Background: an optimization exercise with open tools, aiming at small area, a short achievable clock period and few clock cycles per item. Do not read the settings as production practice.
The RTL was checked by simulation tests, not by an equivalence proof against the original design.
Not every run is shown, and edits may drop behaviour that the tests do not exercise.
Power is estimated from default activity; no workload was simulated.

<file path="config.mk">
export PLATFORM = sky130hd
export DESIGN_NAME = MDC
export DESIGN_NICKNAME = MDC
export VERILOG_FILES = /design/flow/design.v
export SDC_FILE = /design/flow/constraint.sdc
export NUM_CORES = 4
export LEC_CHECK = 0
export CAP_MARGIN = 20
export CORE_MARGIN = 2
export CORE_UTILIZATION = 40
export SLEW_MARGIN = 20
</file>
<file path="constraint.sdc">
create_clock -name core_clock -period 22.0 [get_ports {clk}]
set_input_delay 4.4000 -clock core_clock [delete_from_list [all_inputs] [get_ports {clk}]]
set_output_delay 4.4000 -clock core_clock [all_outputs]
set_load 0.01 [all_outputs]
</file>
<file path="design.v">
module bmac #(parameter YW = 23, parameter AW = 34) (
    input  [5:0]    one,
    input  [5:0]    two,
    input  [5:0]    neg,
    input  [YW-1:0] y,
    input  [AW-1:0] acc,
    output [AW-1:0] z
);
    localparam N = YW + 1;
    wire [N-1:0] y1 = {y[YW-1], y};
    wire [N-1:0] y2 = {y, 1'b0};
    wire [AW-1:0] u0, u1, u2, u3, u4, u5;
    genvar i;
    generate for (i = 0; i < 6; i = i + 1) begin : g_pp
        wire [N-1:0] mag = ({N{one[i]}} & y1) | ({N{two[i]}} & y2);
        wire [N-1:0] v = mag ^ {N{neg[i]}};
        wire [N-1:0] u = {~v[N-1], v[N-2:0]};
        wire [AW-1:0] ush = {{AW{1'b0}}, u} << (2*i);
        if (i == 0) assign u0 = ush;
        if (i == 1) assign u1 = ush;
        if (i == 2) assign u2 = ush;
        if (i == 3) assign u3 = ush;
        if (i == 4) assign u4 = ush;
        if (i == 5) assign u5 = ush;
    end endgenerate
    wire [AW-1:0] negs = {{AW{1'b0}}, neg[5], 1'b0, neg[4], 1'b0, neg[3], 1'b0, neg[2], 1'b0, neg[1], 1'b0, neg[0]};
    wire [AW+12:0] kfull = ({{(AW+13){1'b0}}} - ({{(AW+13){1'b0}}, 11'd1365} << (N-1)));
    wire [AW-1:0] kc = kfull[AW-1:0];
    assign z = acc + u0 + u1 + u2 + u3 + u4 + u5 + negs + kc;
endmodule
module MDC(
    clk, rst_n, in_valid, in_data, in_mode,
    out_valid, out_data
);
input clk, rst_n, in_valid;
input [8:0] in_mode;
input [14:0] in_data;
output out_valid;
output [206:0] out_data;
reg [3:0] cnt;           
reg       last;          
reg       ov;            
reg [1:0] md;            
wire [3:0] msyn;
assign msyn[0] = in_mode[8] ^ in_mode[6] ^ in_mode[4] ^ in_mode[2] ^ in_mode[0];
assign msyn[1] = in_mode[7] ^ in_mode[6] ^ in_mode[3] ^ in_mode[2];
assign msyn[2] = in_mode[5] ^ in_mode[4] ^ in_mode[3] ^ in_mode[2];
assign msyn[3] = in_mode[1] ^ in_mode[0];
wire m_d4 = in_mode[6] ^ (msyn == 4'd3);
wire m_d1 = in_mode[2] ^ (msyn == 4'd7);
always @(posedge clk or negedge rst_n) begin
    if (!rst_n) begin
        cnt  <= 4'd0;
        last <= 1'b0;
        ov   <= 1'b0;
    end else begin
        cnt  <= in_valid ? cnt + 4'd1 : 4'd0;
        last <= in_valid && (cnt == 4'd15);
        ov   <= last;
    end
end
always @(posedge clk) begin
    if (in_valid && cnt == 4'd0) md <= m_d4 ? 2'd2 : (m_d1 ? 2'd1 : 2'd0);
end
wire [14:0] cw = in_data;
reg  [3:0]  syn;
reg  [14:0] fixd;
integer p;
always @(*) begin
    syn = 4'd0;
    for (p = 1; p <= 15; p = p + 1)
        if (cw[15 - p]) syn = syn ^ p[3:0];
    fixd = cw;
    for (p = 1; p <= 15; p = p + 1)
        if (syn == p[3:0]) fixd[15 - p] = ~cw[15 - p];
end
wire [10:0] dec = {fixd[12], fixd[10:8], fixd[6:0]};
wire [15:0] kh = 16'd1 << cnt;
wire m2 = (md == 2'd0), m3 = (md == 2'd1), m4 = (md == 2'd2);
reg c0;
reg c1;
reg c2;
reg c3;
reg c4;
reg c5;
reg c6;
reg c7;
reg c8;
reg c9;
reg c10;
reg c11;
reg c12;
reg c13;
reg c14;
reg c15;
reg c16;
reg c17;
reg c18;
reg c19;
reg c20;
reg c21;
reg c22;
reg c23;
reg c24;
reg c25;
reg c26;
reg c27;
reg c28;
reg c29;
reg c30;
reg c31;
reg c32;
reg c33;
reg c34;
reg c35;
reg c36;
reg c37;
reg c38;
reg c39;
reg c40;
reg c41;
reg c42;
reg c43;
reg c44;
reg c45;
reg c46;
reg c47;
reg c48;
reg c49;
reg c50;
reg c51;
reg c52;
reg c53;
reg c54;
reg c55;
reg c56;
reg c57;
reg c58;
reg c59;
always @(posedge clk) begin
    c0 <= in_valid & ((kh[15] & (m4)));
    c1 <= in_valid & ((kh[10] & (m4)) | (kh[11] & (m4)) | (kh[14] & (m3)) | (kh[15] & (m3)));
    c2 <= in_valid & ((kh[13] & (m4)) | (kh[14] & (m4)) | (kh[15] & (m4)));
    c3 <= in_valid & ((kh[6] & (m2)) | (kh[9] & (m2)) | (kh[10] & (m2)) | (kh[14] & (m2)) | (kh[15] & (m2)));
    c4 <= in_valid & ((kh[7] & (m4)) | (kh[11] & (m3)));
    c5 <= in_valid & ((kh[10] & (m4)) | (kh[11] & (m4)) | (kh[13] & (m3)) | (kh[14] & (m3)));
    c6 <= in_valid & ((kh[9] & (m4)));
    c7 <= in_valid & ((kh[5] & (m2)) | (kh[6] & (m4)) | (kh[7] & (m2)) | (kh[10] & (m3)) | (kh[11] & (m2)) | (kh[13] & (m2)));
    c8 <= in_valid & ((kh[5] & (m4)) | (kh[9] & (m3)));
    c9 <= in_valid & ((kh[9] & (m4)) | (kh[10] & (m4)) | (kh[12] & (m3)) | (kh[13] & (m3)));
    c10 <= in_valid & ((kh[11] & (m4)) | (kh[14] & (m3)) | (kh[15] & (m3)));
    c11 <= in_valid & ((kh[6] & (m4)) | (kh[10] & (m3)));
    c12 <= in_valid & ((kh[7] & (m4)));
    c13 <= in_valid & (kh[0]);
    c14 <= in_valid & (kh[1]);
    c15 <= in_valid & (kh[2]);
    c16 <= in_valid & (kh[3]);
    c17 <= in_valid & ((kh[4] & (m2 | m4)) | (kh[5] & (m2)) | (kh[8] & (m3)) | (kh[13] & (m2)));
    c18 <= in_valid & ((kh[6] & (m2 | m4)) | (kh[8] & (m2)) | (kh[9] & (m2)) | (kh[10] & (m2 | m3)) | (kh[12] & (m2)) | (kh[14] & (m2)));
    c19 <= in_valid & ((kh[4] & (m2 | m4)) | (kh[5] & (m2)) | (kh[6] & (m2 | m4)) | (kh[8] & (m2 | m3)) | (kh[9] & (m2)) | (kh[10] & (m2 | m3)) | (kh[12] & (m2)) | (kh[13] & (m2)) | (kh[14] & (m2)));
    c20 <= in_valid & ((kh[6] & (m4)) | (kh[7] & (m4)) | (kh[10] & (m3)) | (kh[11] & (m3)));
    c21 <= in_valid & ((kh[5] & (m4)) | (kh[6] & (m4)) | (kh[9] & (m3)) | (kh[10] & (m3)));
    c22 <= in_valid & ((kh[5] & (m4)) | (kh[7] & (m4)) | (kh[9] & (m3)) | (kh[11] & (m3)));
    c23 <= in_valid & ((kh[4] & (m4)) | (kh[5] & (m4)) | (kh[8] & (m3)) | (kh[9] & (m3)));
    c24 <= in_valid & ((kh[4] & (m4)) | (kh[7] & (m4)));
    c25 <= in_valid & ((kh[9] & (m4)) | (kh[10] & (m4)) | (kh[11] & (m4)) | (kh[12] & (m4)) | (kh[13] & (m3 | m4)) | (kh[14] & (m3 | m4)) | kh[15]);
    c26 <= in_valid & ((kh[14] & (m2)));
    c27 <= in_valid & ((kh[9] & (m4)) | (kh[10] & (m4)) | (kh[11] & (m4)) | (kh[12] & (m4)) | (kh[13] & (m3 | m4)) | (kh[14] & (m3 | m4)) | (kh[15] & (m3 | m4)));
    c28 <= in_valid & ((kh[9] & (m4)) | (kh[10] & (m4)) | (kh[11] & (m4)) | (kh[12] & (m4)) | (kh[13] & (m3 | m4)) | kh[14] | (kh[15] & (m3 | m4)));
    c29 <= in_valid & ((kh[12] & (m4)) | (kh[13] & (m3 | m4)) | (kh[14] & (m3 | m4)) | (kh[15] & (m3 | m4)));
    c30 <= in_valid & ((kh[12] & (m4)) | (kh[13] & (m3 | m4)) | kh[14] | (kh[15] & (m3 | m4)));
    c31 <= in_valid & ((kh[13] & (m3)) | (kh[14] & (m3)) | (kh[15] & (m3)));
    c32 <= in_valid & ((kh[13] & (m2)));
    c33 <= in_valid & ((kh[13] & (m2 | m3)) | (kh[14] & (m3)) | (kh[15] & (m3 | m4)));
    c34 <= in_valid & ((kh[8] & (m4)) | (kh[12] & (m3)));
    c35 <= in_valid & ((kh[8] & (m4)) | (kh[9] & (m4)) | (kh[11] & (m4)) | (kh[12] & (m3)) | (kh[13] & (m2)) | (kh[14] & (m3)) | (kh[15] & (m3 | m4)));
    c36 <= in_valid & ((kh[11] & (m2)));
    c37 <= in_valid & ((kh[8] & (m4)) | (kh[9] & (m4)) | (kh[11] & (m2 | m4)) | (kh[12] & (m3)) | (kh[14] & (m3)) | (kh[15] & (m3 | m4)));
    c38 <= in_valid & ((kh[12] & (m3)));
    c39 <= in_valid & ((kh[14] & (m3)) | (kh[15] & (m3)));
    c40 <= in_valid & ((kh[11] & (m2)) | (kh[12] & (m3)) | (kh[14] & (m3)) | (kh[15] & (m3 | m4)));
    c41 <= in_valid & ((kh[10] & (m2)));
    c42 <= in_valid & ((kh[10] & (m2)) | (kh[12] & (m3)) | (kh[14] & (m3)) | (kh[15] & (m3 | m4)));
    c43 <= in_valid & ((kh[8] & (m4)) | (kh[10] & (m4)) | (kh[11] & (m4)) | (kh[12] & (m3)) | (kh[13] & (m3)) | (kh[14] & (m3)));
    c44 <= in_valid & ((kh[8] & (m4)) | (kh[10] & (m2 | m4)) | (kh[11] & (m4)) | (kh[12] & (m3)) | (kh[13] & (m3)) | (kh[14] & (m3)) | (kh[15] & (m4)));
    c45 <= in_valid & ((kh[9] & (m2)));
    c46 <= in_valid & ((kh[8] & (m4)) | (kh[9] & (m2)) | (kh[10] & (m4)) | (kh[11] & (m4)) | (kh[12] & (m3)) | (kh[13] & (m3)) | (kh[14] & (m3)) | (kh[15] & (m4)));
    c47 <= in_valid & ((kh[12] & (m3)) | (kh[13] & (m3)) | (kh[14] & (m3)));
    c48 <= in_valid & ((kh[9] & (m2)) | (kh[12] & (m3)) | (kh[13] & (m3)) | (kh[14] & (m3)) | (kh[15] & (m4)));
    c49 <= in_valid & ((kh[7] & (m2)));
    c50 <= in_valid & ((kh[7] & (m2)) | (kh[12] & (m3)) | (kh[13] & (m3)) | (kh[14] & (m3)) | (kh[15] & (m4)));
    c51 <= in_valid & ((kh[8] & (m4)) | (kh[9] & (m4)) | (kh[10] & (m4)) | (kh[11] & (m3)) | (kh[12] & (m3)) | (kh[13] & (m3)));
    c52 <= in_valid & ((kh[7] & (m2)) | (kh[8] & (m4)) | (kh[9] & (m4)) | (kh[10] & (m4)) | (kh[11] & (m3)) | (kh[12] & (m3)) | (kh[13] & (m3)) | (kh[15] & (m4)));
    c53 <= in_valid & ((kh[6] & (m2)));
    c54 <= in_valid & ((kh[6] & (m2)) | (kh[8] & (m4)) | (kh[9] & (m4)) | (kh[10] & (m4)) | (kh[11] & (m3)) | (kh[12] & (m3)) | (kh[13] & (m3)) | (kh[15] & (m4)));
    c55 <= in_valid & ((kh[5] & (m2)));
    c56 <= in_valid & ((kh[5] & (m2)) | (kh[8] & (m4)) | (kh[9] & (m4)) | (kh[10] & (m4)) | (kh[11] & (m3)) | (kh[12] & (m3)) | (kh[13] & (m3)) | (kh[15] & (m4)));
    c57 <= in_valid & ((kh[11] & (m3)) | (kh[12] & (m3)) | (kh[13] & (m3)));
    c58 <= in_valid & ((kh[5] & (m2)) | (kh[11] & (m3)) | (kh[12] & (m3)) | (kh[13] & (m3)) | (kh[15] & (m4)));
    c59 <= in_valid & ((kh[5] & (m2)) | (kh[15] & (m3 | m4)));
end
reg [10:0] xr, dl1, dl2, dl3, dl4, dl5, dl6, dl7;
reg [10:0] R0, R1, R2, R3;
reg [22:0] P0, P1, P2, P3, P4, P5;
reg [206:0] out_reg;
always @(posedge clk) begin
    xr <= dec;
    dl1 <= xr; dl2 <= dl1; dl3 <= dl2; dl4 <= dl3; dl5 <= dl4; dl6 <= dl5; dl7 <= dl6;
end
assign out_valid = ov;
wire [45:0] l1_z;
wire [10:0] l1_xn = ({11{((kh[4] & (m2 | m4)) | (kh[5] & (m2 | m4)) | (kh[6] & (m2 | m4)) | (kh[7] & (m4)) | (kh[8] & (m3 | m4)) | kh[9] | kh[10] | (kh[11] & (m3 | m4)) | (kh[12] & (m3 | m4)) | kh[13] | kh[14] | kh[15])}} & dec);
wire l1_subn = ((kh[4] & (m2 | m4)) | (kh[5] & (m2 | m4)) | (kh[6] & (m4)) | (kh[8] & (m3)) | (kh[9] & (m3)) | (kh[10] & (m3 | m4)) | (kh[12] & (m4)) | (kh[13] & (m2)) | (kh[14] & (m3 | m4)));
wire [12:0] l1_xe = {l1_xn[10], l1_xn, 1'b0};
reg  [5:0] l1_one, l1_two, l1_neg;
integer l1_i;
always @(posedge clk) begin
    for (l1_i = 0; l1_i < 6; l1_i = l1_i + 1) begin
        l1_one[l1_i] <= l1_xe[2*l1_i+1] ^ l1_xe[2*l1_i];
        l1_two[l1_i] <= (l1_xe[2*l1_i+2] & ~l1_xe[2*l1_i+1] & ~l1_xe[2*l1_i]) | (~l1_xe[2*l1_i+2] & l1_xe[2*l1_i+1] & l1_xe[2*l1_i]);
        l1_neg[l1_i] <= l1_xe[2*l1_i+2] ^ l1_subn;
    end
end
reg  [33:0] l1_y;
always @(posedge clk) l1_y <= ({34{((kh[12] & (m4)))}} & l1_z[33:0]) | ({34{((kh[13] & (m4)))}} & out_reg[135:102]) | ({34{((kh[15] & (m4)))}} & out_reg[186:153]) | ({34{((kh[14] & (m4)))}} & out_reg[84:51]) | ({34{((kh[9] & (m4)) | (kh[13] & (m3)))}} & {{11{P1[22]}}, P1}) | ({34{((kh[11] & (m4)) | (kh[12] & (m3)) | (kh[15] & (m3)))}} & {{11{P2[22]}}, P2}) | ({34{((kh[10] & (m4)) | (kh[14] & (m3)))}} & {{11{P3[22]}}, P3}) | ({34{((kh[8] & (m4)))}} & {{11{l2_z[22]}}, l2_z[22:0]}) | ({34{((kh[4] & (m4)) | (kh[5] & (m4)) | (kh[8] & (m3)) | (kh[9] & (m3)))}} & {{23{dl1[10]}}, dl1}) | ({34{((kh[4] & (m2)) | (kh[5] & (m2)) | (kh[6] & (m4)) | (kh[10] & (m3)) | (kh[13] & (m2)))}} & {{23{dl2[10]}}, dl2}) | ({34{((kh[6] & (m2)) | (kh[7] & (m4)) | (kh[9] & (m2)) | (kh[10] & (m2)) | (kh[11] & (m3)) | (kh[14] & (m2)) | (kh[15] & (m2)))}} & {{23{dl4[10]}}, dl4});
wire [45:0] l1_acc = ({46{c1}} & {{12{out_reg[33]}}, out_reg[33:0]}) | ({46{c2}} & out_reg[45:0]) | ({46{c3}} & {{23{P0[22]}}, P0}) | ({46{c4}} & {{23{P1[22]}}, P1});
bmac #(.YW(34), .AW(46)) u_l1 (.one(l1_one), .two(l1_two), .neg(l1_neg), .y(l1_y), .acc(l1_acc), .z(l1_z));
wire [33:0] l2_z;
wire [10:0] l2_xn = ({11{((kh[13] & (m3)))}} & R1) | ({11{((kh[14] & (m3)))}} & R2) | ({11{((kh[12] & (m3)))}} & R3) | ({11{((kh[4] & (m4)) | (kh[5] & (m2 | m4)) | (kh[6] & (m2 | m4)) | (kh[7] & (m2 | m4)) | kh[8] | kh[9] | kh[10] | kh[11] | (kh[12] & (m2)) | (kh[13] & (m2)) | (kh[14] & (m2)))}} & dec);
wire l2_subn = ((kh[4] & (m4)) | (kh[6] & (m2)) | (kh[8] & (m2 | m3)) | (kh[9] & (m2 | m4)) | (kh[10] & (m2 | m4)) | (kh[12] & (m2)) | (kh[14] & (m2 | m3)));
wire [12:0] l2_xe = {l2_xn[10], l2_xn, 1'b0};
reg  [5:0] l2_one, l2_two, l2_neg;
integer l2_i;
always @(posedge clk) begin
    for (l2_i = 0; l2_i < 6; l2_i = l2_i + 1) begin
        l2_one[l2_i] <= l2_xe[2*l2_i+1] ^ l2_xe[2*l2_i];
        l2_two[l2_i] <= (l2_xe[2*l2_i+2] & ~l2_xe[2*l2_i+1] & ~l2_xe[2*l2_i]) | (~l2_xe[2*l2_i+2] & l2_xe[2*l2_i+1] & l2_xe[2*l2_i]);
        l2_neg[l2_i] <= l2_xe[2*l2_i+2] ^ l2_subn;
    end
end
reg  [22:0] l2_y;
always @(posedge clk) l2_y <= ({23{((kh[11] & (m4)))}} & P0) | ({23{((kh[13] & (m3)))}} & P1) | ({23{((kh[12] & (m3)))}} & P2) | ({23{((kh[14] & (m3)))}} & P3) | ({23{((kh[9] & (m4)) | (kh[10] & (m4)))}} & P5) | ({23{((kh[8] & (m4)))}} & l1_z[22:0]) | ({23{((kh[4] & (m4)) | (kh[6] & (m2)) | (kh[8] & (m2 | m3)) | (kh[9] & (m2)) | (kh[10] & (m2)) | (kh[12] & (m2)) | (kh[14] & (m2)))}} & {{12{dl2[10]}}, dl2}) | ({23{((kh[5] & (m2 | m4)) | (kh[7] & (m2)) | (kh[9] & (m3)) | (kh[11] & (m2)) | (kh[13] & (m2)))}} & {{12{dl4[10]}}, dl4}) | ({23{((kh[6] & (m4)) | (kh[7] & (m4)) | (kh[10] & (m3)) | (kh[11] & (m3)))}} & {{12{dl5[10]}}, dl5});
wire [33:0] l2_acc = ({34{c5}} & out_reg[135:102]) | ({34{c6}} & out_reg[84:51]) | ({34{c7}} & {{11{P0[22]}}, P0}) | ({34{c4}} & {{11{P3[22]}}, P3}) | ({34{c8}} & {{11{P4[22]}}, P4});
bmac #(.YW(23), .AW(34)) u_l2 (.one(l2_one), .two(l2_two), .neg(l2_neg), .y(l2_y), .acc(l2_acc), .z(l2_z));
wire [33:0] l3_z;
wire [10:0] l3_xn = ({11{((kh[13] & (m3)))}} & R0) | ({11{((kh[12] & (m3)))}} & R1) | ({11{((kh[11] & (m3)))}} & R2) | ({11{((kh[15] & (m3)))}} & dl1) | ({11{((kh[4] & (m4)) | (kh[5] & (m4)) | (kh[6] & (m4)) | (kh[7] & (m4)) | (kh[8] & (m4)) | (kh[9] & (m3 | m4)) | (kh[10] & (m3 | m4)) | (kh[11] & (m4)) | (kh[14] & (m3)))}} & dec);
wire l3_subn = ((kh[4] & (m4)) | (kh[5] & (m4)) | (kh[9] & (m3 | m4)) | (kh[12] & (m3)) | (kh[15] & (m3)));
wire [12:0] l3_xe = {l3_xn[10], l3_xn, 1'b0};
reg  [5:0] l3_one, l3_two, l3_neg;
integer l3_i;
always @(posedge clk) begin
    for (l3_i = 0; l3_i < 6; l3_i = l3_i + 1) begin
        l3_one[l3_i] <= l3_xe[2*l3_i+1] ^ l3_xe[2*l3_i];
        l3_two[l3_i] <= (l3_xe[2*l3_i+2] & ~l3_xe[2*l3_i+1] & ~l3_xe[2*l3_i]) | (~l3_xe[2*l3_i+2] & l3_xe[2*l3_i+1] & l3_xe[2*l3_i]);
        l3_neg[l3_i] <= l3_xe[2*l3_i+2] ^ l3_subn;
    end
end
reg  [22:0] l3_y;
always @(posedge clk) l3_y <= ({23{((kh[9] & (m4)) | (kh[12] & (m3)) | (kh[15] & (m3)))}} & P0) | ({23{((kh[8] & (m4)) | (kh[13] & (m3)))}} & P2) | ({23{((kh[10] & (m4)) | (kh[11] & (m3 | m4)) | (kh[14] & (m3)))}} & P4) | ({23{((kh[5] & (m4)) | (kh[9] & (m3)))}} & {{12{dl2[10]}}, dl2}) | ({23{((kh[6] & (m4)) | (kh[10] & (m3)))}} & {{12{dl4[10]}}, dl4}) | ({23{((kh[7] & (m4)))}} & {{12{dl6[10]}}, dl6}) | ({23{((kh[4] & (m4)))}} & {{12{xr[10]}}, xr});
wire [33:0] l3_acc = ({34{c9}} & out_reg[186:153]) | ({34{c10}} & out_reg[84:51]) | ({34{c11}} & {{11{P2[22]}}, P2}) | ({34{c12}} & {{11{P5[22]}}, P5});
bmac #(.YW(23), .AW(34)) u_l3 (.one(l3_one), .two(l3_two), .neg(l3_neg), .y(l3_y), .acc(l3_acc), .z(l3_z));
always @(posedge clk) begin
    if (c13) R0 <= xr;
    if (c14) R1 <= xr;
    if (c15) R2 <= xr;
    if (c16) R3 <= xr;
    if (c19) P0 <= ({23{c17}} & l1_z[22:0]) | ({23{c18}} & l2_z[22:0]);
    if (c20) P1 <= ({23{c20}} & l1_z[22:0]);
    if (c21) P2 <= ({23{c21}} & l3_z[22:0]);
    if (c22) P3 <= ({23{c8}} & l1_z[22:0]) | ({23{c4}} & l2_z[22:0]);
    if (c23) P4 <= ({23{c23}} & l2_z[22:0]);
    if (c24) P5 <= ({23{c24}} & l3_z[22:0]);
    if (c25) out_reg[0] <= (c25 & l1_z[0]);
    if (c25) out_reg[1] <= (c25 & l1_z[1]);
    if (c25) out_reg[2] <= (c25 & l1_z[2]);
    if (c25) out_reg[3] <= (c25 & l1_z[3]);
    if (c25) out_reg[4] <= (c25 & l1_z[4]);
    if (c25) out_reg[5] <= (c25 & l1_z[5]);
    if (c25) out_reg[6] <= (c25 & l1_z[6]);
    if (c25) out_reg[7] <= (c25 & l1_z[7]);
    if (c25) out_reg[8] <= (c25 & l1_z[8]);
    if (c25) out_reg[9] <= (c25 & l1_z[9]);
    if (c25) out_reg[10] <= (c25 & l1_z[10]);
    if (c25) out_reg[11] <= (c25 & l1_z[11]);
    if (c25) out_reg[12] <= (c25 & l1_z[12]);
    if (c25) out_reg[13] <= (c25 & l1_z[13]);
    if (c25) out_reg[14] <= (c25 & l1_z[14]);
    if (c25) out_reg[15] <= (c25 & l1_z[15]);
    if (c25) out_reg[16] <= (c25 & l1_z[16]);
    if (c25) out_reg[17] <= (c25 & l1_z[17]);
    if (c25) out_reg[18] <= (c25 & l1_z[18]);
    if (c25) out_reg[19] <= (c25 & l1_z[19]);
    if (c25) out_reg[20] <= (c25 & l1_z[20]);
    if (c25) out_reg[21] <= (c25 & l1_z[21]);
    if (c25) out_reg[22] <= (c25 & l1_z[22]);
    if (c28) out_reg[23] <= (c26 & l1_z[0]) | (c27 & l1_z[23]);
    if (c28) out_reg[24] <= (c26 & l1_z[1]) | (c27 & l1_z[24]);
    if (c28) out_reg[25] <= (c26 & l1_z[2]) | (c27 & l1_z[25]);
    if (c28) out_reg[26] <= (c27 & l1_z[26]) | (c26 & l1_z[3]);
    if (c28) out_reg[27] <= (c27 & l1_z[27]) | (c26 & l1_z[4]);
    if (c28) out_reg[28] <= (c27 & l1_z[28]) | (c26 & l1_z[5]);
    if (c28) out_reg[29] <= (c27 & l1_z[29]) | (c26 & l1_z[6]);
    if (c28) out_reg[30] <= (c27 & l1_z[30]) | (c26 & l1_z[7]);
    if (c28) out_reg[31] <= (c27 & l1_z[31]) | (c26 & l1_z[8]);
    if (c28) out_reg[32] <= (c27 & l1_z[32]) | (c26 & l1_z[9]);
    if (c28) out_reg[33] <= (c26 & l1_z[10]) | (c27 & l1_z[33]);
    if (c30) out_reg[34] <= (c26 & l1_z[11]) | (c29 & l1_z[34]);
    if (c30) out_reg[35] <= (c26 & l1_z[12]) | (c29 & l1_z[35]);
    if (c30) out_reg[36] <= (c26 & l1_z[13]) | (c29 & l1_z[36]);
    if (c30) out_reg[37] <= (c26 & l1_z[14]) | (c29 & l1_z[37]);
    if (c30) out_reg[38] <= (c26 & l1_z[15]) | (c29 & l1_z[38]);
    if (c30) out_reg[39] <= (c26 & l1_z[16]) | (c29 & l1_z[39]);
    if (c30) out_reg[40] <= (c26 & l1_z[17]) | (c29 & l1_z[40]);
    if (c30) out_reg[41] <= (c26 & l1_z[18]) | (c29 & l1_z[41]);
    if (c30) out_reg[42] <= (c26 & l1_z[19]) | (c29 & l1_z[42]);
    if (c30) out_reg[43] <= (c26 & l1_z[20]) | (c29 & l1_z[43]);
    if (c30) out_reg[44] <= (c26 & l1_z[21]) | (c29 & l1_z[44]);
    if (c30) out_reg[45] <= (c26 & l1_z[22]) | (c29 & l1_z[45]);
    if (c33) out_reg[46] <= (c31 & l1_z[45]) | (c32 & l2_z[0]);
    if (c33) out_reg[47] <= (c31 & l1_z[45]) | (c32 & l2_z[1]);
    if (c33) out_reg[48] <= (c31 & l1_z[45]) | (c32 & l2_z[2]);
    if (c33) out_reg[49] <= (c31 & l1_z[45]) | (c32 & l2_z[3]);
    if (c33) out_reg[50] <= (c31 & l1_z[45]) | (c32 & l2_z[4]);
    if (c35) out_reg[51] <= (c34 & l1_z[0]) | (c6 & l2_z[0]) | (c32 & l2_z[5]) | (c10 & l3_z[0]);
    if (c35) out_reg[52] <= (c34 & l1_z[1]) | (c6 & l2_z[1]) | (c32 & l2_z[6]) | (c10 & l3_z[1]);
    if (c35) out_reg[53] <= (c34 & l1_z[2]) | (c6 & l2_z[2]) | (c32 & l2_z[7]) | (c10 & l3_z[2]);
    if (c35) out_reg[54] <= (c34 & l1_z[3]) | (c6 & l2_z[3]) | (c32 & l2_z[8]) | (c10 & l3_z[3]);
    if (c35) out_reg[55] <= (c34 & l1_z[4]) | (c6 & l2_z[4]) | (c32 & l2_z[9]) | (c10 & l3_z[4]);
    if (c35) out_reg[56] <= (c34 & l1_z[5]) | (c32 & l2_z[10]) | (c6 & l2_z[5]) | (c10 & l3_z[5]);
    if (c35) out_reg[57] <= (c34 & l1_z[6]) | (c32 & l2_z[11]) | (c6 & l2_z[6]) | (c10 & l3_z[6]);
    if (c35) out_reg[58] <= (c34 & l1_z[7]) | (c32 & l2_z[12]) | (c6 & l2_z[7]) | (c10 & l3_z[7]);
    if (c35) out_reg[59] <= (c34 & l1_z[8]) | (c32 & l2_z[13]) | (c6 & l2_z[8]) | (c10 & l3_z[8]);
    if (c35) out_reg[60] <= (c34 & l1_z[9]) | (c32 & l2_z[14]) | (c6 & l2_z[9]) | (c10 & l3_z[9]);
    if (c35) out_reg[61] <= (c34 & l1_z[10]) | (c6 & l2_z[10]) | (c32 & l2_z[15]) | (c10 & l3_z[10]);
    if (c35) out_reg[62] <= (c34 & l1_z[11]) | (c6 & l2_z[11]) | (c32 & l2_z[16]) | (c10 & l3_z[11]);
    if (c35) out_reg[63] <= (c34 & l1_z[12]) | (c6 & l2_z[12]) | (c32 & l2_z[17]) | (c10 & l3_z[12]);
    if (c35) out_reg[64] <= (c34 & l1_z[13]) | (c6 & l2_z[13]) | (c32 & l2_z[18]) | (c10 & l3_z[13]);
    if (c35) out_reg[65] <= (c34 & l1_z[14]) | (c6 & l2_z[14]) | (c32 & l2_z[19]) | (c10 & l3_z[14]);
    if (c35) out_reg[66] <= (c34 & l1_z[15]) | (c6 & l2_z[15]) | (c32 & l2_z[20]) | (c10 & l3_z[15]);
    if (c35) out_reg[67] <= (c34 & l1_z[16]) | (c6 & l2_z[16]) | (c32 & l2_z[21]) | (c10 & l3_z[16]);
    if (c35) out_reg[68] <= (c34 & l1_z[17]) | (c6 & l2_z[17]) | (c32 & l2_z[22]) | (c10 & l3_z[17]);
    if (c37) out_reg[69] <= (c34 & l1_z[18]) | (c36 & l2_z[0]) | (c6 & l2_z[18]) | (c10 & l3_z[18]);
    if (c37) out_reg[70] <= (c34 & l1_z[19]) | (c36 & l2_z[1]) | (c6 & l2_z[19]) | (c10 & l3_z[19]);
    if (c37) out_reg[71] <= (c34 & l1_z[20]) | (c36 & l2_z[2]) | (c6 & l2_z[20]) | (c10 & l3_z[20]);
    if (c37) out_reg[72] <= (c34 & l1_z[21]) | (c6 & l2_z[21]) | (c36 & l2_z[3]) | (c10 & l3_z[21]);
    if (c37) out_reg[73] <= (c34 & l1_z[22]) | (c6 & l2_z[22]) | (c36 & l2_z[4]) | (c10 & l3_z[22]);
    if (c37) out_reg[74] <= (c34 & l1_z[23]) | (c6 & l2_z[23]) | (c36 & l2_z[5]) | (c10 & l3_z[23]);
    if (c37) out_reg[75] <= (c34 & l1_z[24]) | (c6 & l2_z[24]) | (c36 & l2_z[6]) | (c10 & l3_z[24]);
    if (c37) out_reg[76] <= (c34 & l1_z[25]) | (c6 & l2_z[25]) | (c36 & l2_z[7]) | (c10 & l3_z[25]);
    if (c37) out_reg[77] <= (c34 & l1_z[26]) | (c6 & l2_z[26]) | (c36 & l2_z[8]) | (c10 & l3_z[26]);
    if (c37) out_reg[78] <= (c34 & l1_z[27]) | (c6 & l2_z[27]) | (c36 & l2_z[9]) | (c10 & l3_z[27]);
    if (c37) out_reg[79] <= (c34 & l1_z[28]) | (c36 & l2_z[10]) | (c6 & l2_z[28]) | (c10 & l3_z[28]);
    if (c37) out_reg[80] <= (c34 & l1_z[29]) | (c36 & l2_z[11]) | (c6 & l2_z[29]) | (c10 & l3_z[29]);
    if (c37) out_reg[81] <= (c34 & l1_z[30]) | (c36 & l2_z[12]) | (c6 & l2_z[30]) | (c10 & l3_z[30]);
    if (c37) out_reg[82] <= (c34 & l1_z[31]) | (c36 & l2_z[13]) | (c6 & l2_z[31]) | (c10 & l3_z[31]);
    if (c37) out_reg[83] <= (c34 & l1_z[32]) | (c36 & l2_z[14]) | (c6 & l2_z[32]) | (c10 & l3_z[32]);
    if (c37) out_reg[84] <= (c34 & l1_z[33]) | (c36 & l2_z[15]) | (c6 & l2_z[33]) | (c10 & l3_z[33]);
    if (c40) out_reg[85] <= (c38 & l1_z[34]) | (c36 & l2_z[16]) | (c39 & l3_z[33]);
    if (c40) out_reg[86] <= (c38 & l1_z[35]) | (c36 & l2_z[17]) | (c39 & l3_z[33]);
    if (c40) out_reg[87] <= (c38 & l1_z[36]) | (c36 & l2_z[18]) | (c39 & l3_z[33]);
    if (c40) out_reg[88] <= (c38 & l1_z[37]) | (c36 & l2_z[19]) | (c39 & l3_z[33]);
    if (c40) out_reg[89] <= (c38 & l1_z[38]) | (c36 & l2_z[20]) | (c39 & l3_z[33]);
    if (c40) out_reg[90] <= (c38 & l1_z[39]) | (c36 & l2_z[21]) | (c39 & l3_z[33]);
    if (c40) out_reg[91] <= (c38 & l1_z[40]) | (c36 & l2_z[22]) | (c39 & l3_z[33]);
    if (c42) out_reg[92] <= (c41 & l1_z[0]) | (c38 & l1_z[41]) | (c39 & l3_z[33]);
    if (c42) out_reg[93] <= (c41 & l1_z[1]) | (c38 & l1_z[42]) | (c39 & l3_z[33]);
    if (c42) out_reg[94] <= (c41 & l1_z[2]) | (c38 & l1_z[43]) | (c39 & l3_z[33]);
    if (c42) out_reg[95] <= (c41 & l1_z[3]) | (c38 & l1_z[44]) | (c39 & l3_z[33]);
    if (c42) out_reg[96] <= (c41 & l1_z[4]) | (c38 & l1_z[45]) | (c39 & l3_z[33]);
    if (c42) out_reg[97] <= (c38 & l1_z[45]) | (c41 & l1_z[5]) | (c39 & l3_z[33]);
    if (c42) out_reg[98] <= (c38 & l1_z[45]) | (c41 & l1_z[6]) | (c39 & l3_z[33]);
    if (c42) out_reg[99] <= (c38 & l1_z[45]) | (c41 & l1_z[7]) | (c39 & l3_z[33]);
    if (c42) out_reg[100] <= (c38 & l1_z[45]) | (c41 & l1_z[8]) | (c39 & l3_z[33]);
    if (c42) out_reg[101] <= (c38 & l1_z[45]) | (c41 & l1_z[9]) | (c39 & l3_z[33]);
    if (c44) out_reg[102] <= (c41 & l1_z[10]) | (c43 & l2_z[0]);
    if (c44) out_reg[103] <= (c41 & l1_z[11]) | (c43 & l2_z[1]);
    if (c44) out_reg[104] <= (c41 & l1_z[12]) | (c43 & l2_z[2]);
    if (c44) out_reg[105] <= (c41 & l1_z[13]) | (c43 & l2_z[3]);
    if (c44) out_reg[106] <= (c41 & l1_z[14]) | (c43 & l2_z[4]);
    if (c44) out_reg[107] <= (c41 & l1_z[15]) | (c43 & l2_z[5]);
    if (c44) out_reg[108] <= (c41 & l1_z[16]) | (c43 & l2_z[6]);
    if (c44) out_reg[109] <= (c41 & l1_z[17]) | (c43 & l2_z[7]);
    if (c44) out_reg[110] <= (c41 & l1_z[18]) | (c43 & l2_z[8]);
    if (c44) out_reg[111] <= (c41 & l1_z[19]) | (c43 & l2_z[9]);
    if (c44) out_reg[112] <= (c41 & l1_z[20]) | (c43 & l2_z[10]);
    if (c44) out_reg[113] <= (c41 & l1_z[21]) | (c43 & l2_z[11]);
    if (c44) out_reg[114] <= (c41 & l1_z[22]) | (c43 & l2_z[12]);
    if (c46) out_reg[115] <= (c45 & l1_z[0]) | (c43 & l2_z[13]);
    if (c46) out_reg[116] <= (c45 & l1_z[1]) | (c43 & l2_z[14]);
    if (c46) out_reg[117] <= (c45 & l1_z[2]) | (c43 & l2_z[15]);
    if (c46) out_reg[118] <= (c45 & l1_z[3]) | (c43 & l2_z[16]);
    if (c46) out_reg[119] <= (c45 & l1_z[4]) | (c43 & l2_z[17]);
    if (c46) out_reg[120] <= (c45 & l1_z[5]) | (c43 & l2_z[18]);
    if (c46) out_reg[121] <= (c45 & l1_z[6]) | (c43 & l2_z[19]);
    if (c46) out_reg[122] <= (c45 & l1_z[7]) | (c43 & l2_z[20]);
    if (c46) out_reg[123] <= (c45 & l1_z[8]) | (c43 & l2_z[21]);
    if (c46) out_reg[124] <= (c45 & l1_z[9]) | (c43 & l2_z[22]);
    if (c46) out_reg[125] <= (c45 & l1_z[10]) | (c43 & l2_z[23]);
    if (c46) out_reg[126] <= (c45 & l1_z[11]) | (c43 & l2_z[24]);
    if (c46) out_reg[127] <= (c45 & l1_z[12]) | (c43 & l2_z[25]);
    if (c46) out_reg[128] <= (c45 & l1_z[13]) | (c43 & l2_z[26]);
    if (c46) out_reg[129] <= (c45 & l1_z[14]) | (c43 & l2_z[27]);
    if (c46) out_reg[130] <= (c45 & l1_z[15]) | (c43 & l2_z[28]);
    if (c46) out_reg[131] <= (c45 & l1_z[16]) | (c43 & l2_z[29]);
    if (c46) out_reg[132] <= (c45 & l1_z[17]) | (c43 & l2_z[30]);
    if (c46) out_reg[133] <= (c45 & l1_z[18]) | (c43 & l2_z[31]);
    if (c46) out_reg[134] <= (c45 & l1_z[19]) | (c43 & l2_z[32]);
    if (c46) out_reg[135] <= (c45 & l1_z[20]) | (c43 & l2_z[33]);
    if (c48) out_reg[136] <= (c45 & l1_z[21]) | (c47 & l2_z[33]);
    if (c48) out_reg[137] <= (c45 & l1_z[22]) | (c47 & l2_z[33]);
    if (c50) out_reg[138] <= (c49 & l2_z[0]) | (c47 & l2_z[33]);
    if (c50) out_reg[139] <= (c49 & l2_z[1]) | (c47 & l2_z[33]);
    if (c50) out_reg[140] <= (c49 & l2_z[2]) | (c47 & l2_z[33]);
    if (c50) out_reg[141] <= (c49 & l2_z[3]) | (c47 & l2_z[33]);
    if (c50) out_reg[142] <= (c47 & l2_z[33]) | (c49 & l2_z[4]);
    if (c50) out_reg[143] <= (c47 & l2_z[33]) | (c49 & l2_z[5]);
    if (c50) out_reg[144] <= (c47 & l2_z[33]) | (c49 & l2_z[6]);
    if (c50) out_reg[145] <= (c47 & l2_z[33]) | (c49 & l2_z[7]);
    if (c50) out_reg[146] <= (c47 & l2_z[33]) | (c49 & l2_z[8]);
    if (c50) out_reg[147] <= (c47 & l2_z[33]) | (c49 & l2_z[9]);
    if (c50) out_reg[148] <= (c49 & l2_z[10]) | (c47 & l2_z[33]);
    if (c50) out_reg[149] <= (c49 & l2_z[11]) | (c47 & l2_z[33]);
    if (c50) out_reg[150] <= (c49 & l2_z[12]) | (c47 & l2_z[33]);
    if (c50) out_reg[151] <= (c49 & l2_z[13]) | (c47 & l2_z[33]);
    if (c50) out_reg[152] <= (c49 & l2_z[14]) | (c47 & l2_z[33]);
    if (c52) out_reg[153] <= (c49 & l2_z[15]) | (c51 & l3_z[0]);
    if (c52) out_reg[154] <= (c49 & l2_z[16]) | (c51 & l3_z[1]);
    if (c52) out_reg[155] <= (c49 & l2_z[17]) | (c51 & l3_z[2]);
    if (c52) out_reg[156] <= (c49 & l2_z[18]) | (c51 & l3_z[3]);
    if (c52) out_reg[157] <= (c49 & l2_z[19]) | (c51 & l3_z[4]);
    if (c52) out_reg[158] <= (c49 & l2_z[20]) | (c51 & l3_z[5]);
    if (c52) out_reg[159] <= (c49 & l2_z[21]) | (c51 & l3_z[6]);
    if (c52) out_reg[160] <= (c49 & l2_z[22]) | (c51 & l3_z[7]);
    if (c54) out_reg[161] <= (c53 & l1_z[0]) | (c51 & l3_z[8]);
    if (c54) out_reg[162] <= (c53 & l1_z[1]) | (c51 & l3_z[9]);
    if (c54) out_reg[163] <= (c53 & l1_z[2]) | (c51 & l3_z[10]);
    if (c54) out_reg[164] <= (c53 & l1_z[3]) | (c51 & l3_z[11]);
    if (c54) out_reg[165] <= (c53 & l1_z[4]) | (c51 & l3_z[12]);
    if (c54) out_reg[166] <= (c53 & l1_z[5]) | (c51 & l3_z[13]);
    if (c54) out_reg[167] <= (c53 & l1_z[6]) | (c51 & l3_z[14]);
    if (c54) out_reg[168] <= (c53 & l1_z[7]) | (c51 & l3_z[15]);
    if (c54) out_reg[169] <= (c53 & l1_z[8]) | (c51 & l3_z[16]);
    if (c54) out_reg[170] <= (c53 & l1_z[9]) | (c51 & l3_z[17]);
    if (c54) out_reg[171] <= (c53 & l1_z[10]) | (c51 & l3_z[18]);
    if (c54) out_reg[172] <= (c53 & l1_z[11]) | (c51 & l3_z[19]);
    if (c54) out_reg[173] <= (c53 & l1_z[12]) | (c51 & l3_z[20]);
    if (c54) out_reg[174] <= (c53 & l1_z[13]) | (c51 & l3_z[21]);
    if (c54) out_reg[175] <= (c53 & l1_z[14]) | (c51 & l3_z[22]);
    if (c54) out_reg[176] <= (c53 & l1_z[15]) | (c51 & l3_z[23]);
    if (c54) out_reg[177] <= (c53 & l1_z[16]) | (c51 & l3_z[24]);
    if (c54) out_reg[178] <= (c53 & l1_z[17]) | (c51 & l3_z[25]);
    if (c54) out_reg[179] <= (c53 & l1_z[18]) | (c51 & l3_z[26]);
    if (c54) out_reg[180] <= (c53 & l1_z[19]) | (c51 & l3_z[27]);
    if (c54) out_reg[181] <= (c53 & l1_z[20]) | (c51 & l3_z[28]);
    if (c54) out_reg[182] <= (c53 & l1_z[21]) | (c51 & l3_z[29]);
    if (c54) out_reg[183] <= (c53 & l1_z[22]) | (c51 & l3_z[30]);
    if (c56) out_reg[184] <= (c55 & l2_z[0]) | (c51 & l3_z[31]);
    if (c56) out_reg[185] <= (c55 & l2_z[1]) | (c51 & l3_z[32]);
    if (c56) out_reg[186] <= (c55 & l2_z[2]) | (c51 & l3_z[33]);
    if (c58) out_reg[187] <= (c55 & l2_z[3]) | (c57 & l3_z[33]);
    if (c58) out_reg[188] <= (c55 & l2_z[4]) | (c57 & l3_z[33]);
    if (c58) out_reg[189] <= (c55 & l2_z[5]) | (c57 & l3_z[33]);
    if (c58) out_reg[190] <= (c55 & l2_z[6]) | (c57 & l3_z[33]);
    if (c58) out_reg[191] <= (c55 & l2_z[7]) | (c57 & l3_z[33]);
    if (c58) out_reg[192] <= (c55 & l2_z[8]) | (c57 & l3_z[33]);
    if (c58) out_reg[193] <= (c55 & l2_z[9]) | (c57 & l3_z[33]);
    if (c58) out_reg[194] <= (c55 & l2_z[10]) | (c57 & l3_z[33]);
    if (c58) out_reg[195] <= (c55 & l2_z[11]) | (c57 & l3_z[33]);
    if (c58) out_reg[196] <= (c55 & l2_z[12]) | (c57 & l3_z[33]);
    if (c58) out_reg[197] <= (c55 & l2_z[13]) | (c57 & l3_z[33]);
    if (c58) out_reg[198] <= (c55 & l2_z[14]) | (c57 & l3_z[33]);
    if (c58) out_reg[199] <= (c55 & l2_z[15]) | (c57 & l3_z[33]);
    if (c58) out_reg[200] <= (c55 & l2_z[16]) | (c57 & l3_z[33]);
    if (c58) out_reg[201] <= (c55 & l2_z[17]) | (c57 & l3_z[33]);
    if (c58) out_reg[202] <= (c55 & l2_z[18]) | (c57 & l3_z[33]);
    if (c58) out_reg[203] <= (c55 & l2_z[19]) | (c57 & l3_z[33]);
    if (c59) out_reg[204] <= (c55 & l2_z[20]);
    if (c59) out_reg[205] <= (c55 & l2_z[21]);
    if (c59) out_reg[206] <= (c55 & l2_z[22]);
end
reg s4;
always @(posedge clk) s4 <= c0 & l1_z[45];
assign out_data = (out_reg | {{161{s4}}, 46'd0}) & {207{ov}};
endmodule
</file>
<file path="flow/run.sh">
#!/bin/bash
# The standard ORFS layout (standard.sh), with repair_timing asked to
# leave 15.5 ns of setup slack at the design's 22 ns clock, so that it works on
# every register-to-register path longer than 6.5 ns. The SDC is unchanged.
set -euo pipefail
bash standard.sh SETUP_SLACK_MARGIN=15.5 finish > orfs_flow.log 2>&1
</file>
<file path="standard.sh">
#!/bin/bash
# synth_recipe.tcl (not shown) runs the flow's synth.tcl, then flattens the netlist and writes it again
# the make line also repeats each setting of config.mk as NAME=value (left out here)
make -C /OpenROAD-flow-scripts/flow DESIGN_CONFIG=/design/flow/config.mk WORK_HOME=/design/flow/orfs CLKGATE_MAP_FILE= SYNTH_SCRIPT=/design/flow/synth_recipe.tcl "${@:-finish}"
</file>
==> summary.txt, run 1 <==
----------------------------------------------------
[Global routing]
  Met1 GRT Util ... 0.445
  First-pass GRT wire length ... 353000 µm
  Vias in the first global route ... 46422
  Global-route track usage on met2 ... 0.507
  Gr usage total ... 0.347
  Pin count of the biggest net entering global routing ... 60
  GRT met3 Usage ... 0.103

[STA]
  Highest Clock Rate ... 153 MHz
  Number of endpoints failing setup at the final stage ... 0
  Worst max-slew margin expressed relative to the limit ... 0.102
  Final worst clock skew ... 37.1 ps
  Setup_tns ... 0 ps
  Final Hold Vio Count ... 0

[Min path]
  Hold worst-path end ... dl4[5]
  Hold crit path type ... reg -> reg
  Worst min-delay path startpoint ... dl3[5]

[Finish]
  Number of non-clock inverters in the layout ... 443
  Layout Area Growth over Synthesis ... 15.1%
  Clock buffer count in the final layout ... 107
  Sequential cell area ... 17300 µm²
  Largest register FFs ... 207
  Final core utilization ... 0.462
  Largest class ... multi-input gates

[Worst setup path]
  Most repeated library cell on the critical path ... sky130_fd_sc_hd__fa_1
  Critical-path cell list ... or2_4 > a222oi_1 > fa_1 > inv_1 > fa_1 > fa_1 > fa_1 > ha_1 > and4_1 > nand2_1 > a21o_1 > a41oi_4 > a31oi_1 > o31ai_2 > xor2_2 > a22o_1 > a221o_1
  Largest incremental delay on the critical path ... 530 ps
  Critical Path End ... out_reg[84]
  Worst-case register-to-register setup slack ... 15460 ps

[Yosys]
  Area share of fa/ha/maj cells after synthesis ... 0.203
  Synth Area in Compound Gates ... 0.214
  Most common cell in the netlist ... sky130_fd_sc_hd__nand2_1
  Main combinational cell family by area after synthesis ... compound AO/OA/AOI/OAI gates
  Post-synthesis mux area share ... 0.00466
  Post-synthesis cell count ... 5563
  Ys flop type ... sky130_fd_sc_hd__edfxtp_1
  Xor and xnor area share after synthesis ... 0.109

[Clocking]
  Number of clock buffers inserted by TritonCTS ... 75
  Number of hold-repair buffers added at the cts stage ... 0

[Pwr]
  Power Dens Cells ... 70.1 nW/µm²
  Standby leakage power ... 27.6 nW
  Max VDD drop ... 64.7 µV

[Route]
  Max Used Layer ... met5
  Total detailed-routing wirelength ... 252000 µm

[Place]
  Last weighted congestion value of the routability-driven placer ... 1.03
  Number of buffers inserted by port buffering ... 234
  Post-Place Setup Slack ... 14520 ps

[Floorplanning]
  Total core area ... 137000 µm²
  Number of ports placed on the die boundary ... 235
  Core Rows ... 136

[Status]
  Outcome ... complete, no violations

----------------------------------------------------
Testbench counts for the RTL of run 1, summed over its fixed seeds: cycles 9,216, items 512.
run 1: cell usage in the layout (no fill, tap or decap), drive strengths merged, types with 16 or more instances in the layout:
cell type and instances:
a21o 67, a21oi 140, a221o 47, a221oi 23, a222oi 192, a22o 145, a22oi 493, a31oi 19
and2 181, and3 24, buf 197, clkbuf 151, clkdlybuf4s15 21, clkdlybuf4s50 16, clkinv 25, dfxtp 269
dlygate4sd2 50, dlymetal6s2s 106, edfxtp 391, fa 388, ha 273, inv 446, nand2 505, nand3 100
nand4 28, nor2 120, nor2b 22, nor3 18, o21a 187, o21ai 104, xnor2 303, xor2 368
run 1: critical path: cells and delay by family (launching register included):
kind | cells | cell delay, ps
DFF | 1 | 410
buffers and inverters | 1 | 120
and+or+nand+nor | 3 | 680
adders and majority gates | 5 | 2300
xor gates and xnor gates | 1 | 490
AOI/OAI and AO/OA | 7 | 2300
run 1: power by group:
group / switching, mW / internal [mW] / leakage (nW) / total (mW)
clock network: 0.579 / 0.742 / 1.25 / 1.32
registers: 0.0804 / 1.37 / 5.94 / 1.45
logic: 1.14 / 0.529 / 20.4 / 1.67
Fig. 1: run 1, placement density heat map
Scale bar: 100 µm. 37 x 37 tiles, from black (low) to pale yellow (high), 0 to 100% covered.
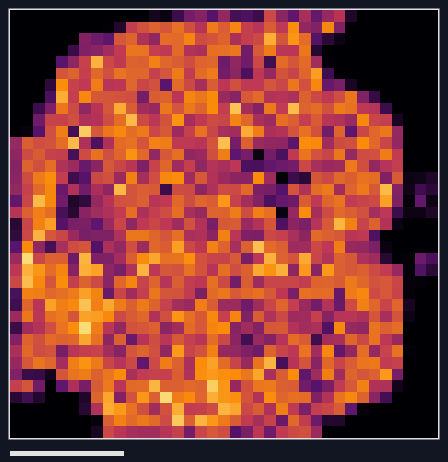
The emptiest ninth of the die: upper right. The fullest tile reaches 93%. 6.4% of the tiles are over 75% full. The densest ninth of the die: bottom center.

Fig. 2: run 1, layout detail
Region (167, 167) to (207, 207) µm. Cells in gray, sequential cells in the stronger gray; small squares are vias.
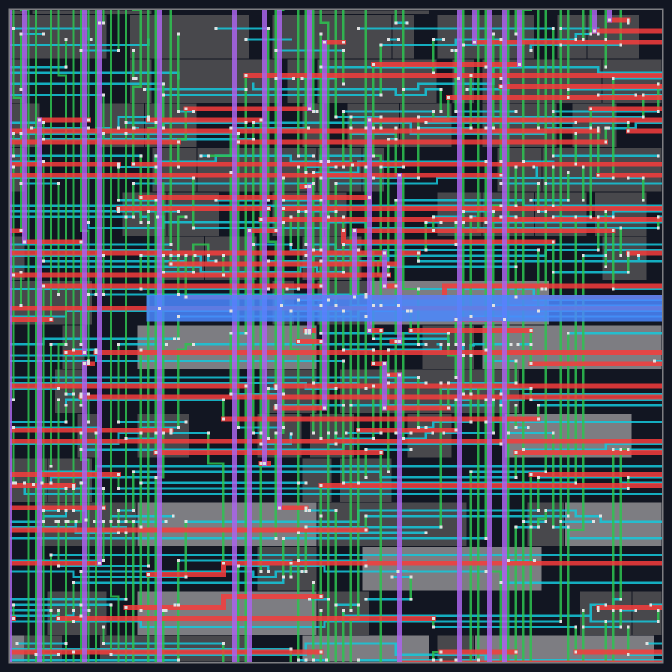
Key: green = M2; red = M3; blue = M5; purple = M4; cyan = M1
82 logic cells have their middle in the window. Most frequent: a22oi_1 (13), fa_1 (9). Sequential cells in the window: 10. Netlist names of flops here include P1 (3), P3 (3), P0 (2).

Fig. 3: run 1, the metal 4 layer
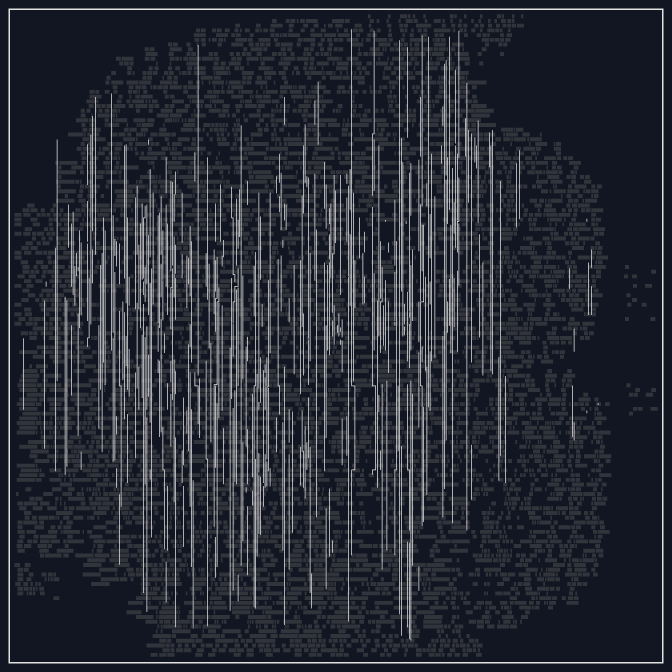
The layer carries 19900 µm of wire. 269 nets have wire on it.

Fig. 4: run 1, drive-strength map
Scale bar: 100 µm.
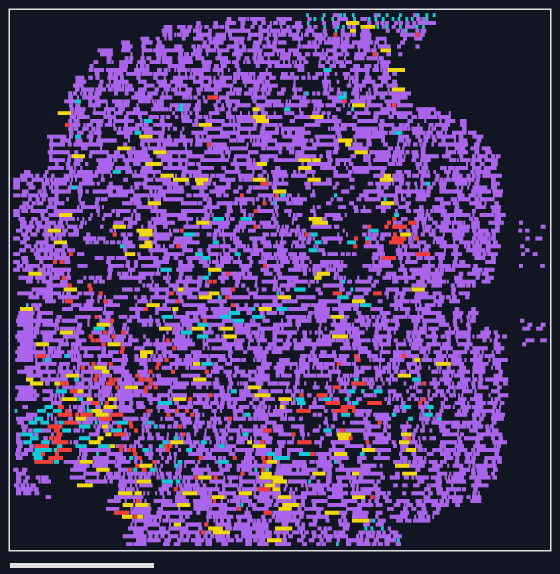
Key: yellow = x6 and larger [cells 155, share 2.8%, most used clkbuf_16]; purple = x1 and smaller [cells 5093, share 90%, most used nand2_1]; red = x3 and x4 [cells 198, share 3.5%, most used buf_4]; cyan = x2 [cells 186, share 3.3%, most used clkbuf_2]

--- run 2: outline of the changes from run 1 ---
design.v: 484 -> 487 lines; modules unchanged: 1
  MDC: edited, 454 -> 457 lines
==> flow/run.sh (replaced) <==
#!/bin/bash
# The standard ORFS layout (standard.sh) with three changes to how it is
# made; the SDC and the clock period are unchanged:
#  - repair_timing is asked to leave 15.5 ns of setup slack at the 22 ns clock,
#    so it works on every path longer than 6.5 ns;
#  - the port buffers that buffer_ports inserts are buf_4 cells instead of the
#    delay cells it picks by default;
#  - the resizer may swap a cell for one with a different footprint.
set -euo pipefail
bash standard.sh SETUP_SLACK_MARGIN=15.5 MATCH_CELL_FOOTPRINT=0 \
  "BUFFER_PORTS_ARGS=-buffer_cell sky130_fd_sc_hd__buf_4" finish > orfs_flow.log 2>&1
--- a/config.mk
+++ b/config.mk
@@ -8,4 +8,5 @@
 export CAP_MARGIN = 20
 export CORE_MARGIN = 2
-export CORE_UTILIZATION = 40
+export CORE_UTILIZATION = 55
+export PLACE_DENSITY = 0.72
 export SLEW_MARGIN = 20
Fig. 5: run 2, placement view
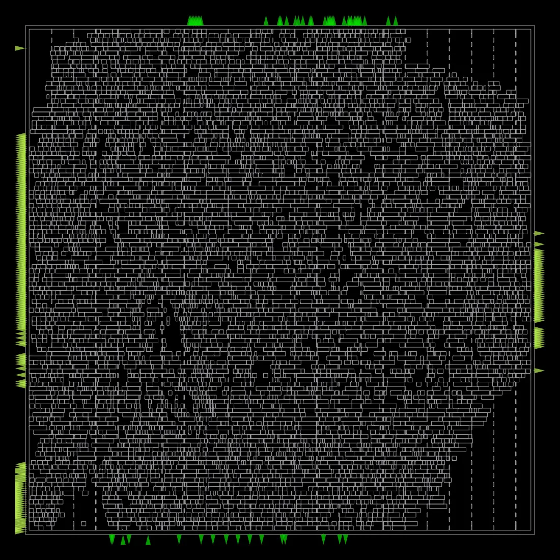
count of non-filler cells in the finished layout: 6876
final core utilization: 0.616
total core area: 98000 µm²

==> summary.txt, run 2 <==
----------------------------------------------------
[Status]
  Outcome ... complete, no violations

[Floorplanning]
  Core Rows ... 115
  Number of ports placed on the die boundary ... 235

[Finish]
  Most common cell after layout, fill and taps aside ... sky130_fd_sc_hd__a22oi_1
  Leading cell types in the layout, fill and taps excluded ... sky130_fd_sc_hd__a22oi_1, sky130_fd_sc_hd__inv_1, sky130_fd_sc_hd__nand2_1
  Largest register FFs ... 207

[Pwr]
  Standby leakage power ... 25.4 nW
  Largest power group ... combinational logic
  Part of the total power dissipated in the clock network ... 0.294
  Portion of total power attributed to combinational logic ... 0.380
  Max VDD drop ... 84.4 µV
  Sequential share of power ... 0.326
  Pint ... 2.52 mW
  Sequential cell power ... 1.40 mW
  Power drawn by the combinational cells ... 1.63 mW
  Fraction of power spent switching nets ... 0.413
  Switching Power ... 1.77 mW
  Clock network power consumption ... 1.26 mW
  Power Dens Cells ... 71.2 nW/µm²

[Global routing]
  First-pass GRT wire length ... 340000 µm
  Global-route track usage on met2 ... 0.648
  Met1 GRT Util ... 0.563
  Busiest layer in global routing ... met2
  GRT met3 Usage ... 0.207
  Pin count of the biggest net entering global routing ... 107
  Gr usage total ... 0.463
  Vias in the first global route ... 48540

[Yosys]
  Synth Area in Compound Gates ... 0.226
  Mean area per synthesized cell ... 9.78 µm²
  Xor and xnor area share after synthesis ... 0.108
  Yosys synthesis warning count ... 1
  Post-synthesis cell count ... 5540
  Post-synthesis mux area share ... 0.00674
  Most common cell in the netlist ... sky130_fd_sc_hd__a22oi_1
  Main combinational cell family by area after synthesis ... compound AO/OA/AOI/OAI gates
  Area share of fa/ha/maj cells after synthesis ... 0.206
  Ys flop type ... sky130_fd_sc_hd__edfxtp_1

[Min path]
  Hold crit path type ... reg -> reg

[Place]
  Post-Place Setup Slack ... 14260 ps
  Last weighted congestion value of the routability-driven placer ... 1.07

[STA]
  Final worst clock skew ... 41.7 ps
  Highest Clock Rate ... 150 MHz
  Number of endpoints failing setup at the final stage ... 0
  Worst max-slew margin expressed relative to the limit ... 0.0816
  Setup_tns ... 0 ps
  Final Hold Vio Count ... 0

[Clocking]
  Clock tree from TritonCTS ... yes
  Number of hold-repair buffers added at the cts stage ... 0
  Number of clock buffers inserted by TritonCTS ... 72

[Route]
  Met2 layer wire length in the routed design ... 96100 µm
  Max Used Layer ... met5

[Worst setup path]
  Largest incremental delay on the critical path ... 1080 ps
  Most repeated library cell on the critical path ... sky130_fd_sc_hd__inv_1
  Worst path bufs/invs ... 5
  Family of cells with the greatest summed delay on the critical path ... compound AO/OA/AOI/OAI gates

----------------------------------------------------
Testbench counts for the RTL of run 2, summed over its fixed seeds: cycles 9,216, items 512.
Fig. 6: run 2, drive-strength map
Scale bar: 100 µm.
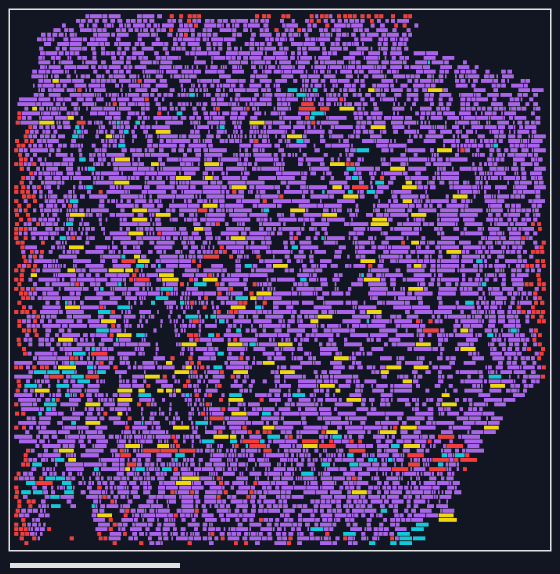
post-route cell area: 60300 µm²
number of signal-net buffers in the layout: 398
Layout Area Growth over Synthesis: 11.3%
fin worst setup slack: 15330 ps

## run 2: cell count changes after synthesis, sizes merged, moves of 25 or more
cell | previous run | this run
edfxtp | 391 | 347
a222oi | 192 | 219
nand2 | 505 | 421
a22oi | 493 | 546
a21o | 67 | 106
a22o | 145 | 94
inv | 442 | 482
nand2b | 12 | 37
## run 2: layout make-up
type | instances | area [µm²]
fillers | 8164 | 37700
multi-input cells | 3927 | 35100
flip-flops and latches | 626 | 16100
repair buffers | 398 | 3260
clock buffers | 101 | 2080
inverters | 483 | 1810
well taps | 1287 | 1610
clock inverters | 32 | 330
diodes | 22 | 55.1
## run 2: path summary, 6_finish.rpt
check / from / endpoint / slack [ps] / depth (start not counted)
min in group asynchronous: rst_n / cnt[0] / 3540 / 1
hold reg to reg: dl3[7] / dl4[7] / 330 / 0
setup reg to reg: c6 / out_reg[23] / 15330 / 17
hold / removal: dl3[7] / dl4[7] / 330 / 0
setup / recovery: c6 / out_reg[23] / 15330 / 17
max in group asynchronous: rst_n / ov / 18290 / 1
==> run 2 -> run 3 <==
==> flow/run.sh (replaced) <==
#!/bin/bash
# The standard ORFS layout (standard.sh) with three changes to how it is
# made; the SDC and the clock period are unchanged:
#  - repair_timing is asked to leave 15.5 ns of setup slack at the 22 ns clock,
#    so it works on every path longer than 6.5 ns;
#  - the port buffers that buffer_ports inserts are buf_2 cells instead of the
#    delay cells it picks by default;
#  - the resizer may swap a cell for one with a different footprint.
set -euo pipefail
bash standard.sh SETUP_SLACK_MARGIN=15.5 MATCH_CELL_FOOTPRINT=0 \
  "BUFFER_PORTS_ARGS=-buffer_cell sky130_fd_sc_hd__buf_2" finish > orfs_flow.log 2>&1
--- a/config.mk
+++ b/config.mk
@@ -5,6 +5,7 @@
 export SDC_FILE = /design/flow/constraint.sdc
 export NUM_CORES = 4
 export LEC_CHECK = 0
+export ABC_AREA = 1
 export CAP_MARGIN = 20
 export CORE_MARGIN = 2
 export CORE_UTILIZATION = 55
Fig. 7: run 3, placement view
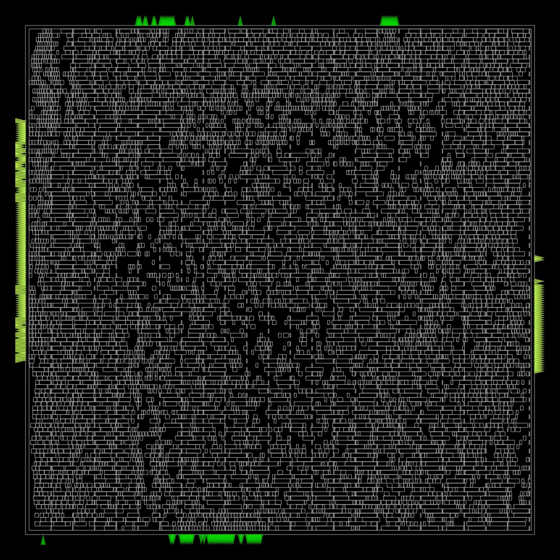
FILL cells: 9112
final core utilization: 0.612

==> summary.txt, run 3 <==
----------------------------------------------------
[Status]
  Outcome ... complete, no violations

[Global routing]
  Met1 GRT Util ... 0.693
  Busiest layer in global routing ... met2
  Vias in the first global route ... 54042
  Gr usage total ... 0.583
  First-pass GRT wire length ... 422000 µm

[Finish]
  Sequential cell area ... 16100 µm²
  Most common cell after layout, fill and taps aside ... sky130_fd_sc_hd__nand2_1
  Largest register FFs ... 207
  Count of non-filler cells in the finished layout ... 8500
  Layout Area Growth over Synthesis ... 10.8%

[Worst setup path]
  Startpoint of the most critical register-to-register path ... l1_y[13]
  Worst flop-to-flop path endpoint ... l2_y[15]
  Family of cells with the greatest summed delay on the critical path ... adder cells
  Worst-case register-to-register setup slack ... 15270 ps
  Worst setup path start ... l1_y[13]
  Depth of the most critical reg-to-reg path ... 17

[Pwr]
  Clock network power consumption ... 1.31 mW
  Max VDD drop ... 57.9 µV
  Fraction of power spent switching nets ... 0.441
  Portion of total power attributed to combinational logic ... 0.409
  Sequential cell power ... 1.32 mW
  Largest power group ... combinational logic
  Pint ... 2.48 mW
  Sequential share of power ... 0.297
  Part of the total power dissipated in the clock network ... 0.295

[Yosys]
  Ys flop type ... sky130_fd_sc_hd__edfxtp_1

[STA]
  Fin worst setup slack ... 15270 ps
  Highest Clock Rate ... 149 MHz
  Final Hold Vio Count ... 0

[Place]
  Number of buffers inserted by port buffering ... 234

[Clocking]
  Clock tree from TritonCTS ... yes
  Number of hold-repair buffers added at the cts stage ... 0

[Floorplanning]
  Number of ports placed on the die boundary ... 235

----------------------------------------------------
Fig. 8: run 3, placement density heat map
Scale bar: 100 µm. 32 x 32 tiles, from black (low) to pale yellow (high), 0 to 100% covered.
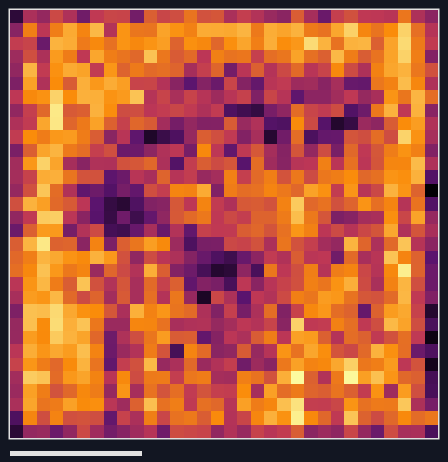
effective utilization at floorplan: 0.552
total core area: 101000 µm²

-- run 3: cell type report --
class / instances / area share
tap: 1368 / 0.0276
multi-input combinational: 4839 / 0.562
timing repair buffer: 388 / 0.0419
inverter: 1100 / 0.0681
sequential: 626 / 0.259
clock buffer: 90 / 0.0313
antenna: 41 / 0.00165
clock inverter: 41 / 0.00772
timing repair inverter: 7 / 0.000827
-- run 3: kinds of logic (layout without fill, tap and decap cells) --
kind of cell | after synthesis | in the layout | synth area share
AO/OA/AOI/OAI | 1482 | 1482 | 0.166
XOR/XNOR | 576 | 576 | 0.0900
adder cells (fa/ha/maj) | 661 | 661 | 0.200
buffers and inverters | 1420 | 1626 | 0.0960
flip-flops | 626 | 626 | 0.286
multiplexers | 6 | 6 | 0.00118
other | 0 | 41 | 0
AND/OR/NAND/NOR | 2114 | 2114 | 0.161
-- run 3: timing repair --
action	in CTS	in global routing
pin swaps	0	7
cloned	1	11
setup endpoints to repair	265	254
gates resized for setup	30	80
buffers inserted	6	25
-- run 3: metal layers --
metal	share of wire	wire [µm]
met5	0.0066	2070
met2	0.37	115000
met4	0.10	32000
met1	0.34	105000
met3	0.19	58800
==> run 3 -> run 4 <==
--- a/config.mk
+++ b/config.mk
@@ -5,7 +5,6 @@
 export SDC_FILE = /design/flow/constraint.sdc
 export NUM_CORES = 4
 export LEC_CHECK = 0
-export ABC_AREA = 1
 export CAP_MARGIN = 20
 export CORE_MARGIN = 2
 export CORE_UTILIZATION = 55
Fig. 9: run 4, placement density heat map
Scale bar: 100 µm. 32 x 32 tiles, from black (low) to pale yellow (high), 0 to 100% covered.
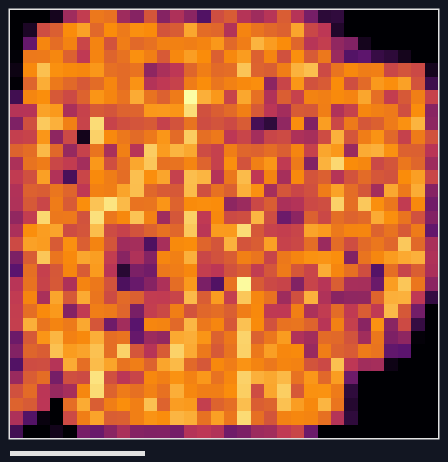
final core utilization: 0.608
total core area: 98000 µm²

==> summary.txt, run 4 <==
----------------------------------------------------
[Status]
  Outcome ... complete, no violations

[Global routing]
  Global-route track usage on met2 ... 0.641
  Busiest layer in global routing ... met2
  First-pass GRT wire length ... 341000 µm
  Met1 GRT Util ... 0.560

[Route]
  Met2 layer wire length in the routed design ... 94800 µm
  Total detailed-routing wirelength ... 240000 µm

[Finish]
  Layout Area Growth over Synthesis ... 9.97%
  FILL cells ... 8155
  Clock buffer count in the final layout ... 102
  Leading cell types in the layout, fill and taps excluded ... sky130_fd_sc_hd__a22oi_1, sky130_fd_sc_hd__inv_1, sky130_fd_sc_hd__nand2_1
  Number of signal-net buffers in the layout ... 381
  Proportion of cell area occupied by multi-input gates ... 0.588
  Sequential share of cell area ... 0.270
  Share of final layout cell area taken by non-clock buffers ... 0.0424
  Sequential cell count ... 626

[Place]
  Last weighted congestion value of the routability-driven placer ... 1.08

[Yosys]
  Yosys synthesis warning count ... 1
  Post-synthesis cell count ... 5540
  Mean area per synthesized cell ... 9.78 µm²
  Post-synthesis mux area share ... 0.00674
  Xor and xnor area share after synthesis ... 0.108
  Area share of fa/ha/maj cells after synthesis ... 0.206
  Synth Area in Compound Gates ... 0.226
  Main combinational cell family by area after synthesis ... compound AO/OA/AOI/OAI gates
  Ys flop type ... sky130_fd_sc_hd__edfxtp_1

[Floorplanning]
  # Taps ... 1287
  Number of ports placed on the die boundary ... 235

[Pwr]
  Portion of total power attributed to combinational logic ... 0.375
  Power Dens Cells ... 72.1 nW/µm²
  Largest power group ... combinational logic
  Switching Power ... 1.78 mW
  Max VDD drop ... 85.6 µV
  Standby leakage power ... 25.4 nW

[STA]
  Worst max-slew margin expressed relative to the limit ... 0.0799
  Number of endpoints failing setup at the final stage ... 0
  Final Hold Vio Count ... 0
  Highest Clock Rate ... 153 MHz

----------------------------------------------------
Fig. 10: run 4, layout detail
Region (139, 139) to (179, 179) µm. Cells in gray, sequential cells in the stronger gray; small squares are vias.
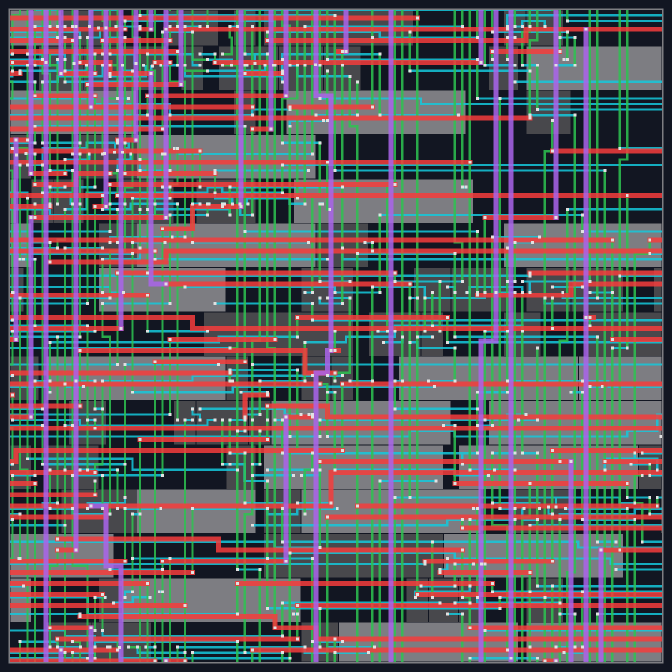

[run 4: cell types whose count changed after synthesis, moves of 200 or more]
cell,before,now
sky130_fd_sc_hd__xnor2_1,25,277
sky130_fd_sc_hd__clkbuf_1,238,446
sky130_fd_sc_hd__nand2_1,1066,421
sky130_fd_sc_hd__o22ai_1,538,11
sky130_fd_sc_hd__a21oi_1,321,121
sky130_fd_sc_hd__nand3_1,356,94
sky130_fd_sc_hd__a222oi_1,0,219
sky130_fd_sc_hd__inv_1,955,480
sky130_fd_sc_hd__a22oi_1,21,545
sky130_fd_sc_hd__nor2_1,461,102
[run 4: critical path, cell delays in order (launching register included)]
cell,delay [ps]
sky130_fd_sc_hd__dfxtp_4,650
sky130_fd_sc_hd__buf_12,390
sky130_fd_sc_hd__o21a_1,240
sky130_fd_sc_hd__buf_2,150
[run 4: path summary, 6_finish.rpt]
kind	from	end	slack (ps)	cells past startpoint
min reg2reg	dl3[4]	dl4[4]	320	0
max in group asynchronous	rst_n	ov	18300	1
max reg2reg	c6	out_reg[41]	15510	18
min in group asynchronous	rst_n	cnt[2]	3530	1
min	dl3[4]	dl4[4]	320	0
max	s4	out_data[204]	15470	3
==> run 4 -> run 5 <==
--- a/config.mk
+++ b/config.mk
@@ -8,5 +8,7 @@
 export CAP_MARGIN = 20
 export CORE_MARGIN = 2
 export CORE_UTILIZATION = 55
+export CTS_CLUSTER_DIAMETER = 60
+export CTS_CLUSTER_SIZE = 30
 export PLACE_DENSITY = 0.72
 export SLEW_MARGIN = 20
Fig. 11: run 5, placement view
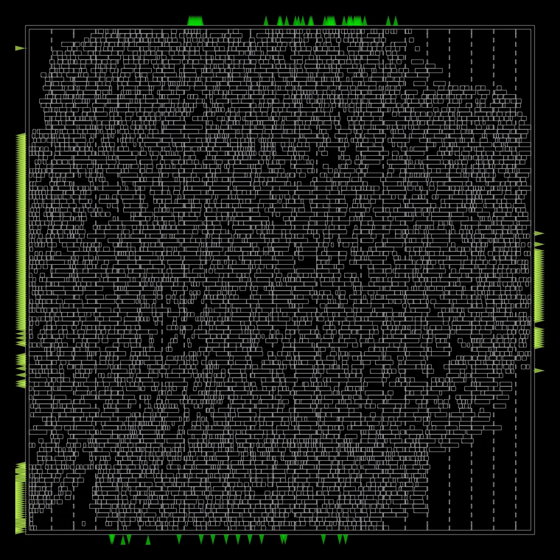
final core utilization: 0.606
# Taps: 1287
sequential share of cell area: 0.271
sequential cell count: 626
count of non-filler cells in the finished layout: 6847

==> summary.txt, run 5 <==
----------------------------------------------------
[Status]
  Outcome ... complete, no violations

[Worst setup path]
  Critical-path top delay cell ... sky130_fd_sc_hd__fa_1
  Worst-case register-to-register setup slack ... 15460 ps
  Worst path bufs/invs ... 5

[Place]
  Post-Place Setup Slack ... 14240 ps

[Route]
  WL met1 ... 81000 µm
  Met3 routed wirelength ... 40100 µm
  Met2 layer wire length in the routed design ... 96000 µm

[Global routing]
  Busiest layer in global routing ... met2
  Gr usage total ... 0.463
  Global-route track usage on met2 ... 0.646
  GRT met3 Usage ... 0.205

[Yosys]
  Post-synthesis cell count ... 5540
  Mean area per synthesized cell ... 9.78 µm²

[Pwr]
  Standby leakage power ... 25.3 nW
  Portion of total power attributed to combinational logic ... 0.386
  Fraction of power spent switching nets ... 0.437
  Largest power group ... combinational logic

[Clocking]
  Number of hold-repair buffers added at the cts stage ... 0

[Floorplanning]
  Total core area ... 98000 µm²

[STA]
  Worst max-slew margin expressed relative to the limit ... 0.108
  Setup_tns ... 0 ps
  Final worst clock skew ... 44.3 ps
  Highest Clock Rate ... 153 MHz

[Min path]
  Hold crit path type ... reg -> reg

[Finish]
  Largest register FFs ... 207

----------------------------------------------------
Fig. 12: run 5, the metal 4 layer
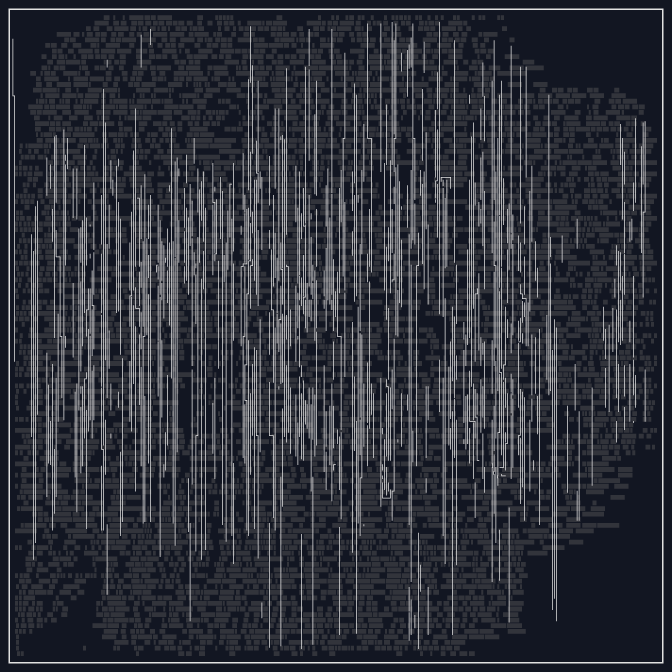
The longest straight run is 173 µm. The wires run mostly vertical.

-- run 5: area by class of cell --
cell class                 count  area (µm²)  area share
sequential                   626       16100       0.271
clock inverter                48         687      0.0116
timing repair buffer         387        2560      0.0430
clock buffer                  65        1570      0.0265
multi-input combinational   3927       35000       0.589
antenna                       24        60.1     0.00101
tap                         1287        1610      0.0271
inverter                     483        1810      0.0305
-- run 5: cells by family after synthesis --
logic type / after synthesis / synth area share
mux: 34 / 0.00674
simple gates: 985 / 0.0877
compound gates: 1584 / 0.226
flops: 626 / 0.296
buf+inv: 987 / 0.0691
fa+ha+maj: 661 / 0.206
xor+xnor: 663 / 0.108
-- run 5: worst paths after layout --
check | cells after the start | from | endpoint
worst max-delay path | 21 | c9 | out_reg[196]
worst min-delay path | 0 | dl3[7] | dl4[7]
worst max register to register | 21 | c9 | out_reg[196]
worst min register to register | 0 | dl3[7] | dl4[7]
max in group asynchronous | 1 | rst_n | ov
min in group asynchronous | 1 | rst_n | cnt[1]
-- run 5: timing repair --
action,in CTS,in global routing
gates resized for setup,40,58
pin swaps,5,12
hold endpoints to repair,0,0
cloned,1,1
endpoints found under the setup margin,363,256
buffers inserted,13,11
==> run 5 -> run 6 <==
==> flow/run.sh (replaced) <==
#!/bin/bash
# The standard ORFS layout (standard.sh) with three changes to how it is
# made; the SDC and the clock period are unchanged:
#  - repair_timing is asked to leave 15.75 ns of setup slack at the 22 ns clock,
#    so it works on every path longer than 6.25 ns;
#  - the port buffers that buffer_ports inserts are buf_2 cells instead of the
#    delay cells it picks by default;
#  - the resizer may swap a cell for one with a different footprint.
set -euo pipefail
bash standard.sh SETUP_SLACK_MARGIN=15.75 MATCH_CELL_FOOTPRINT=0 \
  "BUFFER_PORTS_ARGS=-buffer_cell sky130_fd_sc_hd__buf_2" finish > orfs_flow.log 2>&1
--- a/config.mk
+++ b/config.mk
@@ -8,7 +8,5 @@
 export CAP_MARGIN = 20
 export CORE_MARGIN = 2
 export CORE_UTILIZATION = 55
-export CTS_CLUSTER_DIAMETER = 60
-export CTS_CLUSTER_SIZE = 30
 export PLACE_DENSITY = 0.72
 export SLEW_MARGIN = 20
Fig. 13: run 6, layout detail
Region (139, 139) to (179, 179) µm. Cells in gray, sequential cells in the stronger gray; small squares are vias.
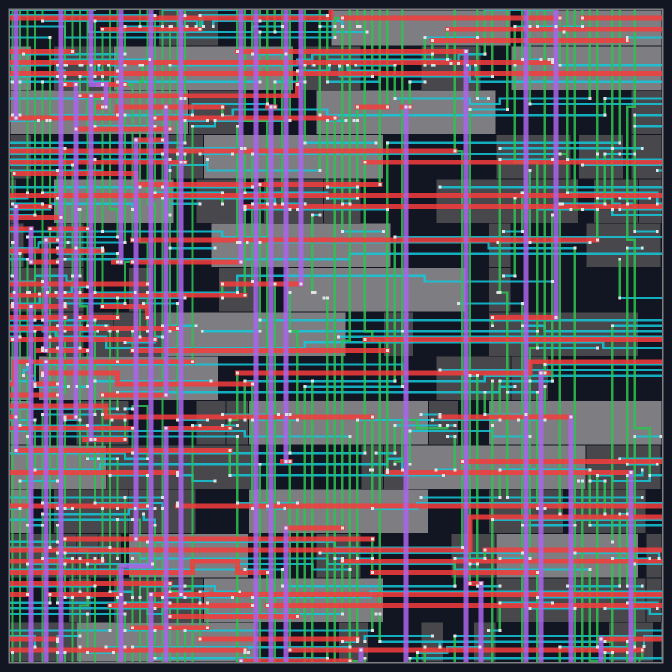

==> summary.txt, run 6 <==
----------------------------------------------------
[Status]
  Outcome ... complete, no violations

[Pwr]
  Switching Power ... 1.79 mW
  Max VDD drop ... 83.8 µV
  Clock network power consumption ... 1.26 mW
  Sequential cell power ... 1.40 mW
  Part of the total power dissipated in the clock network ... 0.289
  Largest power group ... combinational logic
  Sequential share of power ... 0.323
  Power Dens Cells ... 70.8 nW/µm²
  Fraction of power spent switching nets ... 0.413

[Floorplanning]
  Total core area ... 98000 µm²
  Effective utilization at floorplan ... 0.553

[STA]
  Number of endpoints failing setup at the final stage ... 0
  Final Hold Vio Count ... 0
  Worst max-slew margin expressed relative to the limit ... 0.106
  Fin worst setup slack ... 15610 ps

[Yosys]
  Main combinational cell family by area after synthesis ... compound AO/OA/AOI/OAI gates
  Area share of fa/ha/maj cells after synthesis ... 0.206
  Xor and xnor area share after synthesis ... 0.108
  Synth Area in Compound Gates ... 0.226
  Mean area per synthesized cell ... 9.78 µm²
  Simple-gate share of the synthesized area ... 0.0877

[Worst setup path]
  Worst-case register-to-register setup slack ... 15690 ps
  Critical-path cell list ... clkbuf_16 > clkbuf_16 > o21a_1 > buf_2
  Worst flop-to-flop path endpoint ... out_reg[43]
  Largest incremental delay on the critical path ... 540 ps
  Critical-path top delay cell ... sky130_fd_sc_hd__dfrtp_4
  Worst path bufs/invs ... 3

[Finish]
  Leading cell types in the layout, fill and taps excluded ... sky130_fd_sc_hd__a22oi_1, sky130_fd_sc_hd__inv_1, sky130_fd_sc_hd__nand2_1

[Min path]
  Worst min-delay path startpoint ... dl3[2]
  Worst Hold Depth ... 0
  Hold crit path type ... reg -> reg

[Global routing]
  Gr usage total ... 0.469
  First-pass GRT wire length ... 344000 µm

[Clocking]
  Number of hold-repair buffers added at the cts stage ... 0
  Number of clock buffers inserted by TritonCTS ... 72

[Place]
  Last weighted congestion value of the routability-driven placer ... 1.06
  Number of buffers inserted by port buffering ... 234

----------------------------------------------------
Fig. 14: run 6, the metal 4 layer
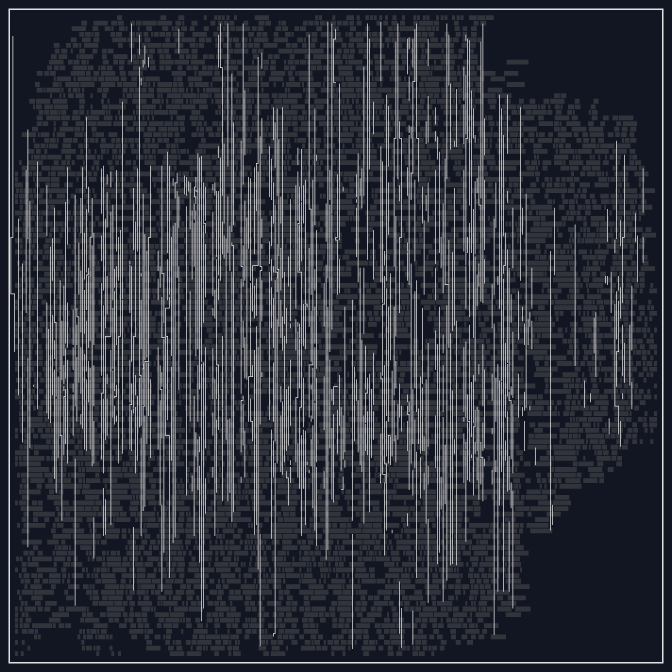
total detailed-routing wirelength: 244000 µm
total number of vias: 50861

-- run 6: metal layers --
metal,vias up,track usage,wire length [µm]
met1,24393,0.561,80300
met4,28,0.340,24000
met3,1411,0.241,43700
met2,5115,0.640,94900
li1,19914,-,-
met5,-,0.0492,877
-- run 6: area by class of cell --
cell class	count	area (µm²)
clock buffers	105	2070
well taps	1287	1610
inverters	483	1810
clock inverters	27	299
multi-input cells	3928	35600
flip-flops and latches	626	16100
repair buffers	422	3700
fillers	7999	36700
diodes	28	70.1
-- run 6: how the worst max path moves through the flow --
stage           startpoint             to  slack [ps]  cells after the start
6_report                ov   out_data[59]       15610                      4
5_1_grt                 ov  out_data[168]       15630                      5
4_1_cts                 ov  out_data[111]       15660                      4
3_5_place_dp            c7       l1_y[24]       14580                     17
3_3_place_gp            c7       l1_y[32]       14680                     17
2_1_floorplan  in_data[14]      l3_two[2]       15690                     10
-- run 6: what timing repair did --
action / CTS / global route
gates cloned: 18 / 8
endpoints found under the setup margin: 415 / 375
buffers inserted: 21 / 13
resized for setup: 82 / 224
pin swaps: 6 / 25
--- run 7: outline of the changes from run 6 ---
design.v: 487 -> 496 lines; modules unchanged: 0
  bmac: edited, 30 -> 38 lines
  MDC: edited, 457 -> 458 lines
==> module bmac as of run 7 <==
module bmac #(parameter YW = 23, parameter AW = 34) (
    input  [10:0]   x,
    input  [YW-1:0] y,
    input           sub,
    input  [AW-1:0] acc,
    output [AW-1:0] z
);
    localparam N = YW + 1;
    wire [12:0] xe = {x[10], x, 1'b0};           
    wire [N-1:0] y1 = {y[YW-1], y};
    wire [N-1:0] y2 = {y, 1'b0};
    wire [AW-1:0] u0, u1, u2, u3, u4, u5;
    wire [5:0] ng;
    genvar i;
    generate for (i = 0; i < 6; i = i + 1) begin : g_pp
        wire b0 = xe[2*i];
        wire b1 = xe[2*i+1];
        wire b2 = xe[2*i+2];
        wire one = b1 ^ b0;
        wire two = (b2 & ~b1 & ~b0) | (~b2 & b1 & b0);
        wire neg = b2 ^ sub;
        wire [N-1:0] mag = ({N{one}} & y1) | ({N{two}} & y2);
        wire [N-1:0] v = mag ^ {N{neg}};
        wire [N-1:0] u = {~v[N-1], v[N-2:0]};
        assign ng[i] = neg;
        wire [AW-1:0] ush = {{AW{1'b0}}, u} << (2*i);
        if (i == 0) assign u0 = ush;
        if (i == 1) assign u1 = ush;
        if (i == 2) assign u2 = ush;
        if (i == 3) assign u3 = ush;
        if (i == 4) assign u4 = ush;
        if (i == 5) assign u5 = ush;
    end endgenerate
    wire [AW-1:0] negs = {{AW{1'b0}}, ng[5], 1'b0, ng[4], 1'b0, ng[3], 1'b0, ng[2], 1'b0, ng[1], 1'b0, ng[0]};
    wire [AW+12:0] kfull = ({{(AW+13){1'b0}}} - ({{(AW+13){1'b0}}, 11'd1365} << (N-1)));
    wire [AW-1:0] kc = kfull[AW-1:0];
    assign z = acc + u0 + u1 + u2 + u3 + u4 + u5 + negs + kc;
endmodule
==> run.sh (new file) <==
#!/bin/bash
# synth_recipe.tcl (not shown) runs the flow's synth.tcl, then flattens the netlist and writes it again
# the make line also repeats each setting of config.mk as NAME=value (left out here)
make -C /OpenROAD-flow-scripts/flow DESIGN_CONFIG=/design/flow/config.mk WORK_HOME=/design/flow/orfs CLKGATE_MAP_FILE= SYNTH_SCRIPT=/design/flow/synth_recipe.tcl finish
--- a/config.mk
+++ b/config.mk
@@ -8,5 +8,4 @@
 export CAP_MARGIN = 20
 export CORE_MARGIN = 2
-export CORE_UTILIZATION = 55
-export PLACE_DENSITY = 0.72
+export CORE_UTILIZATION = 40
 export SLEW_MARGIN = 20
removed: flow/run.sh
removed: standard.sh
Fig. 15: run 7, the metal 4 layer
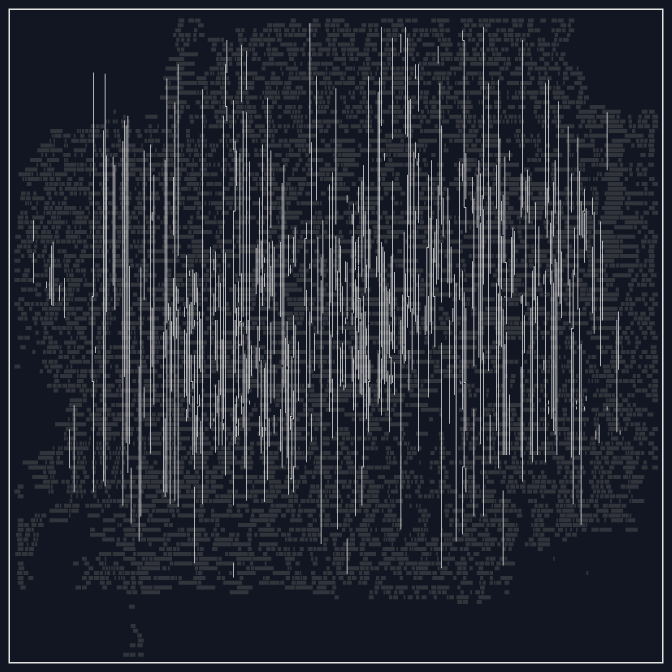
The layer carries 20.3 mm of wire. The wires run mostly vertical. The longest straight run is 235 µm.

==> summary.txt, run 7 <==
----------------------------------------------------
[Status]
  Outcome ... complete, no violations

[Worst setup path]
  Depth of the most critical reg-to-reg path ... 25
  Startpoint of the most critical register-to-register path ... c_l3_y_P23
  Critical-path top delay cell ... sky130_fd_sc_hd__nand2_1
  Worst-case register-to-register setup slack ... 12510 ps
  Worst flop-to-flop path endpoint ... out_reg[197]

[Finish]
  FILL cells ... 12472
  Count of non-filler cells in the finished layout ... 7369
  Layout Area Growth over Synthesis ... 12.8%
  Leading cell types in the layout, fill and taps excluded ... sky130_fd_sc_hd__inv_1, sky130_fd_sc_hd__xnor2_1, sky130_fd_sc_hd__and2_1
  Final core utilization ... 0.456
  Most common cell after layout, fill and taps aside ... sky130_fd_sc_hd__inv_1
  Post-route cell area ... 60100 µm²

[Pwr]
  Standby leakage power ... 24.2 nW
  Pint ... 2.11 mW
  Sequential share of power ... 0.361
  Sequential cell power ... 1.20 mW
  Largest power group ... registers
  Power Dens Cells ... 55.4 nW/µm²
  Switching Power ... 1.23 mW
  Max VDD drop ... 69.9 µV
  Clock network power consumption ... 1.12 mW
  Portion of total power attributed to combinational logic ... 0.301
  Power drawn by the combinational cells ... 1.00 mW

[Clocking]
  Number of clock buffers inserted by TritonCTS ... 60
  Quantity of gates resized following cts ... 0
  Post-CTS setup buffer count ... 0

[Place]
  Post-Place Setup Slack ... 12930 ps
  Number of buffers inserted by port buffering ... 234
  Last weighted congestion value of the routability-driven placer ... 1.04

[Yosys]
  Post-synthesis cell count ... 5563
  Most common cell in the netlist ... sky130_fd_sc_hd__inv_1

[Global routing]
  Gr usage total ... 0.348
  Vias in the first global route ... 47270

[Min path]
  Worst Hold Depth ... 0
  Worst min-delay path startpoint ... dl4[6]

[STA]
  Fin worst setup slack ... 12510 ps
  Highest Clock Rate ... 105 MHz
  Final worst clock skew ... 74.2 ps
  Final Hold Vio Count ... 0

[Route]
  Total number of vias ... 48918

[Floorplanning]
  Total core area ... 132000 µm²
  Effective utilization at floorplan ... 0.404
  Number of ports placed on the die boundary ... 235

----------------------------------------------------
Testbench counts for the RTL of run 7, summed over its fixed seeds: cycles 9,216, items 512.
Fig. 16: run 7, layout detail
Region (165, 165) to (205, 205) µm. Cells in gray, sequential cells in the stronger gray; small squares are vias.
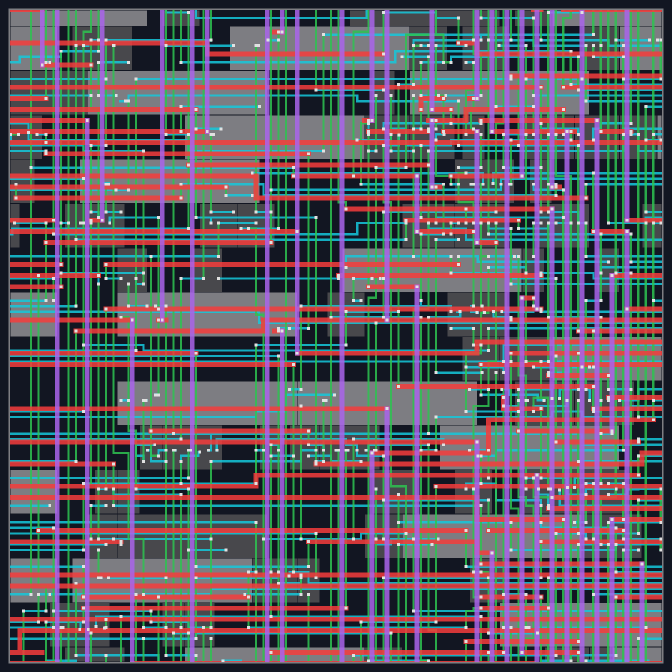
Key: cyan = M1; purple = M4; red = M3; green = M2
Sequential cells in the window: 14. Netlist names of flops here include out_reg (7), P13 (2). 68 logic cells have their middle in the window. Most frequent: edfxtp_1 (14), nand2_1 (9), and2_1 (9).

## run 7: cells by family after synthesis
logic type,count (synthesis),share of synthesized area
AO/OA/AOI/OAI,1469,0.205
XOR/XNOR,700,0.115
adder cells (fa/ha/maj),661,0.210
buffers and inverters,995,0.0705
flip-flops,547,0.279
multiplexers,45,0.00864
AND/OR/NAND/NOR,1146,0.112
## run 7: layer usage
metal | routed length, µm | global-route usage | vias up
li1 | - | - | 19995
met1 | 89200 | 0.440 | 23918
met2 | 97000 | 0.491 | 4089
met3 | 36400 | 0.136 | 896
met4 | 20300 | 0.228 | 20
met5 | 184 | 0 | -
## run 7: area by class of cell
class	instances	area (µm²)	area share
inverter	500	1880	0.0312
timing repair buffer	414	3690	0.0614
clock inverter	28	434	0.00722
tap	1755	2200	0.0365
antenna	19	47.5	0.000791
clock buffer	85	1760	0.0292
multi-input combinational	4021	35200	0.585
sequential	547	14900	0.248
## run 7: critical path: cells and delay by family (launching register included)
family | cells | cell delay (ps)
adder cells (fa/ha/maj) | 5 | 2440
AO/OA/AOI/OAI | 10 | 2830
buffers and inverters | 6 | 2300
flip-flops | 1 | 310
AND/OR/NAND/NOR | 3 | 1140
XOR/XNOR | 1 | 140

[separate check: timing with driven ports]
Ports are ideal in the flow. The routed layouts listed here were re-timed in OpenROAD.
Step 1: set_driving_cell puts a clkbuf_16 on clk and a buf_2 on each other input, an assumption about the parent block.
Step 2 moves the port delays by t, midway between the first and last clock arrival at a register: inputs arrive t later, outputs are due t later. That takes back most of the time a late clock gives input paths.
Three values: ideal ports, drivers, drivers and shift; two values: the first two.
run	t, ns	slack for setup (ns)	hold slack, ns
run 1	0.745	15.461 / 15.447 / 14.825	0.326 / 0.326 / 0.326
run 2	0.724	15.334 / 15.334 / 14.888	0.326 / 0.326 / 0.326
run 3	0.777	15.268 / 15.268 / 14.729	0.315 / 0.315 / 0.315
run 4	0.739	15.472 / 15.395 / 14.949	0.319 / 0.319 / 0.319
run 5	0.764	15.456 / 15.406 / 14.915	0.329 / 0.329 / 0.329
run 6	0.724	15.614 / 15.536 / 15.154	0.315 / 0.315 / 0.315
run 7	0.755	12.507 / 12.507 / 12.507	0.327 / 0.327 / 0.327
After both steps every run listed still meets setup and hold. The setup slack of run 1, which loses most, moves by -0.014 ns with the drivers and by -0.636 ns with both steps.
